Context: an optimization exercise on an open-source flow, tuned for small area, a short achievable clock period and few clock cycles per item. The choices shown serve that exercise and are no tape-out recipe. Some runs may be left out. An edit can pass the tests and still lose a function that they never use. No functional check of the RTL was part of any run shown here. No activity file was given, so power comes from the tool's default toggle rates.

**Run 1: routing congestion map**

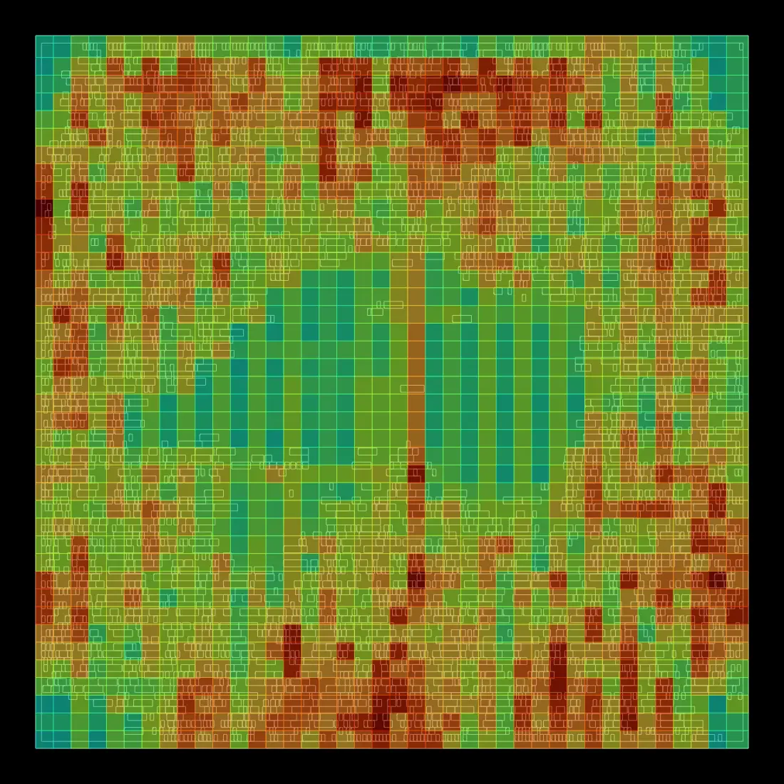
**Run 1: where the registers sit**

Other sequential cells in the stronger gray, the rest of the logic in the fainter gray.
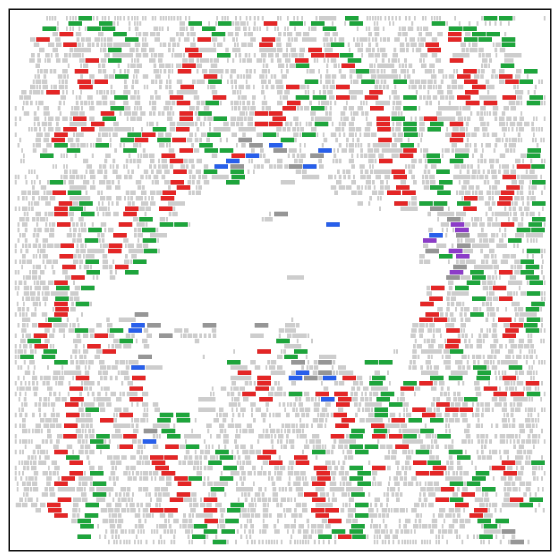
**Run 1: M2 wires**

Scale bar: 100 um. Cells faint in the background.
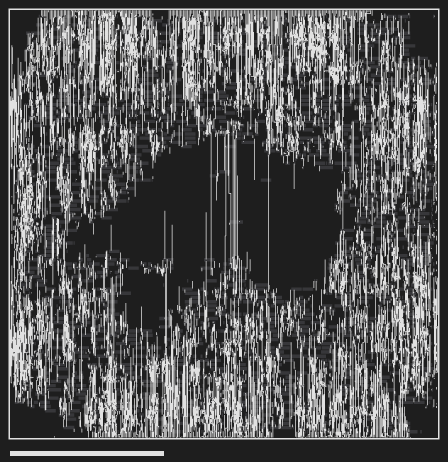
### flow/config.mk
export PLATFORM = sky130hd
export DESIGN_NAME = simple_modular_adder
export DESIGN_NICKNAME = simple_modular_adder
export VERILOG_FILES = /design/flow/design.v
export SDC_FILE = /design/flow/constraint.sdc
export NUM_CORES = 4
export LEC_CHECK = 0
export CAP_MARGIN = 20
export CORE_MARGIN = 2
export CORE_UTILIZATION = 40
export SETUP_SLACK_MARGIN = 2.0
export SLEW_MARGIN = 20
export SYNTH_HIERARCHICAL = 1
### flow/constraint.sdc
create_clock -name core_clock -period 5.0 [get_ports {clk}]
set_input_delay 1.0000 -clock core_clock [delete_from_list [all_inputs] [get_ports {clk}]]
set_output_delay 1.0000 -clock core_clock [all_outputs]
set_load 0.01 [all_outputs]
### flow/design.v
module ma_blk9(a, b, al, bl, hs, bg, bt);
  input [8:0] a, b;
  input al, bl;
  output [8:0] hs;
  output bg, bt;
  wire [8:0] x = a ^ b;
  wire [8:0] g = a & b;
  wire gl = al & bl;
  wire [8:0] y = {g[7:0], gl};
  wire p0_1g = g[0] | (x[0] & gl);
  wire p0_1t = x[0] & 1'b0;
  wire p0_3g = g[2] | (x[2] & g[1]);
  wire p0_3t = x[2] & x[1];
  wire p0_5g = g[4] | (x[4] & g[3]);
  wire p0_5t = x[4] & x[3];
  wire p0_7g = g[6] | (x[6] & g[5]);
  wire p0_7t = x[6] & x[5];
  wire p0_9g = g[8] | (x[8] & g[7]);
  wire p0_9t = x[8] & x[7];
  wire p1_2g = g[1] | (x[1] & p0_1g);
  wire p1_2t = x[1] & p0_1t;
  wire p1_3g = p0_3g | (p0_3t & p0_1g);
  wire p1_3t = p0_3t & p0_1t;
  wire p1_6g = g[5] | (x[5] & p0_5g);
  wire p1_6t = x[5] & p0_5t;
  wire p1_7g = p0_7g | (p0_7t & p0_5g);
  wire p1_7t = p0_7t & p0_5t;
  wire p2_4g = g[3] | (x[3] & p1_3g);
  wire p2_4t = x[3] & p1_3t;
  wire p2_5g = p0_5g | (p0_5t & p1_3g);
  wire p2_5t = p0_5t & p1_3t;
  wire p2_6g = p1_6g | (p1_6t & p1_3g);
  wire p2_6t = p1_6t & p1_3t;
  wire p2_7g = p1_7g | (p1_7t & p1_3g);
  wire p2_7t = p1_7t & p1_3t;
  wire p3_8g = g[7] | (x[7] & p2_7g);
  wire p3_8t = x[7] & p2_7t;
  wire p3_9g = p0_9g | (p0_9t & p2_7g);
  wire p3_9t = p0_9t & p2_7t;
  assign hs[0] = x[0] ^ gl;
  assign hs[1] = x[1] ^ p0_1g;
  assign hs[2] = x[2] ^ p1_2g;
  assign hs[3] = x[3] ^ p1_3g;
  assign hs[4] = x[4] ^ p2_4g;
  assign hs[5] = x[5] ^ p2_5g;
  assign hs[6] = x[6] ^ p2_6g;
  assign hs[7] = x[7] ^ p2_7g;
  assign hs[8] = x[8] ^ p3_8g;
  assign bg = p3_9g & ~g[8];
  assign bt = &(x | y);
endmodule
module mb_blk9(hs, cb, r);
  input [8:0] hs;
  input cb;
  output [8:0] r;
  wire f0_1 = hs[1] & hs[0];
  wire f0_3 = hs[3] & hs[2];
  wire f0_5 = hs[5] & hs[4];
  wire f0_7 = hs[7] & hs[6];
  wire f1_2 = hs[2] & f0_1;
  wire f1_3 = f0_3 & f0_1;
  wire f1_6 = hs[6] & f0_5;
  wire f1_7 = f0_7 & f0_5;
  wire f2_4 = hs[4] & f1_3;
  wire f2_5 = f0_5 & f1_3;
  wire f2_6 = f1_6 & f1_3;
  wire f2_7 = f1_7 & f1_3;
  wire f3_8 = hs[8] & f2_7;
  assign r[0] = hs[0] ^ cb;
  assign r[1] = hs[1] ^ (cb & hs[0]);
  assign r[2] = hs[2] ^ (cb & f0_1);
  assign r[3] = hs[3] ^ (cb & f1_2);
  assign r[4] = hs[4] ^ (cb & f1_3);
  assign r[5] = hs[5] ^ (cb & f2_4);
  assign r[6] = hs[6] ^ (cb & f2_5);
  assign r[7] = hs[7] ^ (cb & f2_6);
  assign r[8] = hs[8] ^ (cb & f2_7);
endmodule
module ma_blk16(a, b, al, bl, hs, bg, bt);
  input [15:0] a, b;
  input al, bl;
  output [15:0] hs;
  output bg, bt;
  wire [15:0] x = a ^ b;
  wire [15:0] g = a & b;
  wire gl = al & bl;
  wire [15:0] y = {g[14:0], gl};
  wire p0_1g = g[0] | (x[0] & gl);
  wire p0_1t = x[0] & 1'b0;
  wire p0_3g = g[2] | (x[2] & g[1]);
  wire p0_3t = x[2] & x[1];
  wire p0_5g = g[4] | (x[4] & g[3]);
  wire p0_5t = x[4] & x[3];
  wire p0_7g = g[6] | (x[6] & g[5]);
  wire p0_7t = x[6] & x[5];
  wire p0_9g = g[8] | (x[8] & g[7]);
  wire p0_9t = x[8] & x[7];
  wire p0_11g = g[10] | (x[10] & g[9]);
  wire p0_11t = x[10] & x[9];
  wire p0_13g = g[12] | (x[12] & g[11]);
  wire p0_13t = x[12] & x[11];
  wire p0_15g = g[14] | (x[14] & g[13]);
  wire p0_15t = x[14] & x[13];
  wire p1_2g = g[1] | (x[1] & p0_1g);
  wire p1_2t = x[1] & p0_1t;
  wire p1_3g = p0_3g | (p0_3t & p0_1g);
  wire p1_3t = p0_3t & p0_1t;
  wire p1_6g = g[5] | (x[5] & p0_5g);
  wire p1_6t = x[5] & p0_5t;
  wire p1_7g = p0_7g | (p0_7t & p0_5g);
  wire p1_7t = p0_7t & p0_5t;
  wire p1_10g = g[9] | (x[9] & p0_9g);
  wire p1_10t = x[9] & p0_9t;
  wire p1_11g = p0_11g | (p0_11t & p0_9g);
  wire p1_11t = p0_11t & p0_9t;
  wire p1_14g = g[13] | (x[13] & p0_13g);
  wire p1_14t = x[13] & p0_13t;
  wire p1_15g = p0_15g | (p0_15t & p0_13g);
  wire p1_15t = p0_15t & p0_13t;
  wire p2_4g = g[3] | (x[3] & p1_3g);
  wire p2_4t = x[3] & p1_3t;
  wire p2_5g = p0_5g | (p0_5t & p1_3g);
  wire p2_5t = p0_5t & p1_3t;
  wire p2_6g = p1_6g | (p1_6t & p1_3g);
  wire p2_6t = p1_6t & p1_3t;
  wire p2_7g = p1_7g | (p1_7t & p1_3g);
  wire p2_7t = p1_7t & p1_3t;
  wire p2_12g = g[11] | (x[11] & p1_11g);
  wire p2_12t = x[11] & p1_11t;
  wire p2_13g = p0_13g | (p0_13t & p1_11g);
  wire p2_13t = p0_13t & p1_11t;
  wire p2_14g = p1_14g | (p1_14t & p1_11g);
  wire p2_14t = p1_14t & p1_11t;
  wire p2_15g = p1_15g | (p1_15t & p1_11g);
  wire p2_15t = p1_15t & p1_11t;
  wire p3_8g = g[7] | (x[7] & p2_7g);
  wire p3_8t = x[7] & p2_7t;
  wire p3_9g = p0_9g | (p0_9t & p2_7g);
  wire p3_9t = p0_9t & p2_7t;
  wire p3_10g = p1_10g | (p1_10t & p2_7g);
  wire p3_10t = p1_10t & p2_7t;
  wire p3_11g = p1_11g | (p1_11t & p2_7g);
  wire p3_11t = p1_11t & p2_7t;
  wire p3_12g = p2_12g | (p2_12t & p2_7g);
  wire p3_12t = p2_12t & p2_7t;
  wire p3_13g = p2_13g | (p2_13t & p2_7g);
  wire p3_13t = p2_13t & p2_7t;
  wire p3_14g = p2_14g | (p2_14t & p2_7g);
  wire p3_14t = p2_14t & p2_7t;
  wire p3_15g = p2_15g | (p2_15t & p2_7g);
  wire p3_15t = p2_15t & p2_7t;
  wire p4_16g = g[15] | (x[15] & p3_15g);
  wire p4_16t = x[15] & p3_15t;
  assign hs[0] = x[0] ^ gl;
  assign hs[1] = x[1] ^ p0_1g;
  assign hs[2] = x[2] ^ p1_2g;
  assign hs[3] = x[3] ^ p1_3g;
  assign hs[4] = x[4] ^ p2_4g;
  assign hs[5] = x[5] ^ p2_5g;
  assign hs[6] = x[6] ^ p2_6g;
  assign hs[7] = x[7] ^ p2_7g;
  assign hs[8] = x[8] ^ p3_8g;
  assign hs[9] = x[9] ^ p3_9g;
  assign hs[10] = x[10] ^ p3_10g;
  assign hs[11] = x[11] ^ p3_11g;
  assign hs[12] = x[12] ^ p3_12g;
  assign hs[13] = x[13] ^ p3_13g;
  assign hs[14] = x[14] ^ p3_14g;
  assign hs[15] = x[15] ^ p3_15g;
  assign bg = p4_16g & ~g[15];
  assign bt = &(x | y);
endmodule
module mb_blk16(hs, cb, r);
  input [15:0] hs;
  input cb;
  output [15:0] r;
  wire f0_1 = hs[1] & hs[0];
  wire f0_3 = hs[3] & hs[2];
  wire f0_5 = hs[5] & hs[4];
  wire f0_7 = hs[7] & hs[6];
  wire f0_9 = hs[9] & hs[8];
  wire f0_11 = hs[11] & hs[10];
  wire f0_13 = hs[13] & hs[12];
  wire f0_15 = hs[15] & hs[14];
  wire f1_2 = hs[2] & f0_1;
  wire f1_3 = f0_3 & f0_1;
  wire f1_6 = hs[6] & f0_5;
  wire f1_7 = f0_7 & f0_5;
  wire f1_10 = hs[10] & f0_9;
  wire f1_11 = f0_11 & f0_9;
  wire f1_14 = hs[14] & f0_13;
  wire f1_15 = f0_15 & f0_13;
  wire f2_4 = hs[4] & f1_3;
  wire f2_5 = f0_5 & f1_3;
  wire f2_6 = f1_6 & f1_3;
  wire f2_7 = f1_7 & f1_3;
  wire f2_12 = hs[12] & f1_11;
  wire f2_13 = f0_13 & f1_11;
  wire f2_14 = f1_14 & f1_11;
  wire f2_15 = f1_15 & f1_11;
  wire f3_8 = hs[8] & f2_7;
  wire f3_9 = f0_9 & f2_7;
  wire f3_10 = f1_10 & f2_7;
  wire f3_11 = f1_11 & f2_7;
  wire f3_12 = f2_12 & f2_7;
  wire f3_13 = f2_13 & f2_7;
  wire f3_14 = f2_14 & f2_7;
  wire f3_15 = f2_15 & f2_7;
  assign r[0] = hs[0] ^ cb;
  assign r[1] = hs[1] ^ (cb & hs[0]);
  assign r[2] = hs[2] ^ (cb & f0_1);
  assign r[3] = hs[3] ^ (cb & f1_2);
  assign r[4] = hs[4] ^ (cb & f1_3);
  assign r[5] = hs[5] ^ (cb & f2_4);
  assign r[6] = hs[6] ^ (cb & f2_5);
  assign r[7] = hs[7] ^ (cb & f2_6);
  assign r[8] = hs[8] ^ (cb & f2_7);
  assign r[9] = hs[9] ^ (cb & f3_8);
  assign r[10] = hs[10] ^ (cb & f3_9);
  assign r[11] = hs[11] ^ (cb & f3_10);
  assign r[12] = hs[12] ^ (cb & f3_11);
  assign r[13] = hs[13] ^ (cb & f3_12);
  assign r[14] = hs[14] ^ (cb & f3_13);
  assign r[15] = hs[15] ^ (cb & f3_14);
endmodule
module ma_low(a, b, x5, l0, l1, c0, c1);
  input [4:0] a, b;
  input x5;
  output [5:0] l0, l1;
  output c0, c1;
  wire [6:0] s0 = {2'b0, a} + {2'b0, b} + {1'b0, x5, 5'b0};
  wire [6:0] s1 = s0 + 7'd19;
  assign l0 = s0[5:0];
  assign l1 = s1[5:0];
  assign c0 = s0[6];
  assign c1 = s1[6];
endmodule
module ma_pre(bg, bt, pg, pt);
  input [15:0] bg, bt;
  output [15:0] pg, pt;
  wire q0_1g = bg[1] | (bt[1] & bg[0]);
  wire q0_1t = bt[1] & bt[0];
  wire q0_3g = bg[3] | (bt[3] & bg[2]);
  wire q0_3t = bt[3] & bt[2];
  wire q0_5g = bg[5] | (bt[5] & bg[4]);
  wire q0_5t = bt[5] & bt[4];
  wire q0_7g = bg[7] | (bt[7] & bg[6]);
  wire q0_7t = bt[7] & bt[6];
  wire q0_9g = bg[9] | (bt[9] & bg[8]);
  wire q0_9t = bt[9] & bt[8];
  wire q0_11g = bg[11] | (bt[11] & bg[10]);
  wire q0_11t = bt[11] & bt[10];
  wire q0_13g = bg[13] | (bt[13] & bg[12]);
  wire q0_13t = bt[13] & bt[12];
  wire q0_15g = bg[15] | (bt[15] & bg[14]);
  wire q0_15t = bt[15] & bt[14];
  assign pg[0] = bg[0];
  assign pt[0] = bt[0];
  assign pg[1] = q0_1g;
  assign pt[1] = q0_1t;
  assign pg[2] = bg[2];
  assign pt[2] = bt[2];
  assign pg[3] = q0_3g;
  assign pt[3] = q0_3t;
  assign pg[4] = bg[4];
  assign pt[4] = bt[4];
  assign pg[5] = q0_5g;
  assign pt[5] = q0_5t;
  assign pg[6] = bg[6];
  assign pt[6] = bt[6];
  assign pg[7] = q0_7g;
  assign pt[7] = q0_7t;
  assign pg[8] = bg[8];
  assign pt[8] = bt[8];
  assign pg[9] = q0_9g;
  assign pt[9] = q0_9t;
  assign pg[10] = bg[10];
  assign pt[10] = bt[10];
  assign pg[11] = q0_11g;
  assign pt[11] = q0_11t;
  assign pg[12] = bg[12];
  assign pt[12] = bt[12];
  assign pg[13] = q0_13g;
  assign pt[13] = q0_13t;
  assign pg[14] = bg[14];
  assign pt[14] = bt[14];
  assign pg[15] = q0_15g;
  assign pt[15] = q0_15t;
endmodule
module mb_carry(pg, pt, c0, c1, y, sel, cb);
  input [15:0] pg, pt;
  input c0, c1, y;
  output sel;
  output [15:0] cb;
  wire r1_2g = pg[2] | (pt[2] & pg[1]);
  wire r1_2t = pt[2] & pt[1];
  wire r1_3g = pg[3] | (pt[3] & pg[1]);
  wire r1_3t = pt[3] & pt[1];
  wire r1_6g = pg[6] | (pt[6] & pg[5]);
  wire r1_6t = pt[6] & pt[5];
  wire r1_7g = pg[7] | (pt[7] & pg[5]);
  wire r1_7t = pt[7] & pt[5];
  wire r1_10g = pg[10] | (pt[10] & pg[9]);
  wire r1_10t = pt[10] & pt[9];
  wire r1_11g = pg[11] | (pt[11] & pg[9]);
  wire r1_11t = pt[11] & pt[9];
  wire r1_14g = pg[14] | (pt[14] & pg[13]);
  wire r1_14t = pt[14] & pt[13];
  wire r1_15g = pg[15] | (pt[15] & pg[13]);
  wire r1_15t = pt[15] & pt[13];
  wire r2_4g = pg[4] | (pt[4] & r1_3g);
  wire r2_4t = pt[4] & r1_3t;
  wire r2_5g = pg[5] | (pt[5] & r1_3g);
  wire r2_5t = pt[5] & r1_3t;
  wire r2_6g = r1_6g | (r1_6t & r1_3g);
  wire r2_6t = r1_6t & r1_3t;
  wire r2_7g = r1_7g | (r1_7t & r1_3g);
  wire r2_7t = r1_7t & r1_3t;
  wire r2_12g = pg[12] | (pt[12] & r1_11g);
  wire r2_12t = pt[12] & r1_11t;
  wire r2_13g = pg[13] | (pt[13] & r1_11g);
  wire r2_13t = pt[13] & r1_11t;
  wire r2_14g = r1_14g | (r1_14t & r1_11g);
  wire r2_14t = r1_14t & r1_11t;
  wire r2_15g = r1_15g | (r1_15t & r1_11g);
  wire r2_15t = r1_15t & r1_11t;
  wire r3_8g = pg[8] | (pt[8] & r2_7g);
  wire r3_8t = pt[8] & r2_7t;
  wire r3_9g = pg[9] | (pt[9] & r2_7g);
  wire r3_9t = pt[9] & r2_7t;
  wire r3_10g = r1_10g | (r1_10t & r2_7g);
  wire r3_10t = r1_10t & r2_7t;
  wire r3_11g = r1_11g | (r1_11t & r2_7g);
  wire r3_11t = r1_11t & r2_7t;
  wire r3_12g = r2_12g | (r2_12t & r2_7g);
  wire r3_12t = r2_12t & r2_7t;
  wire r3_13g = r2_13g | (r2_13t & r2_7g);
  wire r3_13t = r2_13t & r2_7t;
  wire r3_14g = r2_14g | (r2_14t & r2_7g);
  wire r3_14t = r2_14t & r2_7t;
  wire r3_15g = r2_15g | (r2_15t & r2_7g);
  wire r3_15t = r2_15t & r2_7t;
  assign sel = y | r3_15g | (r3_15t & c1);
  wire cin = c0 | (sel & c1);
  assign cb[0] = cin;
  assign cb[1] = pg[0] | (pt[0] & cin);
  assign cb[2] = pg[1] | (pt[1] & cin);
  assign cb[3] = r1_2g | (r1_2t & cin);
  assign cb[4] = r1_3g | (r1_3t & cin);
  assign cb[5] = r2_4g | (r2_4t & cin);
  assign cb[6] = r2_5g | (r2_5t & cin);
  assign cb[7] = r2_6g | (r2_6t & cin);
  assign cb[8] = r2_7g | (r2_7t & cin);
  assign cb[9] = r3_8g | (r3_8t & cin);
  assign cb[10] = r3_9g | (r3_9t & cin);
  assign cb[11] = r3_10g | (r3_10t & cin);
  assign cb[12] = r3_11g | (r3_11t & cin);
  assign cb[13] = r3_12g | (r3_12t & cin);
  assign cb[14] = r3_13g | (r3_13t & cin);
  assign cb[15] = r3_14g | (r3_14t & cin);
endmodule
module simple_modular_adder(a,b,clk,rst,out,done);
input [255:0] a,b;
input clk,rst;
output [255:0] out;
output done;
wire [254:6] hs;
wire [15:0] bg, bt;
wire [15:0] pg, pt;
wire [5:0] l0, l1;
wire c0, c1;
ma_low u_low(.a(a[4:0]), .b(b[4:0]), .x5(a[5] ^ b[5]), .l0(l0), .l1(l1), .c0(c0), .c1(c1));
ma_blk16 u_a0(.a(a[21:6]), .b(b[21:6]), .al(a[5]), .bl(b[5]), .hs(hs[21:6]), .bg(bg[0]), .bt(bt[0]));
ma_blk16 u_a1(.a(a[37:22]), .b(b[37:22]), .al(a[21]), .bl(b[21]), .hs(hs[37:22]), .bg(bg[1]), .bt(bt[1]));
ma_blk16 u_a2(.a(a[53:38]), .b(b[53:38]), .al(a[37]), .bl(b[37]), .hs(hs[53:38]), .bg(bg[2]), .bt(bt[2]));
ma_blk16 u_a3(.a(a[69:54]), .b(b[69:54]), .al(a[53]), .bl(b[53]), .hs(hs[69:54]), .bg(bg[3]), .bt(bt[3]));
ma_blk16 u_a4(.a(a[85:70]), .b(b[85:70]), .al(a[69]), .bl(b[69]), .hs(hs[85:70]), .bg(bg[4]), .bt(bt[4]));
ma_blk16 u_a5(.a(a[101:86]), .b(b[101:86]), .al(a[85]), .bl(b[85]), .hs(hs[101:86]), .bg(bg[5]), .bt(bt[5]));
ma_blk16 u_a6(.a(a[117:102]), .b(b[117:102]), .al(a[101]), .bl(b[101]), .hs(hs[117:102]), .bg(bg[6]), .bt(bt[6]));
ma_blk16 u_a7(.a(a[133:118]), .b(b[133:118]), .al(a[117]), .bl(b[117]), .hs(hs[133:118]), .bg(bg[7]), .bt(bt[7]));
ma_blk16 u_a8(.a(a[149:134]), .b(b[149:134]), .al(a[133]), .bl(b[133]), .hs(hs[149:134]), .bg(bg[8]), .bt(bt[8]));
ma_blk16 u_a9(.a(a[165:150]), .b(b[165:150]), .al(a[149]), .bl(b[149]), .hs(hs[165:150]), .bg(bg[9]), .bt(bt[9]));
ma_blk16 u_a10(.a(a[181:166]), .b(b[181:166]), .al(a[165]), .bl(b[165]), .hs(hs[181:166]), .bg(bg[10]), .bt(bt[10]));
ma_blk16 u_a11(.a(a[197:182]), .b(b[197:182]), .al(a[181]), .bl(b[181]), .hs(hs[197:182]), .bg(bg[11]), .bt(bt[11]));
ma_blk16 u_a12(.a(a[213:198]), .b(b[213:198]), .al(a[197]), .bl(b[197]), .hs(hs[213:198]), .bg(bg[12]), .bt(bt[12]));
ma_blk16 u_a13(.a(a[229:214]), .b(b[229:214]), .al(a[213]), .bl(b[213]), .hs(hs[229:214]), .bg(bg[13]), .bt(bt[13]));
ma_blk16 u_a14(.a(a[245:230]), .b(b[245:230]), .al(a[229]), .bl(b[229]), .hs(hs[245:230]), .bg(bg[14]), .bt(bt[14]));
ma_blk9 u_a15(.a(a[254:246]), .b(b[254:246]), .al(a[245]), .bl(b[245]), .hs(hs[254:246]), .bg(bg[15]), .bt(bt[15]));
ma_pre u_p(.bg(bg), .bt(bt), .pg(pg), .pt(pt));
reg [254:6] hs_r;
reg [15:0] pg_r, pt_r;
reg [5:0] l0_r, l1_r;
reg c0_r, c1_r, y_r;
always @(posedge clk) begin
  hs_r <= hs;
  pg_r <= pg;
  pt_r <= pt;
  l0_r <= l0;
  l1_r <= l1;
  c0_r <= c0;
  c1_r <= c1;
  y_r <= a[254] & b[254];
end
wire sel;
wire [15:0] cb;
wire [254:0] r;
mb_carry u_c(.pg(pg_r), .pt(pt_r), .c0(c0_r), .c1(c1_r), .y(y_r), .sel(sel), .cb(cb));
assign r[5:0] = sel ? l1_r : l0_r;
mb_blk16 u_b0(.hs(hs_r[21:6]), .cb(cb[0]), .r(r[21:6]));
mb_blk16 u_b1(.hs(hs_r[37:22]), .cb(cb[1]), .r(r[37:22]));
mb_blk16 u_b2(.hs(hs_r[53:38]), .cb(cb[2]), .r(r[53:38]));
mb_blk16 u_b3(.hs(hs_r[69:54]), .cb(cb[3]), .r(r[69:54]));
mb_blk16 u_b4(.hs(hs_r[85:70]), .cb(cb[4]), .r(r[85:70]));
mb_blk16 u_b5(.hs(hs_r[101:86]), .cb(cb[5]), .r(r[101:86]));
mb_blk16 u_b6(.hs(hs_r[117:102]), .cb(cb[6]), .r(r[117:102]));
mb_blk16 u_b7(.hs(hs_r[133:118]), .cb(cb[7]), .r(r[133:118]));
mb_blk16 u_b8(.hs(hs_r[149:134]), .cb(cb[8]), .r(r[149:134]));
mb_blk16 u_b9(.hs(hs_r[165:150]), .cb(cb[9]), .r(r[165:150]));
mb_blk16 u_b10(.hs(hs_r[181:166]), .cb(cb[10]), .r(r[181:166]));
mb_blk16 u_b11(.hs(hs_r[197:182]), .cb(cb[11]), .r(r[197:182]));
mb_blk16 u_b12(.hs(hs_r[213:198]), .cb(cb[12]), .r(r[213:198]));
mb_blk16 u_b13(.hs(hs_r[229:214]), .cb(cb[13]), .r(r[229:214]));
mb_blk16 u_b14(.hs(hs_r[245:230]), .cb(cb[14]), .r(r[245:230]));
mb_blk9 u_b15(.hs(hs_r[254:246]), .cb(cb[15]), .r(r[254:246]));
reg [254:0] res;
reg st, dn;
always @(posedge clk) begin
  res <= r;
  st <= rst;
  dn <= st & ~rst;
end
assign out = {1'b0, res};
assign done = dn;
endmodule
### flow/flow/run.sh
#!/bin/bash
# Layout flow: the standard ORFS flow (standard.sh) with three changes:
#  - the port buffers are the smallest plain buffer, sky130_fd_sc_hd__buf_1, instead of
#    the delay cell buffer_ports picks by default;
#  - synthesis maps no half/full adder cells (ADDER_MAP_FILE empty), so ABC maps all the
#    combinational logic itself;
#  - slow cells with long PMOS stacks (3- and 4-input OR/NOR and some complex gates) are
#    not used.
# Registers are untouched: they come from the standard synthesis.
set -euo pipefail
export BUFFER_PORTS_ARGS="-buffer_cell sky130_fd_sc_hd__buf_1"
export ADDER_MAP_FILE=
export DONT_USE_CELLS="sky130_fd_sc_hd__nor3_1 sky130_fd_sc_hd__nor3_2 sky130_fd_sc_hd__nor3_4 sky130_fd_sc_hd__nor3b_1 sky130_fd_sc_hd__nor3b_2 sky130_fd_sc_hd__nor3b_4 sky130_fd_sc_hd__nor4_1 sky130_fd_sc_hd__nor4_2 sky130_fd_sc_hd__nor4_4 sky130_fd_sc_hd__nor4b_1 sky130_fd_sc_hd__nor4b_2 sky130_fd_sc_hd__nor4b_4 sky130_fd_sc_hd__nor4bb_1 sky130_fd_sc_hd__nor4bb_2 sky130_fd_sc_hd__nor4bb_4 sky130_fd_sc_hd__or3_1 sky130_fd_sc_hd__or3_2 sky130_fd_sc_hd__or3_4 sky130_fd_sc_hd__or3b_1 sky130_fd_sc_hd__or3b_2 sky130_fd_sc_hd__or3b_4 sky130_fd_sc_hd__or4_1 sky130_fd_sc_hd__or4_2 sky130_fd_sc_hd__or4_4 sky130_fd_sc_hd__or4b_1 sky130_fd_sc_hd__or4b_2 sky130_fd_sc_hd__or4b_4 sky130_fd_sc_hd__or4bb_1 sky130_fd_sc_hd__or4bb_2 sky130_fd_sc_hd__or4bb_4  sky130_fd_sc_hd__a2111o_1 sky130_fd_sc_hd__a2111o_2 sky130_fd_sc_hd__a2111o_4 sky130_fd_sc_hd__a2111oi_0 sky130_fd_sc_hd__a2111oi_1 sky130_fd_sc_hd__a2111oi_2 sky130_fd_sc_hd__a2111oi_4 sky130_fd_sc_hd__a222oi_1 sky130_fd_sc_hd__a2bb2o_1 sky130_fd_sc_hd__a2bb2o_2 sky130_fd_sc_hd__a2bb2o_4 sky130_fd_sc_hd__a2bb2oi_1 sky130_fd_sc_hd__a2bb2oi_2 sky130_fd_sc_hd__a2bb2oi_4 sky130_fd_sc_hd__a311o_1 sky130_fd_sc_hd__a311o_2 sky130_fd_sc_hd__a311o_4 sky130_fd_sc_hd__a311oi_1 sky130_fd_sc_hd__a311oi_2 sky130_fd_sc_hd__a311oi_4 sky130_fd_sc_hd__a32o_1 sky130_fd_sc_hd__a32o_2 sky130_fd_sc_hd__a32o_4 sky130_fd_sc_hd__a32oi_1 sky130_fd_sc_hd__a32oi_2 sky130_fd_sc_hd__a32oi_4 sky130_fd_sc_hd__a41o_1 sky130_fd_sc_hd__a41o_2 sky130_fd_sc_hd__a41o_4 sky130_fd_sc_hd__a41oi_1 sky130_fd_sc_hd__a41oi_2 sky130_fd_sc_hd__a41oi_4 sky130_fd_sc_hd__o2111a_1 sky130_fd_sc_hd__o2111a_2 sky130_fd_sc_hd__o2111a_4 sky130_fd_sc_hd__o2111ai_1 sky130_fd_sc_hd__o2111ai_2 sky130_fd_sc_hd__o2111ai_4 sky130_fd_sc_hd__o2bb2a_1 sky130_fd_sc_hd__o2bb2a_2 sky130_fd_sc_hd__o2bb2a_4 sky130_fd_sc_hd__o2bb2ai_1 sky130_fd_sc_hd__o2bb2ai_2 sky130_fd_sc_hd__o2bb2ai_4 sky130_fd_sc_hd__o311a_1 sky130_fd_sc_hd__o311a_2 sky130_fd_sc_hd__o311a_4 sky130_fd_sc_hd__o311ai_0 sky130_fd_sc_hd__o311ai_1 sky130_fd_sc_hd__o311ai_2 sky130_fd_sc_hd__o311ai_4 sky130_fd_sc_hd__o32a_1 sky130_fd_sc_hd__o32a_2 sky130_fd_sc_hd__o32a_4 sky130_fd_sc_hd__o32ai_1 sky130_fd_sc_hd__o32ai_2 sky130_fd_sc_hd__o32ai_4 sky130_fd_sc_hd__o41a_1 sky130_fd_sc_hd__o41a_2 sky130_fd_sc_hd__o41a_4 sky130_fd_sc_hd__o41ai_1 sky130_fd_sc_hd__o41ai_2 sky130_fd_sc_hd__o41ai_4 "
bash standard.sh > standard.log 2>&1
### flow/standard.sh
#!/bin/bash
# synth_recipe.tcl (not shown) runs the flow's synth.tcl, then flattens the netlist and writes it again
# the make line also repeats each setting of config.mk as NAME=value (left out here)
make -C /OpenROAD-flow-scripts/flow DESIGN_CONFIG=/design/flow/config.mk WORK_HOME=/design/flow/orfs CLKGATE_MAP_FILE= SYNTH_SCRIPT=/design/flow/synth_recipe.tcl "${@:-finish}"
==> impl_metrics.tcl, run 1 <==
set metrics [dict create \
    worst_slew_pin_slew_ns 0.8189 \
    grt.busiest_layer "met2" \
    synth_most_common_cell "dfxtp_1" \
    p_total_w 0.01426 \
    worstHoldPathCells 1 \
    grt_usage_pct 23.98 \
    drtIter0Drc 1711 \
    cts_tree "built" \
    n_all_inverters 85 \
    grt_pass1_wl_um 145600 \
    area_growth_pct 19.66 \
    r2r_end "res[132]$_DFF_P_" \
    io_pins 771 \
    max_slew_margin_pct 45.15 \
    tap_cells 969 \
    crit_path_frequent_cell "nand4_4" \
    ir_worst_vdd_mv 0.2404 \
    dp_hpwl_um 80950 \
    async_flop_share_pct 0 \
    setup_violations 0 \
    status "finished clean" \
    yosysTopAreaCell "dfxtp_1" \
    rsz0062_at_grt "true" \
    clkSlewWorstSetupHoldPaths_ns 0.06 \
    synth_top_area_share_pct 36.97 \
    critPathTopFamily "compound AO/OA/AOI/OAI gates" \
    grt_pass1_vias 25320 \
    synth_edf_count 0 \
    maxCapViolCount 0 \
    synth_common_cells "553 x dfxtp_1, 457 x xnor2_1, 299 x xor2_1" \
    clk_path_buf_depth 3 \
    clk_share_pct 6.027 \
    die_area_um2 77060 \
    finalMaxSlewViolations 0 \
    worst-path-max-fanout 10 \
    yosysWarnings 7 \
    route.detailed.drc 0 \
    critPathKind "flip-flop to flip-flop" \
    final-nonclk-buf-share_pct 8.098 \
    p_sw_share_pct 32.37 \
    endpoint_kind "flip-flop" \
]
## Picture notes: 'routing congestion map'
met1 usage in global routing: 28.47%
drt wl/cell: 18.85 um
M3 GR Usage: 6.628%
met2 Use GR: 40.53%

## Picture notes: 'where the registers sit'
| color | name in the netlist | sequential cells | where |
|---|---|---|---|
| red | hs_r | 249 | all over the die |
| blue | pg_r | 16 | center |
| green | res | 255 | all over the die |
| purple | l0_r | 6 | east |
Layout Utilization: 48.21%
Seq. cell area: 11070 um^2

## Picture notes: 'M2 wires'
longest straight run: 92.5 um
share of all routed wire: 47%
wire length on this layer: 45.9 mm
nets with wire on the layer: 3872
main direction: vertical
WL final: 96970 um
via count: 27160

[run 1: modules after synthesis (local to each module, per instance)]
module / area (um^2) / cells inside / flops+latches / times used
ma_blk16: 825.8 / 128 / 0 / 15
ma_blk9: 559.3 / 73 / 0 / 1
ma_low: 342.8 / 43 / 0 / 1
ma_pre: 351.6 / 48 / 0 / 1
mb_blk16: 296.5 / 41 / 0 / 15
mb_blk9: 155.1 / 21 / 0 / 1
mb_carry: 494.2 / 72 / 0 / 1
simple_modular_adder: 11200 / 565 / 553 / 1
[run 1: logic make-up (layout without fill, tap and decap cells)]
| kind of cell | count (synthesis) | in the layout | share of synthesized area, % |
|---|---|---|---|
| buffers and inverters | 182 | 969 | 2.783 |
| flip-flops | 553 | 553 | 36.97 |
| AND/OR/NAND/NOR | 1015 | 1015 | 17.73 |
| multiplexers | 6 | 6 | 0.3009 |
| XOR/XNOR | 761 | 761 | 22.39 |
| adder cells (fa/ha/maj) | 65 | 65 | 2.311 |
| other | 1 | 32 | 0.01252 |
| AO/OA/AOI/OAI | 774 | 774 | 17.51 |
[run 1: per-layer routing]
layer	part of all wire [%]	vias up
li1	-	13510
met1	41	12600
met2	47	867
met3	7.9	175
met4	3.9	10
met5	0.061	-
==> run 1 -> run 2 <==
==> flow/flow/run.sh (replaced) <==
#!/bin/bash
# Layout flow: the standard ORFS flow (standard.sh, run on a config that includes
# the standard flow's config.mk) with three changes:
#  - the port buffers are the smallest plain buffer, sky130_fd_sc_hd__buf_1, instead of
#    the delay cell buffer_ports picks by default;
#  - synthesis maps no half/full adder cells (ADDER_MAP_FILE empty), so ABC maps all the
#    combinational logic itself;
#  - slow cells with long PMOS stacks (3- and 4-input OR/NOR and some complex gates) are
#    added to the don't-use list.
# Registers are untouched: they come from the standard synthesis.
set -euo pipefail
here=$(pwd)
cat > own.mk <<EOM
include $here/config.mk
export BUFFER_PORTS_ARGS = -buffer_cell sky130_fd_sc_hd__buf_1
export ADDER_MAP_FILE =
export DONT_USE_CELLS = sky130_fd_sc_hd__nor3_1 sky130_fd_sc_hd__nor3_2 sky130_fd_sc_hd__nor3_4 sky130_fd_sc_hd__nor3b_1 sky130_fd_sc_hd__nor3b_2 sky130_fd_sc_hd__nor3b_4 sky130_fd_sc_hd__nor4_1 sky130_fd_sc_hd__nor4_2 sky130_fd_sc_hd__nor4_4 sky130_fd_sc_hd__nor4b_1 sky130_fd_sc_hd__nor4b_2 sky130_fd_sc_hd__nor4b_4 sky130_fd_sc_hd__nor4bb_1 sky130_fd_sc_hd__nor4bb_2 sky130_fd_sc_hd__nor4bb_4 sky130_fd_sc_hd__or3_1 sky130_fd_sc_hd__or3_2 sky130_fd_sc_hd__or3_4 sky130_fd_sc_hd__or3b_1 sky130_fd_sc_hd__or3b_2 sky130_fd_sc_hd__or3b_4 sky130_fd_sc_hd__or4_1 sky130_fd_sc_hd__or4_2 sky130_fd_sc_hd__or4_4 sky130_fd_sc_hd__or4b_1 sky130_fd_sc_hd__or4b_2 sky130_fd_sc_hd__or4b_4 sky130_fd_sc_hd__or4bb_1 sky130_fd_sc_hd__or4bb_2 sky130_fd_sc_hd__or4bb_4  sky130_fd_sc_hd__a2111o_1 sky130_fd_sc_hd__a2111o_2 sky130_fd_sc_hd__a2111o_4 sky130_fd_sc_hd__a2111oi_0 sky130_fd_sc_hd__a2111oi_1 sky130_fd_sc_hd__a2111oi_2 sky130_fd_sc_hd__a2111oi_4 sky130_fd_sc_hd__a222oi_1 sky130_fd_sc_hd__a2bb2o_1 sky130_fd_sc_hd__a2bb2o_2 sky130_fd_sc_hd__a2bb2o_4 sky130_fd_sc_hd__a2bb2oi_1 sky130_fd_sc_hd__a2bb2oi_2 sky130_fd_sc_hd__a2bb2oi_4 sky130_fd_sc_hd__a311o_1 sky130_fd_sc_hd__a311o_2 sky130_fd_sc_hd__a311o_4 sky130_fd_sc_hd__a311oi_1 sky130_fd_sc_hd__a311oi_2 sky130_fd_sc_hd__a311oi_4 sky130_fd_sc_hd__a32o_1 sky130_fd_sc_hd__a32o_2 sky130_fd_sc_hd__a32o_4 sky130_fd_sc_hd__a32oi_1 sky130_fd_sc_hd__a32oi_2 sky130_fd_sc_hd__a32oi_4 sky130_fd_sc_hd__a41o_1 sky130_fd_sc_hd__a41o_2 sky130_fd_sc_hd__a41o_4 sky130_fd_sc_hd__a41oi_1 sky130_fd_sc_hd__a41oi_2 sky130_fd_sc_hd__a41oi_4 sky130_fd_sc_hd__o2111a_1 sky130_fd_sc_hd__o2111a_2 sky130_fd_sc_hd__o2111a_4 sky130_fd_sc_hd__o2111ai_1 sky130_fd_sc_hd__o2111ai_2 sky130_fd_sc_hd__o2111ai_4 sky130_fd_sc_hd__o2bb2a_1 sky130_fd_sc_hd__o2bb2a_2 sky130_fd_sc_hd__o2bb2a_4 sky130_fd_sc_hd__o2bb2ai_1 sky130_fd_sc_hd__o2bb2ai_2 sky130_fd_sc_hd__o2bb2ai_4 sky130_fd_sc_hd__o311a_1 sky130_fd_sc_hd__o311a_2 sky130_fd_sc_hd__o311a_4 sky130_fd_sc_hd__o311ai_0 sky130_fd_sc_hd__o311ai_1 sky130_fd_sc_hd__o311ai_2 sky130_fd_sc_hd__o311ai_4 sky130_fd_sc_hd__o32a_1 sky130_fd_sc_hd__o32a_2 sky130_fd_sc_hd__o32a_4 sky130_fd_sc_hd__o32ai_1 sky130_fd_sc_hd__o32ai_2 sky130_fd_sc_hd__o32ai_4 sky130_fd_sc_hd__o41a_1 sky130_fd_sc_hd__o41a_2 sky130_fd_sc_hd__o41a_4 sky130_fd_sc_hd__o41ai_1 sky130_fd_sc_hd__o41ai_2 sky130_fd_sc_hd__o41ai_4 
EOM
sed "s#DESIGN_CONFIG=[^ ]*#DESIGN_CONFIG=$here/own.mk#" standard.sh > own.sh
bash own.sh > standard.log 2>&1
**Run 2: where the registers sit**

Other sequential cells in the stronger gray, the rest of the logic in the fainter gray.
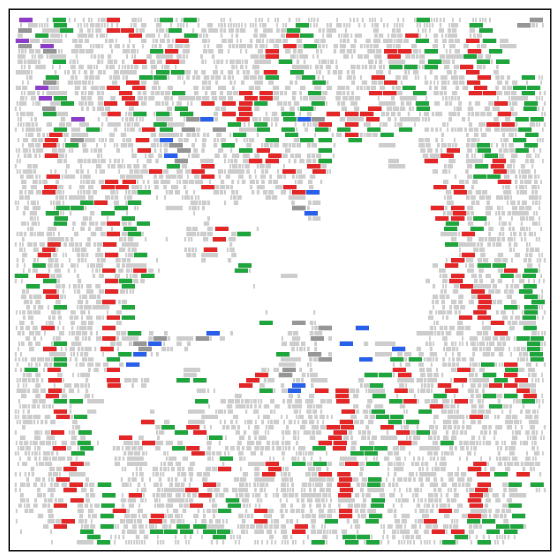
| color | name in the netlist | sequential cells |
|---|---|---|
| red | hs_r | 249 |
| purple | l0_r | 6 |
| blue | pg_r | 16 |
| green | res | 255 |
Layout Utilization: 47.97%
P_seq: 0.00597 W
sequential fraction of total cell area: 30.33%

**Run 2: routing congestion map**

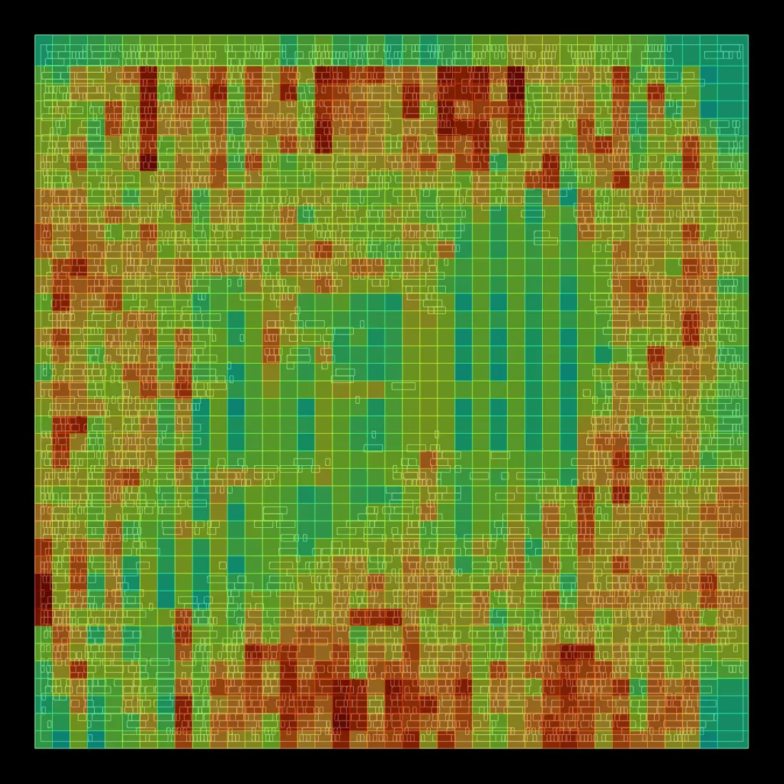
GR peak layer: met2
gr usage total: 23.56%
met2 Use GR: 39.82%
M3 GR Usage: 7.798%
drt wl/cell: 19.09 um

==> run 2 against run 1 <==
Net effect:
- still clean
- sequential power down 1%
- via count down 1.5%
- worst hold slack worse by 0.0059 ns
- register-to-register slack better by 0.25 ns
- global-route usage down 0.42 points
- critical path type unchanged
==> impl_metrics.tcl, run 2 <==
set metrics [dict create \
    yosysTopAreaCell "dfxtp_1" \
    wl_met3_um 8259 \
    critPathKind "flip-flop to flip-flop" \
    seqCellArea_um2 11070 \
    clkSlewWorstSetupHoldPaths_ns 0.06 \
    top_layer_used "met5" \
    worstHoldPathCells 1 \
    worst_slew_pin_slew_ns 0.9154 \
    synth_common_cells "553 x dfxtp_1, 457 x xnor2_1, 269 x xor2_1" \
    maxCapViolCount 0 \
    synthSimpleGateAreaFrac_pct 17.29 \
    grt_pass1_vias 25130 \
    cts_tree "built" \
    finalMaxSlewViolations 0 \
    max_slew_margin_pct 38.77 \
    synth_most_common_cell "dfxtp_1" \
    io_pins 771 \
    synth_edf_count 0 \
    synth_top_area_share_pct 36.00 \
    worst-path-max-fanout 13 \
    status "finished clean" \
    yosysWarnings 7 \
    wl_um 98050 \
    synth_top_family_by_area "XOR/XNOR gates" \
    grtUsageMet1_pct 27.01 \
]
## run 2: cell count changes in the layout (fill, tap and decap cells not counted), moves of 43 or more
cell     previous run  this run
nand4_1            46       122
o21ai_0            79        35
nor3_1             94         0
nor2_1            244       183
a21oi_2             3        46
a22oi_1            46         0
nor4_1             75         0
and4_1              0        48
inv_1              85        24
## run 2: power by group through the flow
stage                     Sequential [W]  Clock [W]  Combinational (W)
final                            0.00597    0.00529            0.00345
after global routing             0.00607    0.00560            0.00378
after CTS                        0.00597    0.00543            0.00346
after detailed placement         0.00605          0            0.00344
after global placement           0.00604          0            0.00342
after floorplan                  0.00614          0            0.00201
## run 2: cell type report
cell class / count / area share (%)
clock inverters: 31 / 1.402
repair buffers: 768 / 7.909
multi-input cells: 2617 / 51.16
inverters: 24 / 0.2468
flip-flops and latches: 553 / 30.33
diodes: 24 / 0.1646
well taps: 1030 / 3.531
clock buffers: 88 / 5.256
## run 2: critical path: stages, from the launching register on
cell and delay (ns):
dfxtp_1 0.46, nand4_2 0.24, o21ai_2 0.33, a211oi_4 0.24, o31ai_1 0.64, and4_4 0.48
nand4_1 0.13, xnor2_1 0.14
==> run 3: too many edits to list; what changed since run 2 <==
flow/design.v: 434 -> 734 lines; modules unchanged: 1
  ma_blk1: new, 11 lines
  mo_blk1: new, 6 lines
  ma_blk4: new, 17 lines
  mo_blk4: new, 13 lines
  mb_carry: edited, 72 -> 507 lines
  simple_modular_adder: edited, 73 -> 168 lines
  removed: ma_blk9, mb_blk9, ma_blk16, mb_blk16, ma_pre
==> module mo_blk4 as of run 3 <==
module mo_blk4(hs, cb, r);
  input [3:0] hs;
  input cb;
  output [3:0] r;
  wire f0_1 = hs[1] & hs[0];
  wire f0_3 = hs[3] & hs[2];
  wire f1_2 = hs[2] & f0_1;
  wire f1_3 = f0_3 & f0_1;
  assign r[0] = hs[0] ^ cb;
  assign r[1] = hs[1] ^ (cb & hs[0]);
  assign r[2] = hs[2] ^ (cb & f0_1);
  assign r[3] = hs[3] ^ (cb & f1_2);
endmodule
==> module mo_blk1 as of run 3 <==
module mo_blk1(hs, cb, r);
  input [0:0] hs;
  input cb;
  output [0:0] r;
  assign r[0] = hs[0] ^ cb;
endmodule
==> module simple_modular_adder as of run 3 <==
module simple_modular_adder(a,b,clk,rst,out,done);
input [255:0] a,b;
input clk,rst;
output [255:0] out;
output done;
wire [254:6] hs;
wire [62:0] bg;
wire [5:0] l0, l1;
wire c0, c1;
ma_low u_low(.a(a[4:0]), .b(b[4:0]), .x5(a[5] ^ b[5]), .l0(l0), .l1(l1), .c0(c0), .c1(c1));
ma_blk4 u_a0(.a(a[9:6]), .b(b[9:6]), .al(a[5]), .bl(b[5]), .hs(hs[9:6]), .bg(bg[0]));
ma_blk4 u_a1(.a(a[13:10]), .b(b[13:10]), .al(a[9]), .bl(b[9]), .hs(hs[13:10]), .bg(bg[1]));
ma_blk4 u_a2(.a(a[17:14]), .b(b[17:14]), .al(a[13]), .bl(b[13]), .hs(hs[17:14]), .bg(bg[2]));
ma_blk4 u_a3(.a(a[21:18]), .b(b[21:18]), .al(a[17]), .bl(b[17]), .hs(hs[21:18]), .bg(bg[3]));
ma_blk4 u_a4(.a(a[25:22]), .b(b[25:22]), .al(a[21]), .bl(b[21]), .hs(hs[25:22]), .bg(bg[4]));
ma_blk4 u_a5(.a(a[29:26]), .b(b[29:26]), .al(a[25]), .bl(b[25]), .hs(hs[29:26]), .bg(bg[5]));
ma_blk4 u_a6(.a(a[33:30]), .b(b[33:30]), .al(a[29]), .bl(b[29]), .hs(hs[33:30]), .bg(bg[6]));
ma_blk4 u_a7(.a(a[37:34]), .b(b[37:34]), .al(a[33]), .bl(b[33]), .hs(hs[37:34]), .bg(bg[7]));
ma_blk4 u_a8(.a(a[41:38]), .b(b[41:38]), .al(a[37]), .bl(b[37]), .hs(hs[41:38]), .bg(bg[8]));
ma_blk4 u_a9(.a(a[45:42]), .b(b[45:42]), .al(a[41]), .bl(b[41]), .hs(hs[45:42]), .bg(bg[9]));
ma_blk4 u_a10(.a(a[49:46]), .b(b[49:46]), .al(a[45]), .bl(b[45]), .hs(hs[49:46]), .bg(bg[10]));
ma_blk4 u_a11(.a(a[53:50]), .b(b[53:50]), .al(a[49]), .bl(b[49]), .hs(hs[53:50]), .bg(bg[11]));
ma_blk4 u_a12(.a(a[57:54]), .b(b[57:54]), .al(a[53]), .bl(b[53]), .hs(hs[57:54]), .bg(bg[12]));
ma_blk4 u_a13(.a(a[61:58]), .b(b[61:58]), .al(a[57]), .bl(b[57]), .hs(hs[61:58]), .bg(bg[13]));
ma_blk4 u_a14(.a(a[65:62]), .b(b[65:62]), .al(a[61]), .bl(b[61]), .hs(hs[65:62]), .bg(bg[14]));
ma_blk4 u_a15(.a(a[69:66]), .b(b[69:66]), .al(a[65]), .bl(b[65]), .hs(hs[69:66]), .bg(bg[15]));
ma_blk4 u_a16(.a(a[73:70]), .b(b[73:70]), .al(a[69]), .bl(b[69]), .hs(hs[73:70]), .bg(bg[16]));
ma_blk4 u_a17(.a(a[77:74]), .b(b[77:74]), .al(a[73]), .bl(b[73]), .hs(hs[77:74]), .bg(bg[17]));
ma_blk4 u_a18(.a(a[81:78]), .b(b[81:78]), .al(a[77]), .bl(b[77]), .hs(hs[81:78]), .bg(bg[18]));
ma_blk4 u_a19(.a(a[85:82]), .b(b[85:82]), .al(a[81]), .bl(b[81]), .hs(hs[85:82]), .bg(bg[19]));
ma_blk4 u_a20(.a(a[89:86]), .b(b[89:86]), .al(a[85]), .bl(b[85]), .hs(hs[89:86]), .bg(bg[20]));
ma_blk4 u_a21(.a(a[93:90]), .b(b[93:90]), .al(a[89]), .bl(b[89]), .hs(hs[93:90]), .bg(bg[21]));
ma_blk4 u_a22(.a(a[97:94]), .b(b[97:94]), .al(a[93]), .bl(b[93]), .hs(hs[97:94]), .bg(bg[22]));
ma_blk4 u_a23(.a(a[101:98]), .b(b[101:98]), .al(a[97]), .bl(b[97]), .hs(hs[101:98]), .bg(bg[23]));
ma_blk4 u_a24(.a(a[105:102]), .b(b[105:102]), .al(a[101]), .bl(b[101]), .hs(hs[105:102]), .bg(bg[24]));
ma_blk4 u_a25(.a(a[109:106]), .b(b[109:106]), .al(a[105]), .bl(b[105]), .hs(hs[109:106]), .bg(bg[25]));
ma_blk4 u_a26(.a(a[113:110]), .b(b[113:110]), .al(a[109]), .bl(b[109]), .hs(hs[113:110]), .bg(bg[26]));
ma_blk4 u_a27(.a(a[117:114]), .b(b[117:114]), .al(a[113]), .bl(b[113]), .hs(hs[117:114]), .bg(bg[27]));
ma_blk4 u_a28(.a(a[121:118]), .b(b[121:118]), .al(a[117]), .bl(b[117]), .hs(hs[121:118]), .bg(bg[28]));
ma_blk4 u_a29(.a(a[125:122]), .b(b[125:122]), .al(a[121]), .bl(b[121]), .hs(hs[125:122]), .bg(bg[29]));
ma_blk4 u_a30(.a(a[129:126]), .b(b[129:126]), .al(a[125]), .bl(b[125]), .hs(hs[129:126]), .bg(bg[30]));
ma_blk4 u_a31(.a(a[133:130]), .b(b[133:130]), .al(a[129]), .bl(b[129]), .hs(hs[133:130]), .bg(bg[31]));
ma_blk4 u_a32(.a(a[137:134]), .b(b[137:134]), .al(a[133]), .bl(b[133]), .hs(hs[137:134]), .bg(bg[32]));
ma_blk4 u_a33(.a(a[141:138]), .b(b[141:138]), .al(a[137]), .bl(b[137]), .hs(hs[141:138]), .bg(bg[33]));
ma_blk4 u_a34(.a(a[145:142]), .b(b[145:142]), .al(a[141]), .bl(b[141]), .hs(hs[145:142]), .bg(bg[34]));
ma_blk4 u_a35(.a(a[149:146]), .b(b[149:146]), .al(a[145]), .bl(b[145]), .hs(hs[149:146]), .bg(bg[35]));
ma_blk4 u_a36(.a(a[153:150]), .b(b[153:150]), .al(a[149]), .bl(b[149]), .hs(hs[153:150]), .bg(bg[36]));
ma_blk4 u_a37(.a(a[157:154]), .b(b[157:154]), .al(a[153]), .bl(b[153]), .hs(hs[157:154]), .bg(bg[37]));
ma_blk4 u_a38(.a(a[161:158]), .b(b[161:158]), .al(a[157]), .bl(b[157]), .hs(hs[161:158]), .bg(bg[38]));
ma_blk4 u_a39(.a(a[165:162]), .b(b[165:162]), .al(a[161]), .bl(b[161]), .hs(hs[165:162]), .bg(bg[39]));
ma_blk4 u_a40(.a(a[169:166]), .b(b[169:166]), .al(a[165]), .bl(b[165]), .hs(hs[169:166]), .bg(bg[40]));
ma_blk4 u_a41(.a(a[173:170]), .b(b[173:170]), .al(a[169]), .bl(b[169]), .hs(hs[173:170]), .bg(bg[41]));
ma_blk4 u_a42(.a(a[177:174]), .b(b[177:174]), .al(a[173]), .bl(b[173]), .hs(hs[177:174]), .bg(bg[42]));
ma_blk4 u_a43(.a(a[181:178]), .b(b[181:178]), .al(a[177]), .bl(b[177]), .hs(hs[181:178]), .bg(bg[43]));
ma_blk4 u_a44(.a(a[185:182]), .b(b[185:182]), .al(a[181]), .bl(b[181]), .hs(hs[185:182]), .bg(bg[44]));
ma_blk4 u_a45(.a(a[189:186]), .b(b[189:186]), .al(a[185]), .bl(b[185]), .hs(hs[189:186]), .bg(bg[45]));
ma_blk4 u_a46(.a(a[193:190]), .b(b[193:190]), .al(a[189]), .bl(b[189]), .hs(hs[193:190]), .bg(bg[46]));
ma_blk4 u_a47(.a(a[197:194]), .b(b[197:194]), .al(a[193]), .bl(b[193]), .hs(hs[197:194]), .bg(bg[47]));
ma_blk4 u_a48(.a(a[201:198]), .b(b[201:198]), .al(a[197]), .bl(b[197]), .hs(hs[201:198]), .bg(bg[48]));
ma_blk4 u_a49(.a(a[205:202]), .b(b[205:202]), .al(a[201]), .bl(b[201]), .hs(hs[205:202]), .bg(bg[49]));
ma_blk4 u_a50(.a(a[209:206]), .b(b[209:206]), .al(a[205]), .bl(b[205]), .hs(hs[209:206]), .bg(bg[50]));
ma_blk4 u_a51(.a(a[213:210]), .b(b[213:210]), .al(a[209]), .bl(b[209]), .hs(hs[213:210]), .bg(bg[51]));
ma_blk4 u_a52(.a(a[217:214]), .b(b[217:214]), .al(a[213]), .bl(b[213]), .hs(hs[217:214]), .bg(bg[52]));
ma_blk4 u_a53(.a(a[221:218]), .b(b[221:218]), .al(a[217]), .bl(b[217]), .hs(hs[221:218]), .bg(bg[53]));
ma_blk4 u_a54(.a(a[225:222]), .b(b[225:222]), .al(a[221]), .bl(b[221]), .hs(hs[225:222]), .bg(bg[54]));
ma_blk4 u_a55(.a(a[229:226]), .b(b[229:226]), .al(a[225]), .bl(b[225]), .hs(hs[229:226]), .bg(bg[55]));
ma_blk4 u_a56(.a(a[233:230]), .b(b[233:230]), .al(a[229]), .bl(b[229]), .hs(hs[233:230]), .bg(bg[56]));
ma_blk4 u_a57(.a(a[237:234]), .b(b[237:234]), .al(a[233]), .bl(b[233]), .hs(hs[237:234]), .bg(bg[57]));
ma_blk4 u_a58(.a(a[241:238]), .b(b[241:238]), .al(a[237]), .bl(b[237]), .hs(hs[241:238]), .bg(bg[58]));
ma_blk4 u_a59(.a(a[245:242]), .b(b[245:242]), .al(a[241]), .bl(b[241]), .hs(hs[245:242]), .bg(bg[59]));
ma_blk4 u_a60(.a(a[249:246]), .b(b[249:246]), .al(a[245]), .bl(b[245]), .hs(hs[249:246]), .bg(bg[60]));
ma_blk4 u_a61(.a(a[253:250]), .b(b[253:250]), .al(a[249]), .bl(b[249]), .hs(hs[253:250]), .bg(bg[61]));
ma_blk1 u_a62(.a(a[254:254]), .b(b[254:254]), .al(a[253]), .bl(b[253]), .hs(hs[254:254]), .bg(bg[62]));
reg [254:6] hs_r;
reg [5:0] l0_r, l1_r;
reg [62:0] bg_r;
reg c0_r, c1_r, y_r;
always @(posedge clk) begin
  if (rst) begin
    hs_r <= hs;
    l0_r <= l0;
    l1_r <= l1;
  end
  bg_r <= bg;
  c0_r <= c0;
  c1_r <= c1;
  y_r <= a[254] & b[254];
end
wire sel;
wire [62:0] cb;
mb_carry u_c(.bg(bg_r), .hs(hs_r), .c0(c0_r), .c1(c1_r), .y(y_r), .sel(sel), .cb(cb));
reg [62:0] cb_r;
reg sel_r;
reg st, dn;
always @(posedge clk) begin
  cb_r <= cb;
  sel_r <= sel;
  st <= rst;
  dn <= st & ~rst;
end
wire [254:0] r;
assign r[5:0] = sel_r ? l1_r : l0_r;
mo_blk4 u_o0(.hs(hs_r[9:6]), .cb(cb_r[0]), .r(r[9:6]));
mo_blk4 u_o1(.hs(hs_r[13:10]), .cb(cb_r[1]), .r(r[13:10]));
mo_blk4 u_o2(.hs(hs_r[17:14]), .cb(cb_r[2]), .r(r[17:14]));
mo_blk4 u_o3(.hs(hs_r[21:18]), .cb(cb_r[3]), .r(r[21:18]));
mo_blk4 u_o4(.hs(hs_r[25:22]), .cb(cb_r[4]), .r(r[25:22]));
mo_blk4 u_o5(.hs(hs_r[29:26]), .cb(cb_r[5]), .r(r[29:26]));
mo_blk4 u_o6(.hs(hs_r[33:30]), .cb(cb_r[6]), .r(r[33:30]));
mo_blk4 u_o7(.hs(hs_r[37:34]), .cb(cb_r[7]), .r(r[37:34]));
mo_blk4 u_o8(.hs(hs_r[41:38]), .cb(cb_r[8]), .r(r[41:38]));
mo_blk4 u_o9(.hs(hs_r[45:42]), .cb(cb_r[9]), .r(r[45:42]));
mo_blk4 u_o10(.hs(hs_r[49:46]), .cb(cb_r[10]), .r(r[49:46]));
mo_blk4 u_o11(.hs(hs_r[53:50]), .cb(cb_r[11]), .r(r[53:50]));
mo_blk4 u_o12(.hs(hs_r[57:54]), .cb(cb_r[12]), .r(r[57:54]));
mo_blk4 u_o13(.hs(hs_r[61:58]), .cb(cb_r[13]), .r(r[61:58]));
mo_blk4 u_o14(.hs(hs_r[65:62]), .cb(cb_r[14]), .r(r[65:62]));
mo_blk4 u_o15(.hs(hs_r[69:66]), .cb(cb_r[15]), .r(r[69:66]));
mo_blk4 u_o16(.hs(hs_r[73:70]), .cb(cb_r[16]), .r(r[73:70]));
mo_blk4 u_o17(.hs(hs_r[77:74]), .cb(cb_r[17]), .r(r[77:74]));
mo_blk4 u_o18(.hs(hs_r[81:78]), .cb(cb_r[18]), .r(r[81:78]));
mo_blk4 u_o19(.hs(hs_r[85:82]), .cb(cb_r[19]), .r(r[85:82]));
mo_blk4 u_o20(.hs(hs_r[89:86]), .cb(cb_r[20]), .r(r[89:86]));
mo_blk4 u_o21(.hs(hs_r[93:90]), .cb(cb_r[21]), .r(r[93:90]));
mo_blk4 u_o22(.hs(hs_r[97:94]), .cb(cb_r[22]), .r(r[97:94]));
mo_blk4 u_o23(.hs(hs_r[101:98]), .cb(cb_r[23]), .r(r[101:98]));
mo_blk4 u_o24(.hs(hs_r[105:102]), .cb(cb_r[24]), .r(r[105:102]));
mo_blk4 u_o25(.hs(hs_r[109:106]), .cb(cb_r[25]), .r(r[109:106]));
mo_blk4 u_o26(.hs(hs_r[113:110]), .cb(cb_r[26]), .r(r[113:110]));
mo_blk4 u_o27(.hs(hs_r[117:114]), .cb(cb_r[27]), .r(r[117:114]));
mo_blk4 u_o28(.hs(hs_r[121:118]), .cb(cb_r[28]), .r(r[121:118]));
mo_blk4 u_o29(.hs(hs_r[125:122]), .cb(cb_r[29]), .r(r[125:122]));
mo_blk4 u_o30(.hs(hs_r[129:126]), .cb(cb_r[30]), .r(r[129:126]));
mo_blk4 u_o31(.hs(hs_r[133:130]), .cb(cb_r[31]), .r(r[133:130]));
mo_blk4 u_o32(.hs(hs_r[137:134]), .cb(cb_r[32]), .r(r[137:134]));
mo_blk4 u_o33(.hs(hs_r[141:138]), .cb(cb_r[33]), .r(r[141:138]));
mo_blk4 u_o34(.hs(hs_r[145:142]), .cb(cb_r[34]), .r(r[145:142]));
mo_blk4 u_o35(.hs(hs_r[149:146]), .cb(cb_r[35]), .r(r[149:146]));
mo_blk4 u_o36(.hs(hs_r[153:150]), .cb(cb_r[36]), .r(r[153:150]));
mo_blk4 u_o37(.hs(hs_r[157:154]), .cb(cb_r[37]), .r(r[157:154]));
mo_blk4 u_o38(.hs(hs_r[161:158]), .cb(cb_r[38]), .r(r[161:158]));
mo_blk4 u_o39(.hs(hs_r[165:162]), .cb(cb_r[39]), .r(r[165:162]));
mo_blk4 u_o40(.hs(hs_r[169:166]), .cb(cb_r[40]), .r(r[169:166]));
mo_blk4 u_o41(.hs(hs_r[173:170]), .cb(cb_r[41]), .r(r[173:170]));
mo_blk4 u_o42(.hs(hs_r[177:174]), .cb(cb_r[42]), .r(r[177:174]));
mo_blk4 u_o43(.hs(hs_r[181:178]), .cb(cb_r[43]), .r(r[181:178]));
mo_blk4 u_o44(.hs(hs_r[185:182]), .cb(cb_r[44]), .r(r[185:182]));
mo_blk4 u_o45(.hs(hs_r[189:186]), .cb(cb_r[45]), .r(r[189:186]));
mo_blk4 u_o46(.hs(hs_r[193:190]), .cb(cb_r[46]), .r(r[193:190]));
mo_blk4 u_o47(.hs(hs_r[197:194]), .cb(cb_r[47]), .r(r[197:194]));
mo_blk4 u_o48(.hs(hs_r[201:198]), .cb(cb_r[48]), .r(r[201:198]));
mo_blk4 u_o49(.hs(hs_r[205:202]), .cb(cb_r[49]), .r(r[205:202]));
mo_blk4 u_o50(.hs(hs_r[209:206]), .cb(cb_r[50]), .r(r[209:206]));
mo_blk4 u_o51(.hs(hs_r[213:210]), .cb(cb_r[51]), .r(r[213:210]));
mo_blk4 u_o52(.hs(hs_r[217:214]), .cb(cb_r[52]), .r(r[217:214]));
mo_blk4 u_o53(.hs(hs_r[221:218]), .cb(cb_r[53]), .r(r[221:218]));
mo_blk4 u_o54(.hs(hs_r[225:222]), .cb(cb_r[54]), .r(r[225:222]));
mo_blk4 u_o55(.hs(hs_r[229:226]), .cb(cb_r[55]), .r(r[229:226]));
mo_blk4 u_o56(.hs(hs_r[233:230]), .cb(cb_r[56]), .r(r[233:230]));
mo_blk4 u_o57(.hs(hs_r[237:234]), .cb(cb_r[57]), .r(r[237:234]));
mo_blk4 u_o58(.hs(hs_r[241:238]), .cb(cb_r[58]), .r(r[241:238]));
mo_blk4 u_o59(.hs(hs_r[245:242]), .cb(cb_r[59]), .r(r[245:242]));
mo_blk4 u_o60(.hs(hs_r[249:246]), .cb(cb_r[60]), .r(r[249:246]));
mo_blk4 u_o61(.hs(hs_r[253:250]), .cb(cb_r[61]), .r(r[253:250]));
mo_blk1 u_o62(.hs(hs_r[254:254]), .cb(cb_r[62]), .r(r[254:254]));
assign out = {1'b0, r};
assign done = dn;
endmodule
==> module ma_blk4 as of run 3 <==
module ma_blk4(a, b, al, bl, hs, bg);
  input [3:0] a, b;
  input al, bl;
  output [3:0] hs;
  output bg;
  wire [4:0] c;
  assign c[0] = al & bl;
  assign hs[0] = a[0] ^ b[0] ^ c[0];
  assign c[1] = (a[0] & b[0]) | (c[0] & (a[0] ^ b[0]));
  assign hs[1] = a[1] ^ b[1] ^ c[1];
  assign c[2] = (a[1] & b[1]) | (c[1] & (a[1] ^ b[1]));
  assign hs[2] = a[2] ^ b[2] ^ c[2];
  assign c[3] = (a[2] & b[2]) | (c[2] & (a[2] ^ b[2]));
  assign hs[3] = a[3] ^ b[3] ^ c[3];
  assign c[4] = (a[3] & b[3]) | (c[3] & (a[3] ^ b[3]));
  assign bg = c[4] & ~(a[3] & b[3]);
endmodule
==> flow/flow/run.sh (replaced) <==
#!/bin/bash
# Layout flow: the standard ORFS flow (standard.sh, run on a config that includes
# the standard flow's config.mk) with two changes:
#  - the port buffers are the smallest plain buffer, sky130_fd_sc_hd__buf_1, instead of
#    the delay cell buffer_ports picks by default;
#  - (adder cells are mapped as in the standard flow)
#  - slow cells with long PMOS stacks (3- and 4-input OR/NOR and some complex gates) are
#    added to the don't-use list.
# Registers are untouched: they come from the standard synthesis.
set -euo pipefail
here=$(pwd)
cat > own.mk <<EOM
include $here/config.mk
export BUFFER_PORTS_ARGS = -buffer_cell sky130_fd_sc_hd__buf_1
export DONT_USE_CELLS = sky130_fd_sc_hd__nor3_1 sky130_fd_sc_hd__nor3_2 sky130_fd_sc_hd__nor3_4 sky130_fd_sc_hd__nor3b_1 sky130_fd_sc_hd__nor3b_2 sky130_fd_sc_hd__nor3b_4 sky130_fd_sc_hd__nor4_1 sky130_fd_sc_hd__nor4_2 sky130_fd_sc_hd__nor4_4 sky130_fd_sc_hd__nor4b_1 sky130_fd_sc_hd__nor4b_2 sky130_fd_sc_hd__nor4b_4 sky130_fd_sc_hd__nor4bb_1 sky130_fd_sc_hd__nor4bb_2 sky130_fd_sc_hd__nor4bb_4 sky130_fd_sc_hd__or3_1 sky130_fd_sc_hd__or3_2 sky130_fd_sc_hd__or3_4 sky130_fd_sc_hd__or3b_1 sky130_fd_sc_hd__or3b_2 sky130_fd_sc_hd__or3b_4 sky130_fd_sc_hd__or4_1 sky130_fd_sc_hd__or4_2 sky130_fd_sc_hd__or4_4 sky130_fd_sc_hd__or4b_1 sky130_fd_sc_hd__or4b_2 sky130_fd_sc_hd__or4b_4 sky130_fd_sc_hd__or4bb_1 sky130_fd_sc_hd__or4bb_2 sky130_fd_sc_hd__or4bb_4  sky130_fd_sc_hd__a2111o_1 sky130_fd_sc_hd__a2111o_2 sky130_fd_sc_hd__a2111o_4 sky130_fd_sc_hd__a2111oi_0 sky130_fd_sc_hd__a2111oi_1 sky130_fd_sc_hd__a2111oi_2 sky130_fd_sc_hd__a2111oi_4 sky130_fd_sc_hd__a222oi_1 sky130_fd_sc_hd__a2bb2o_1 sky130_fd_sc_hd__a2bb2o_2 sky130_fd_sc_hd__a2bb2o_4 sky130_fd_sc_hd__a2bb2oi_1 sky130_fd_sc_hd__a2bb2oi_2 sky130_fd_sc_hd__a2bb2oi_4 sky130_fd_sc_hd__a311o_1 sky130_fd_sc_hd__a311o_2 sky130_fd_sc_hd__a311o_4 sky130_fd_sc_hd__a311oi_1 sky130_fd_sc_hd__a311oi_2 sky130_fd_sc_hd__a311oi_4 sky130_fd_sc_hd__a32o_1 sky130_fd_sc_hd__a32o_2 sky130_fd_sc_hd__a32o_4 sky130_fd_sc_hd__a32oi_1 sky130_fd_sc_hd__a32oi_2 sky130_fd_sc_hd__a32oi_4 sky130_fd_sc_hd__a41o_1 sky130_fd_sc_hd__a41o_2 sky130_fd_sc_hd__a41o_4 sky130_fd_sc_hd__a41oi_1 sky130_fd_sc_hd__a41oi_2 sky130_fd_sc_hd__a41oi_4 sky130_fd_sc_hd__o2111a_1 sky130_fd_sc_hd__o2111a_2 sky130_fd_sc_hd__o2111a_4 sky130_fd_sc_hd__o2111ai_1 sky130_fd_sc_hd__o2111ai_2 sky130_fd_sc_hd__o2111ai_4 sky130_fd_sc_hd__o2bb2a_1 sky130_fd_sc_hd__o2bb2a_2 sky130_fd_sc_hd__o2bb2a_4 sky130_fd_sc_hd__o2bb2ai_1 sky130_fd_sc_hd__o2bb2ai_2 sky130_fd_sc_hd__o2bb2ai_4 sky130_fd_sc_hd__o311a_1 sky130_fd_sc_hd__o311a_2 sky130_fd_sc_hd__o311a_4 sky130_fd_sc_hd__o311ai_0 sky130_fd_sc_hd__o311ai_1 sky130_fd_sc_hd__o311ai_2 sky130_fd_sc_hd__o311ai_4 sky130_fd_sc_hd__o32a_1 sky130_fd_sc_hd__o32a_2 sky130_fd_sc_hd__o32a_4 sky130_fd_sc_hd__o32ai_1 sky130_fd_sc_hd__o32ai_2 sky130_fd_sc_hd__o32ai_4 sky130_fd_sc_hd__o41a_1 sky130_fd_sc_hd__o41a_2 sky130_fd_sc_hd__o41a_4 sky130_fd_sc_hd__o41ai_1 sky130_fd_sc_hd__o41ai_2 sky130_fd_sc_hd__o41ai_4 
EOM
sed "s#DESIGN_CONFIG=[^ ]*#DESIGN_CONFIG=$here/own.mk#" standard.sh > own.sh
bash own.sh > standard.log 2>&1
--- a/flow/config.mk
+++ b/flow/config.mk
@@ -9,5 +9,5 @@
 export CORE_MARGIN = 2
 export CORE_UTILIZATION = 40
-export SETUP_SLACK_MARGIN = 2.0
+export SETUP_SLACK_MARGIN = 2.45
 export SLEW_MARGIN = 20
 export SYNTH_HIERARCHICAL = 1
**Run 3: where the registers sit**

Other sequential cells in the stronger gray, the rest of the logic in the fainter gray.
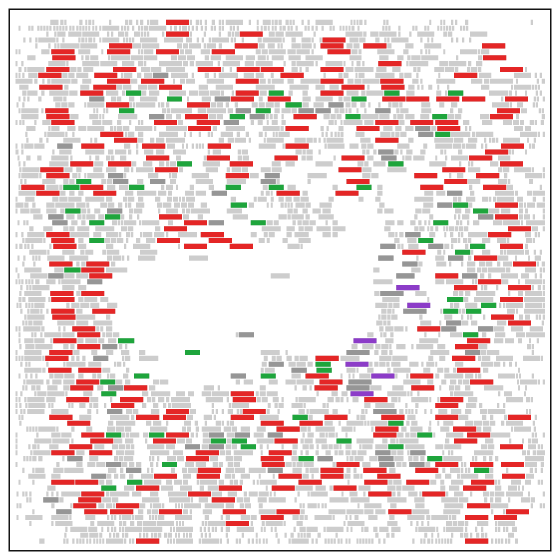
| color | name in the netlist | sequential cells |
|---|---|---|
| green | cb_r | 63 |
| red | hs_r | 249 |
| purple | l0_r | 6 |
not colored: 75
Seq. cell area: 10490 um^2
sequential fraction of total cell area: 31.30%
Layout Utilization: 56.57%
P_seq: 0.00439 W

**Run 3: M2 wires**

Scale bar: 50 um. Cells faint in the background.
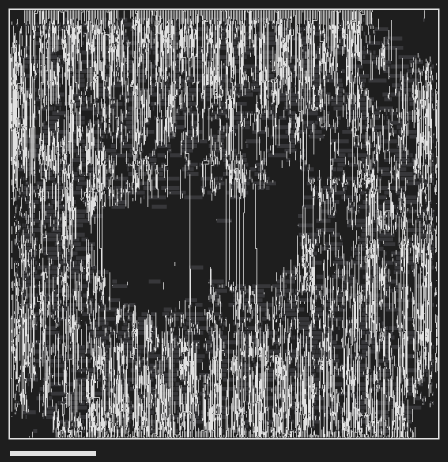
nets with wire on the layer: 3443
main direction: vertical
longest straight run: 101 um
wire length on this layer: 40.7 mm
share of all routed wire: 51%
via count: 18300
met2 Use GR: 43.98%

==> run 3 against run 2 <==
Net effect:
- final cell count decreased by 28%
- still clean on timing, DRC and antenna
- sequential share of layout area increased by 0.97 points
- routed wire length decreased by 19%
- clock skew decreased by 0.0046 ns
- highest routed layer unchanged
- worst hold slack improved by 0.012 ns
==> impl_metrics.tcl, run 3 <==
set metrics [dict create \
    status "finished clean" \
    critPathKind "flip-flop to flip-flop" \
    met3_usage_pct 7.795 \
    grt.busiest_layer "met2" \
    synth_top_area_share_pct 32.61 \
    worst-path-max-fanout 4 \
    maxCapViolCount 0 \
    io_pins 771 \
    grt_pass1_vias 19360 \
    grtUsageMet1_pct 26.65 \
    max_slew_margin_pct 44.91 \
    cp_slowest_stage_delay_ns 0.42 \
    finalCritPeriodShare_pct 60.16 \
    wl_um 79120 \
    cts_tree "built" \
    top_layer_used "met5" \
    synth_edf_count 261 \
    yosysWarnings 7 \
    synth_most_common_cell "inv_1" \
    finalMaxSlewViolations 0 \
    synth_common_cells "327 x inv_1, 261 x edfxtp_1, 194 x ha_1" \
    post_drt_wl_per_cell_um 21.30 \
    synthSimpleGateAreaFrac_pct 13.34 \
    cp.depth 12 \
    path_cells "and4_4 > a211oi_2 > nor2_2 > a221o_2 > a21o_1 > a22oi_2 > buf_6 > a21boi_4 > a21o_4 > a221o_1 > buf_4 > a21o_1" \
    worst_slew_pin_slew_ns 0.8264 \
    worstHoldPathCells 1 \
    crit_path_frequent_cell "a21o_1" \
    synth_top_family_by_area "adder cells" \
    grt_usage_pct 24.65 \
    cts.hold.buffers_added 0 \
    clk_path_buf_depth 3 \
    clkSlewWorstSetupHoldPaths_ns 0.06 \
    yosysTopAreaCell "edfxtp_1" \
    crit_buf_inv 2 \
    cp_slowest_cell "a221o_2" \
    wl_met3_um 5958 \
    cts_sinks 393 \
]
[run 3: layout make-up]
| class | instances | area [um^2] | area share [%] |
|---|---|---|---|
| antenna | 18 | 45.04 | 0.1344 |
| timing repair buffer | 941 | 4987 | 14.88 |
| multi-input combinational | 1176 | 14270 | 42.59 |
| clock buffer | 61 | 1321 | 3.942 |
| inverter | 328 | 1234 | 3.681 |
| tap | 773 | 967.2 | 2.886 |
| clock inverter | 25 | 195.2 | 0.5824 |
| sequential | 393 | 10490 | 31.30 |
[run 3: cell families (layout without fill, tap and decap cells)]
family / count (synthesis) / after routing
DFF: 393 / 393
other: 1 / 19
xor gates and xnor gates: 194 / 194
muxes: 6 / 6
adders and majority gates: 381 / 381
buffers and inverters: 334 / 1355
and+or+nand+nor: 441 / 441
AOI/OAI and AO/OA: 153 / 153
[run 3: worst register-to-register path: cells and delay by family, from the launching register on]
family / cells / cell delay (ns)
buf+inv: 2 / 0.29
simple gates: 2 / 0.32
compound gates: 8 / 1.88
flops: 1 / 0.39
[run 3: power by group]
part / switching (W) / internal [W]
clock network: 0.00139 / 0.00197
registers: 0.000381 / 0.00401
logic: 0.00161 / 0.00151
--- run 4: outline of the changes from run 3 ---
flow/design.v: 734 -> 802 lines; modules unchanged: 1
  ma_blk1: edited, 11 -> 13 lines
  mb_blk1: new, 6 lines
  ma_blk4: edited, 17 -> 19 lines
  mb_blk4: new, 13 lines
  ma_pre: new, 254 lines
  mb_carry: edited, 507 -> 319 lines
  simple_modular_adder: edited, 168 -> 166 lines
  removed: mo_blk1, mo_blk4
==> module ma_blk4 as of run 4 <==
module ma_blk4(a, b, al, bl, hs, bg, bp);
  input [3:0] a, b;
  input al, bl;
  output [3:0] hs;
  output bg, bp;
  wire [4:0] c;
  assign c[0] = al & bl;
  assign hs[0] = a[0] ^ b[0] ^ c[0];
  assign c[1] = (a[0] & b[0]) | (c[0] & (a[0] ^ b[0]));
  assign hs[1] = a[1] ^ b[1] ^ c[1];
  assign c[2] = (a[1] & b[1]) | (c[1] & (a[1] ^ b[1]));
  assign hs[2] = a[2] ^ b[2] ^ c[2];
  assign c[3] = (a[2] & b[2]) | (c[2] & (a[2] ^ b[2]));
  assign hs[3] = a[3] ^ b[3] ^ c[3];
  assign c[4] = (a[3] & b[3]) | (c[3] & (a[3] ^ b[3]));
  wire ge = a[3] & b[3];
  assign bg = c[4] & ~ge;
  assign bp = (&hs) & ~(c[4] ^ ge);
endmodule
==> module mb_blk1 as of run 4 <==
module mb_blk1(hs, cb, r);
  input [0:0] hs;
  input cb;
  output [0:0] r;
  assign r[0] = hs[0] ^ cb;
endmodule
==> module ma_blk1 as of run 4 <==
module ma_blk1(a, b, al, bl, hs, bg, bp);
  input [0:0] a, b;
  input al, bl;
  output [0:0] hs;
  output bg, bp;
  wire [1:0] c;
  assign c[0] = al & bl;
  assign hs[0] = a[0] ^ b[0] ^ c[0];
  assign c[1] = (a[0] & b[0]) | (c[0] & (a[0] ^ b[0]));
  wire ge = a[0] & b[0];
  assign bg = c[1] & ~ge;
  assign bp = (&hs) & ~(c[1] ^ ge);
endmodule
==> module mb_blk4 as of run 4 <==
module mb_blk4(hs, cb, r);
  input [3:0] hs;
  input cb;
  output [3:0] r;
  wire f0_1 = hs[1] & hs[0];
  wire f0_3 = hs[3] & hs[2];
  wire f1_2 = hs[2] & f0_1;
  wire f1_3 = f0_3 & f0_1;
  assign r[0] = hs[0] ^ cb;
  assign r[1] = hs[1] ^ (cb & hs[0]);
  assign r[2] = hs[2] ^ (cb & f0_1);
  assign r[3] = hs[3] ^ (cb & f1_2);
endmodule
==> module ma_pre as of run 4 <==
module ma_pre(bg, bp, pg, pp);
  input [62:0] bg, bp;
  output [62:0] pg, pp;
  wire q0_1g = bg[1] | (bp[1] & bg[0]);
  wire q0_1t = bp[1] & bp[0];
  wire q0_3g = bg[3] | (bp[3] & bg[2]);
  wire q0_3t = bp[3] & bp[2];
  wire q0_5g = bg[5] | (bp[5] & bg[4]);
  wire q0_5t = bp[5] & bp[4];
  wire q0_7g = bg[7] | (bp[7] & bg[6]);
  wire q0_7t = bp[7] & bp[6];
  wire q0_9g = bg[9] | (bp[9] & bg[8]);
  wire q0_9t = bp[9] & bp[8];
  wire q0_11g = bg[11] | (bp[11] & bg[10]);
  wire q0_11t = bp[11] & bp[10];
  wire q0_13g = bg[13] | (bp[13] & bg[12]);
  wire q0_13t = bp[13] & bp[12];
  wire q0_15g = bg[15] | (bp[15] & bg[14]);
  wire q0_15t = bp[15] & bp[14];
  wire q0_17g = bg[17] | (bp[17] & bg[16]);
  wire q0_17t = bp[17] & bp[16];
  wire q0_19g = bg[19] | (bp[19] & bg[18]);
  wire q0_19t = bp[19] & bp[18];
  wire q0_21g = bg[21] | (bp[21] & bg[20]);
  wire q0_21t = bp[21] & bp[20];
  wire q0_23g = bg[23] | (bp[23] & bg[22]);
  wire q0_23t = bp[23] & bp[22];
  wire q0_25g = bg[25] | (bp[25] & bg[24]);
  wire q0_25t = bp[25] & bp[24];
  wire q0_27g = bg[27] | (bp[27] & bg[26]);
  wire q0_27t = bp[27] & bp[26];
  wire q0_29g = bg[29] | (bp[29] & bg[28]);
  wire q0_29t = bp[29] & bp[28];
  wire q0_31g = bg[31] | (bp[31] & bg[30]);
  wire q0_31t = bp[31] & bp[30];
  wire q0_33g = bg[33] | (bp[33] & bg[32]);
  wire q0_33t = bp[33] & bp[32];
  wire q0_35g = bg[35] | (bp[35] & bg[34]);
  wire q0_35t = bp[35] & bp[34];
  wire q0_37g = bg[37] | (bp[37] & bg[36]);
  wire q0_37t = bp[37] & bp[36];
  wire q0_39g = bg[39] | (bp[39] & bg[38]);
  wire q0_39t = bp[39] & bp[38];
  wire q0_41g = bg[41] | (bp[41] & bg[40]);
  wire q0_41t = bp[41] & bp[40];
  wire q0_43g = bg[43] | (bp[43] & bg[42]);
  wire q0_43t = bp[43] & bp[42];
  wire q0_45g = bg[45] | (bp[45] & bg[44]);
  wire q0_45t = bp[45] & bp[44];
  wire q0_47g = bg[47] | (bp[47] & bg[46]);
  wire q0_47t = bp[47] & bp[46];
  wire q0_49g = bg[49] | (bp[49] & bg[48]);
  wire q0_49t = bp[49] & bp[48];
  wire q0_51g = bg[51] | (bp[51] & bg[50]);
  wire q0_51t = bp[51] & bp[50];
  wire q0_53g = bg[53] | (bp[53] & bg[52]);
  wire q0_53t = bp[53] & bp[52];
  wire q0_55g = bg[55] | (bp[55] & bg[54]);
  wire q0_55t = bp[55] & bp[54];
  wire q0_57g = bg[57] | (bp[57] & bg[56]);
  wire q0_57t = bp[57] & bp[56];
  wire q0_59g = bg[59] | (bp[59] & bg[58]);
  wire q0_59t = bp[59] & bp[58];
  wire q0_61g = bg[61] | (bp[61] & bg[60]);
  wire q0_61t = bp[61] & bp[60];
  wire q1_2g = bg[2] | (bp[2] & q0_1g);
  wire q1_2t = bp[2] & q0_1t;
  wire q1_3g = q0_3g | (q0_3t & q0_1g);
  wire q1_3t = q0_3t & q0_1t;
  wire q1_6g = bg[6] | (bp[6] & q0_5g);
  wire q1_6t = bp[6] & q0_5t;
  wire q1_7g = q0_7g | (q0_7t & q0_5g);
  wire q1_7t = q0_7t & q0_5t;
  wire q1_10g = bg[10] | (bp[10] & q0_9g);
  wire q1_10t = bp[10] & q0_9t;
  wire q1_11g = q0_11g | (q0_11t & q0_9g);
  wire q1_11t = q0_11t & q0_9t;
  wire q1_14g = bg[14] | (bp[14] & q0_13g);
  wire q1_14t = bp[14] & q0_13t;
  wire q1_15g = q0_15g | (q0_15t & q0_13g);
  wire q1_15t = q0_15t & q0_13t;
  wire q1_18g = bg[18] | (bp[18] & q0_17g);
  wire q1_18t = bp[18] & q0_17t;
  wire q1_19g = q0_19g | (q0_19t & q0_17g);
  wire q1_19t = q0_19t & q0_17t;
  wire q1_22g = bg[22] | (bp[22] & q0_21g);
  wire q1_22t = bp[22] & q0_21t;
  wire q1_23g = q0_23g | (q0_23t & q0_21g);
  wire q1_23t = q0_23t & q0_21t;
  wire q1_26g = bg[26] | (bp[26] & q0_25g);
  wire q1_26t = bp[26] & q0_25t;
  wire q1_27g = q0_27g | (q0_27t & q0_25g);
  wire q1_27t = q0_27t & q0_25t;
  wire q1_30g = bg[30] | (bp[30] & q0_29g);
  wire q1_30t = bp[30] & q0_29t;
  wire q1_31g = q0_31g | (q0_31t & q0_29g);
  wire q1_31t = q0_31t & q0_29t;
  wire q1_34g = bg[34] | (bp[34] & q0_33g);
  wire q1_34t = bp[34] & q0_33t;
  wire q1_35g = q0_35g | (q0_35t & q0_33g);
  wire q1_35t = q0_35t & q0_33t;
  wire q1_38g = bg[38] | (bp[38] & q0_37g);
  wire q1_38t = bp[38] & q0_37t;
  wire q1_39g = q0_39g | (q0_39t & q0_37g);
  wire q1_39t = q0_39t & q0_37t;
  wire q1_42g = bg[42] | (bp[42] & q0_41g);
  wire q1_42t = bp[42] & q0_41t;
  wire q1_43g = q0_43g | (q0_43t & q0_41g);
  wire q1_43t = q0_43t & q0_41t;
  wire q1_46g = bg[46] | (bp[46] & q0_45g);
  wire q1_46t = bp[46] & q0_45t;
  wire q1_47g = q0_47g | (q0_47t & q0_45g);
  wire q1_47t = q0_47t & q0_45t;
  wire q1_50g = bg[50] | (bp[50] & q0_49g);
  wire q1_50t = bp[50] & q0_49t;
  wire q1_51g = q0_51g | (q0_51t & q0_49g);
  wire q1_51t = q0_51t & q0_49t;
  wire q1_54g = bg[54] | (bp[54] & q0_53g);
  wire q1_54t = bp[54] & q0_53t;
  wire q1_55g = q0_55g | (q0_55t & q0_53g);
  wire q1_55t = q0_55t & q0_53t;
  wire q1_58g = bg[58] | (bp[58] & q0_57g);
  wire q1_58t = bp[58] & q0_57t;
  wire q1_59g = q0_59g | (q0_59t & q0_57g);
  wire q1_59t = q0_59t & q0_57t;
  wire q1_62g = bg[62] | (bp[62] & q0_61g);
  wire q1_62t = bp[62] & q0_61t;
  assign pg[0] = bg[0];
  assign pp[0] = bp[0];
  assign pg[1] = q0_1g;
  assign pp[1] = q0_1t;
  assign pg[2] = q1_2g;
  assign pp[2] = q1_2t;
  assign pg[3] = q1_3g;
  assign pp[3] = q1_3t;
  assign pg[4] = bg[4];
  assign pp[4] = bp[4];
  assign pg[5] = q0_5g;
  assign pp[5] = q0_5t;
  assign pg[6] = q1_6g;
  assign pp[6] = q1_6t;
  assign pg[7] = q1_7g;
  assign pp[7] = q1_7t;
  assign pg[8] = bg[8];
  assign pp[8] = bp[8];
  assign pg[9] = q0_9g;
  assign pp[9] = q0_9t;
  assign pg[10] = q1_10g;
  assign pp[10] = q1_10t;
  assign pg[11] = q1_11g;
  assign pp[11] = q1_11t;
  assign pg[12] = bg[12];
  assign pp[12] = bp[12];
  assign pg[13] = q0_13g;
  assign pp[13] = q0_13t;
  assign pg[14] = q1_14g;
  assign pp[14] = q1_14t;
  assign pg[15] = q1_15g;
  assign pp[15] = q1_15t;
  assign pg[16] = bg[16];
  assign pp[16] = bp[16];
  assign pg[17] = q0_17g;
  assign pp[17] = q0_17t;
  assign pg[18] = q1_18g;
  assign pp[18] = q1_18t;
  assign pg[19] = q1_19g;
  assign pp[19] = q1_19t;
  assign pg[20] = bg[20];
  assign pp[20] = bp[20];
  assign pg[21] = q0_21g;
  assign pp[21] = q0_21t;
  assign pg[22] = q1_22g;
  assign pp[22] = q1_22t;
  assign pg[23] = q1_23g;
  assign pp[23] = q1_23t;
  assign pg[24] = bg[24];
  assign pp[24] = bp[24];
  assign pg[25] = q0_25g;
  assign pp[25] = q0_25t;
  assign pg[26] = q1_26g;
  assign pp[26] = q1_26t;
  assign pg[27] = q1_27g;
  assign pp[27] = q1_27t;
  assign pg[28] = bg[28];
  assign pp[28] = bp[28];
  assign pg[29] = q0_29g;
  assign pp[29] = q0_29t;
  assign pg[30] = q1_30g;
  assign pp[30] = q1_30t;
  assign pg[31] = q1_31g;
  assign pp[31] = q1_31t;
  assign pg[32] = bg[32];
  assign pp[32] = bp[32];
  assign pg[33] = q0_33g;
  assign pp[33] = q0_33t;
  assign pg[34] = q1_34g;
  assign pp[34] = q1_34t;
  assign pg[35] = q1_35g;
  assign pp[35] = q1_35t;
  assign pg[36] = bg[36];
  assign pp[36] = bp[36];
  assign pg[37] = q0_37g;
  assign pp[37] = q0_37t;
  assign pg[38] = q1_38g;
  assign pp[38] = q1_38t;
  assign pg[39] = q1_39g;
  assign pp[39] = q1_39t;
  assign pg[40] = bg[40];
  assign pp[40] = bp[40];
  assign pg[41] = q0_41g;
  assign pp[41] = q0_41t;
  assign pg[42] = q1_42g;
  assign pp[42] = q1_42t;
  assign pg[43] = q1_43g;
  assign pp[43] = q1_43t;
  assign pg[44] = bg[44];
  assign pp[44] = bp[44];
  assign pg[45] = q0_45g;
  assign pp[45] = q0_45t;
  assign pg[46] = q1_46g;
  assign pp[46] = q1_46t;
  assign pg[47] = q1_47g;
  assign pp[47] = q1_47t;
  assign pg[48] = bg[48];
  assign pp[48] = bp[48];
  assign pg[49] = q0_49g;
  assign pp[49] = q0_49t;
  assign pg[50] = q1_50g;
  assign pp[50] = q1_50t;
  assign pg[51] = q1_51g;
  assign pp[51] = q1_51t;
  assign pg[52] = bg[52];
  assign pp[52] = bp[52];
  assign pg[53] = q0_53g;
  assign pp[53] = q0_53t;
  assign pg[54] = q1_54g;
  assign pp[54] = q1_54t;
  assign pg[55] = q1_55g;
  assign pp[55] = q1_55t;
  assign pg[56] = bg[56];
  assign pp[56] = bp[56];
  assign pg[57] = q0_57g;
  assign pp[57] = q0_57t;
  assign pg[58] = q1_58g;
  assign pp[58] = q1_58t;
  assign pg[59] = q1_59g;
  assign pp[59] = q1_59t;
  assign pg[60] = bg[60];
  assign pp[60] = bp[60];
  assign pg[61] = q0_61g;
  assign pp[61] = q0_61t;
  assign pg[62] = q1_62g;
  assign pp[62] = q1_62t;
endmodule
--- a/flow/config.mk
+++ b/flow/config.mk
@@ -9,5 +9,5 @@
 export CORE_MARGIN = 2
 export CORE_UTILIZATION = 40
-export SETUP_SLACK_MARGIN = 2.45
+export SETUP_SLACK_MARGIN = 2.0
 export SLEW_MARGIN = 20
 export SYNTH_HIERARCHICAL = 1
**Run 4: cell density map**

Scale bar: 100 um. 27 x 27 tiles, from white (low) to dark blue (high), 0 to 100% covered.
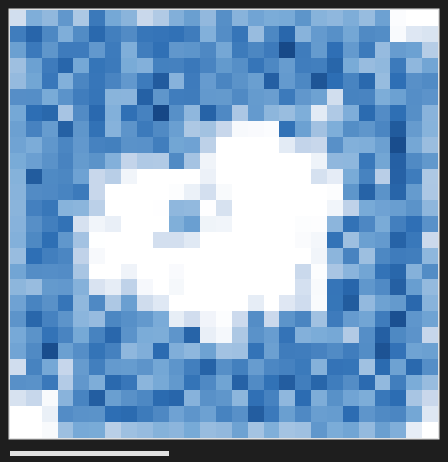
mean over tiles: 45%
nearly empty tiles: 15%
emptiest ninth of the die: center
fullest tile: 91%
tiles over 75% full: 7.5%
core area: 69790 um^2
starting density of the core: 40.22%
Layout Utilization: 48.39%

**Run 4: routing congestion map**

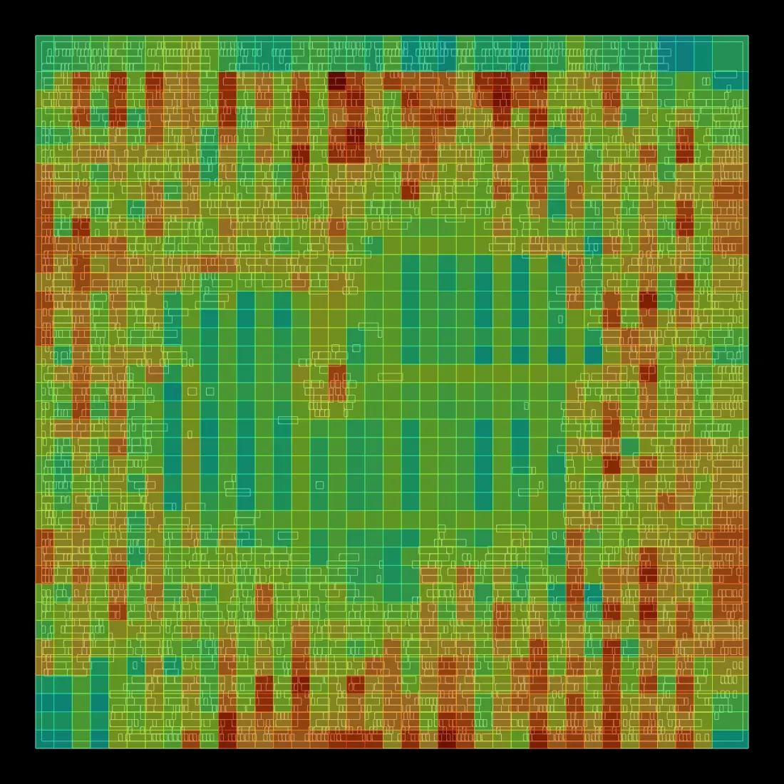
gr usage total: 19.23%
drt wl/cell: 17.40 um
met1 usage in global routing: 21.11%

==> run 4 against run 3 <==
Net effect:
- non-clock buffer count shrank 168
- clock-buffer cell count grew 39
- critical path type is now primary input to flip-flop
- via count grew 0.93%
- global-route usage shrank 5.4 points
- sequential share of layout area grew 7.1 points
- largest power group unchanged
- setup slack gained 0.20 ns
- clock skew grew 0.014 ns
- final area grew 0.75%
==> impl_metrics.tcl, run 4 <==
set metrics [dict create \
    grt_pass1_vias 18730 \
    p_int_w 0.01037 \
    status "finished clean" \
    finalMaxSlewViolations 0 \
    path_cells "buf_1 > and2_1 > fa_2 > fa_1 > inv_1 > fa_1 > nand4b_1 > nor2_1 > and3_2 > and2_1" \
    p_sw_share_pct 28.23 \
    synth_common_cells "647 x dfxtp_1, 322 x inv_1, 194 x ha_1" \
    seqCellArea_um2 12950 \
    vias 18470 \
    maxCapViolCount 0 \
    yosysTopAreaCell "dfxtp_1" \
    finalCritPeriodShare_pct 56.26 \
    largest_cell_class "multi-input combinational cells" \
    yosysWarnings 7 \
    cp_slowest_cell "fa_1" \
    multi_input_cells 1306 \
    worst_slew_pin_slew_ns 0.7158 \
    io_pins 771 \
    flops_and_latches 647 \
    synth_top_family_by_area "adder cells" \
    multiInputGateArea_um2 13200 \
    clockPowerShare_pct 35.5 \
    wl_met3_um 4765 \
    n_all_buffers 773 \
    met3_usage_pct 5.753 \
    n_all_inverters 322 \
    synth_edf_count 0 \
    max_slew_margin_pct 52.28 \
    cts_tree "built" \
    clockBufferCount 100 \
    multi_input_area_share_pct 39.08 \
    cp_slowest_stage_delay_ns 0.42 \
    worst-path-max-fanout 3 \
    synth_most_common_cell "dfxtp_1" \
    worstHoldPathCells 1 \
    synthSimpleGateAreaFrac_pct 12.70 \
    combPwrFrac_pct 18.9 \
    tap_cells 940 \
    clk_share_pct 6.803 \
    cts_sinks 647 \
    diodes 5 \
]
run 4: Yosys stat by module, one instance, submodules excluded:
module | cell area (um^2) | flops+latches | cells | copies in the design
mb_carry | 1195 | 0 | 219 | 1
ma_blk4 | 136.4 | 0 | 14 | 62
mb_blk1 | 8.758 | 0 | 1 | 1
ma_blk1 | 53.80 | 0 | 5 | 1
ma_low | 404.1 | 0 | 47 | 1
ma_pre | 1758 | 0 | 235 | 1
simple_modular_adder | 13090 | 647 | 659 | 1
mb_blk4 | 50.05 | 0 | 6 | 62
run 4: power groups by stage:
stage / combinational [W] / clock, W / sequential [W]
global route: 0.00304 / 0.00548 / 0.00668
floorplan: 0.00136 / 0 / 0.00688
CTS: 0.00278 / 0.00527 / 0.00659
global placement: 0.00276 / 0 / 0.00667
detailed placement: 0.00276 / 0 / 0.00669
finish: 0.00273 / 0.00513 / 0.00658
run 4: worst max-delay path, delay by kind of cell:
family,cells,cell delay (ns)
and+or+nand+nor,5,1.04
buffers and inverters,2,0.15
adders and majority gates,3,1.14
run 4: cell families after synthesis:
group,count (synthesis)
simple gates,530
flops,647
buf+inv,453
mux,6
xor+xnor,194
other cells,1
fa+ha+maj,381
compound gates,194
==> run 4 -> run 5 <==
--- a/flow/design.v
+++ b/flow/design.v
@@ -9,7 +9,7 @@
   assign c[1] = (a[0] & b[0]) | (c[0] & (a[0] ^ b[0]));
   wire ge = a[0] & b[0];
   assign bg = c[1] & ~ge;
-  assign bp = (&hs) & ~(c[1] ^ ge);
+  assign bp = &hs;
 endmodule
 module mb_blk1(hs, cb, r);
   input [0:0] hs;
@@ -34,7 +34,7 @@
   assign c[4] = (a[3] & b[3]) | (c[3] & (a[3] ^ b[3]));
   wire ge = a[3] & b[3];
   assign bg = c[4] & ~ge;
-  assign bp = (&hs) & ~(c[4] ^ ge);
+  assign bp = &hs;
 endmodule
 module mb_blk4(hs, cb, r);
   input [3:0] hs;
**Run 5: where the registers sit**

Other sequential cells in the stronger gray, the rest of the logic in the fainter gray.
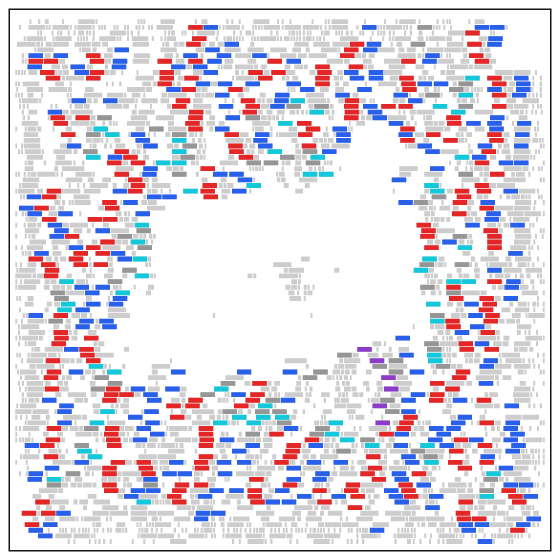
| color | name in the netlist | sequential cells |
|---|---|---|
| blue | res | 255 |
| cyan | bp_r | 63 |
| purple | l0_r | 6 |
| red | hs_r | 249 |
not colored: 74
sequential fraction of total cell area: 39.62%
Seq. cell area: 12950 um^2
Layout Utilization: 50.62%
P_seq: 0.00661 W

**Run 5: cell density map**

Scale bar: 100 um. 26 x 26 tiles, from white (low) to dark blue (high), 0 to 100% covered.
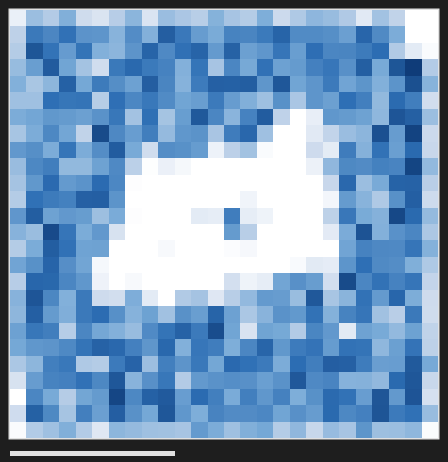
tiles over 75% full: 12%
emptiest ninth of the die: center
mean over tiles: 47%
fullest tile: 95%
core area: 64580 um^2
starting density of the core: 40.57%

==> run 5 against run 4 <==
Net effect:
- power increased by 0.30%
- clock skew decreased by 0.0091 ns
- critical path type is now flip-flop to flip-flop
- sequential cell count unchanged
- die area decreased by 6.5%
==> impl_metrics.tcl, run 5 <==
set metrics [dict create \
    status "finished clean" \
    fp.dieH_um 259.9 \
    combPwrFrac_pct 18.9 \
    worst-path-max-fanout 7 \
    dieWidth_um 259.9 \
    synth_edf_count 0 \
    wl_met3_um 4409 \
    grt_pass1_vias 18820 \
    max_slew_margin_pct 51.21 \
    io_pins 771 \
    required_ns 5.48 \
    synth_area_leaders "dfxtp_1 49%, fa_1 14%, ha_1 9.3%, xnor2_1 4.2%, buf_4 3.7%" \
    p_int_w 0.01045 \
    synthFlopType "dfxtp_1" \
    cts_sinks 647 \
    cellPowerDensity_nw_per_um2 443.3 \
    worstHoldStart "hs_r[249]$_DFF_P_" \
    finalCritPeriodShare_pct 58.27 \
    ir_worst_vdd_mv 0.2567 \
    p_sw_share_pct 27.85 \
    synth_common_cells "647 x dfxtp_1, 194 x ha_1, 187 x fa_1" \
    grt.busiest_layer "met2" \
    r2r_end "res[179]$_DFF_P_" \
    p_total_w 0.01449 \
    power.group.top "sequential cells" \
    route.detailed.drc 0 \
    clkSlewWorstSetupHoldPaths_ns 0.06 \
    synth_top_area_share_pct 49.43 \
    worst_slew_pin_slew_ns 0.7269 \
    cts_tree "built" \
    top_layer_used "met4" \
    grtUsageMet1_pct 23.62 \
    finalMaxSlewViolations 0 \
    setup_violations 0 \
    syn-num-nets 2929 \
    dp_hpwl_um 61610 \
    met3_usage_pct 5.010 \
    p_comb_w 0.00273 \
    antenna_left 0 \
    rsz0062_at_grt "true" \
    yosysWarnings 7 \
    fin_tns_setup_ns 0 \
    place_ws_ns 1.583 \
    cts_buffers 69 \
    p_clk_w 0.00515 \
    vias 17170 \
    yosysTopAreaCell "dfxtp_1" \
    synth_most_common_cell "dfxtp_1" \
    synthesis.area_um2 26200 \
    clockPowerShare_pct 35.5 \
    viasPerCell 4.702 \
    area_growth_pct 24.76 \
    final_area_um2 32690 \
    post_drt_wl_per_cell_um 19.65 \
    worstHoldPathCells 1 \
    h-tree-depth 3 \
    maxCapViolCount 0 \
    antenna_found_initial 6 \
    wl_um 71760 \
    grt_usage_pct 20.89 \
]
==> run 5: final cells by class <==
class	instances	area (um^2)
fill	5775	31890
multi-input combinational	1243	13380
sequential	647	12950
timing repair buffer	771	2909
clock buffer	95	1946
tap	855	1070
clock inverter	25	377.9
inverter	12	45.04
antenna	3	7.507
==> run 5: cell families (layout without fill, tap and decap cells) <==
logic type / count (synthesis) / after routing / synth area share (%)
other cells: 1 / 4 / 0.01431
mux: 6 / 6 / 0.3438
simple gates: 467 / 467 / 10.91
xor+xnor: 194 / 194 / 6.566
compound gates: 194 / 194 / 5.239
buf+inv: 144 / 903 / 3.944
fa+ha+maj: 381 / 381 / 23.55
flops: 647 / 647 / 49.43
==> run 5: what timing repair did <==
action,CTS,global route
hold buffers,0,0
resized for setup,0,4
endpoints found under the setup margin,0,20
==> run 5: worst max-delay path, cell delays in order (launching register included) <==
cell      delay, ns
dfxtp_1        0.39
a21o_1         0.30
a211oi_1       0.47
nand2_1        0.31
o211ai_1       0.57
a31oi_1        0.27
ha_1           0.25
xor2_1         0.25

-- afterwards: timing with drivers on the ports --
No port has a modelled driver above. Below, the same layouts with a new extraction and two added sets of constraints.
Step 1 (the two cells are an assumption about what drives the block):
set clk [get_ports {clk}]
set_driving_cell -lib_cell sky130_fd_sc_hd__clkbuf_16 $clk
set_driving_cell -lib_cell sky130_fd_sc_hd__buf_2 [delete_from_list [all_inputs] $clk]
Step 2 times the ports against the registers' clock, not the clock port: input delays grow and output delays shrink by t, the midpoint of the rising clock arrivals with the driver on.
Three values: ideal, step 1, step 2; two values: the first two.
run | shift t [ns] | setup WS [ns] | hold WS [ns] | slew at the worst register clock pin (ns) | worst slew at a driven data input, ns
run 1 | 0.673 | 1.977 / 1.977 / 1.557 | 0.422 / 0.422 / 0.422 | 0.06 / 0.06 | 0.16
run 2 | 0.644 | 2.230 / 2.230 / 1.760 | 0.416 / 0.416 / 0.416 | 0.06 / 0.06 | 0.15
run 3 | 0.629 | 1.992 / 1.992 / 1.992 | 0.428 / 0.428 / 0.428 | 0.06 / 0.06 | 0.14
run 4 | 0.643 | 2.187 / 2.216 / 1.574 | 0.399 / 0.399 / 0.399 | 0.06 / 0.06 | 0.12
run 5 | 0.644 | 2.086 / 2.086 / 1.583 | 0.426 / 0.426 / 0.426 | 0.06 / 0.06 | 0.09
After both steps setup and hold are still met in every run listed. The setup slack of run 4, which loses most, moves by +0.029 ns with the drivers and by -0.613 ns with both steps.
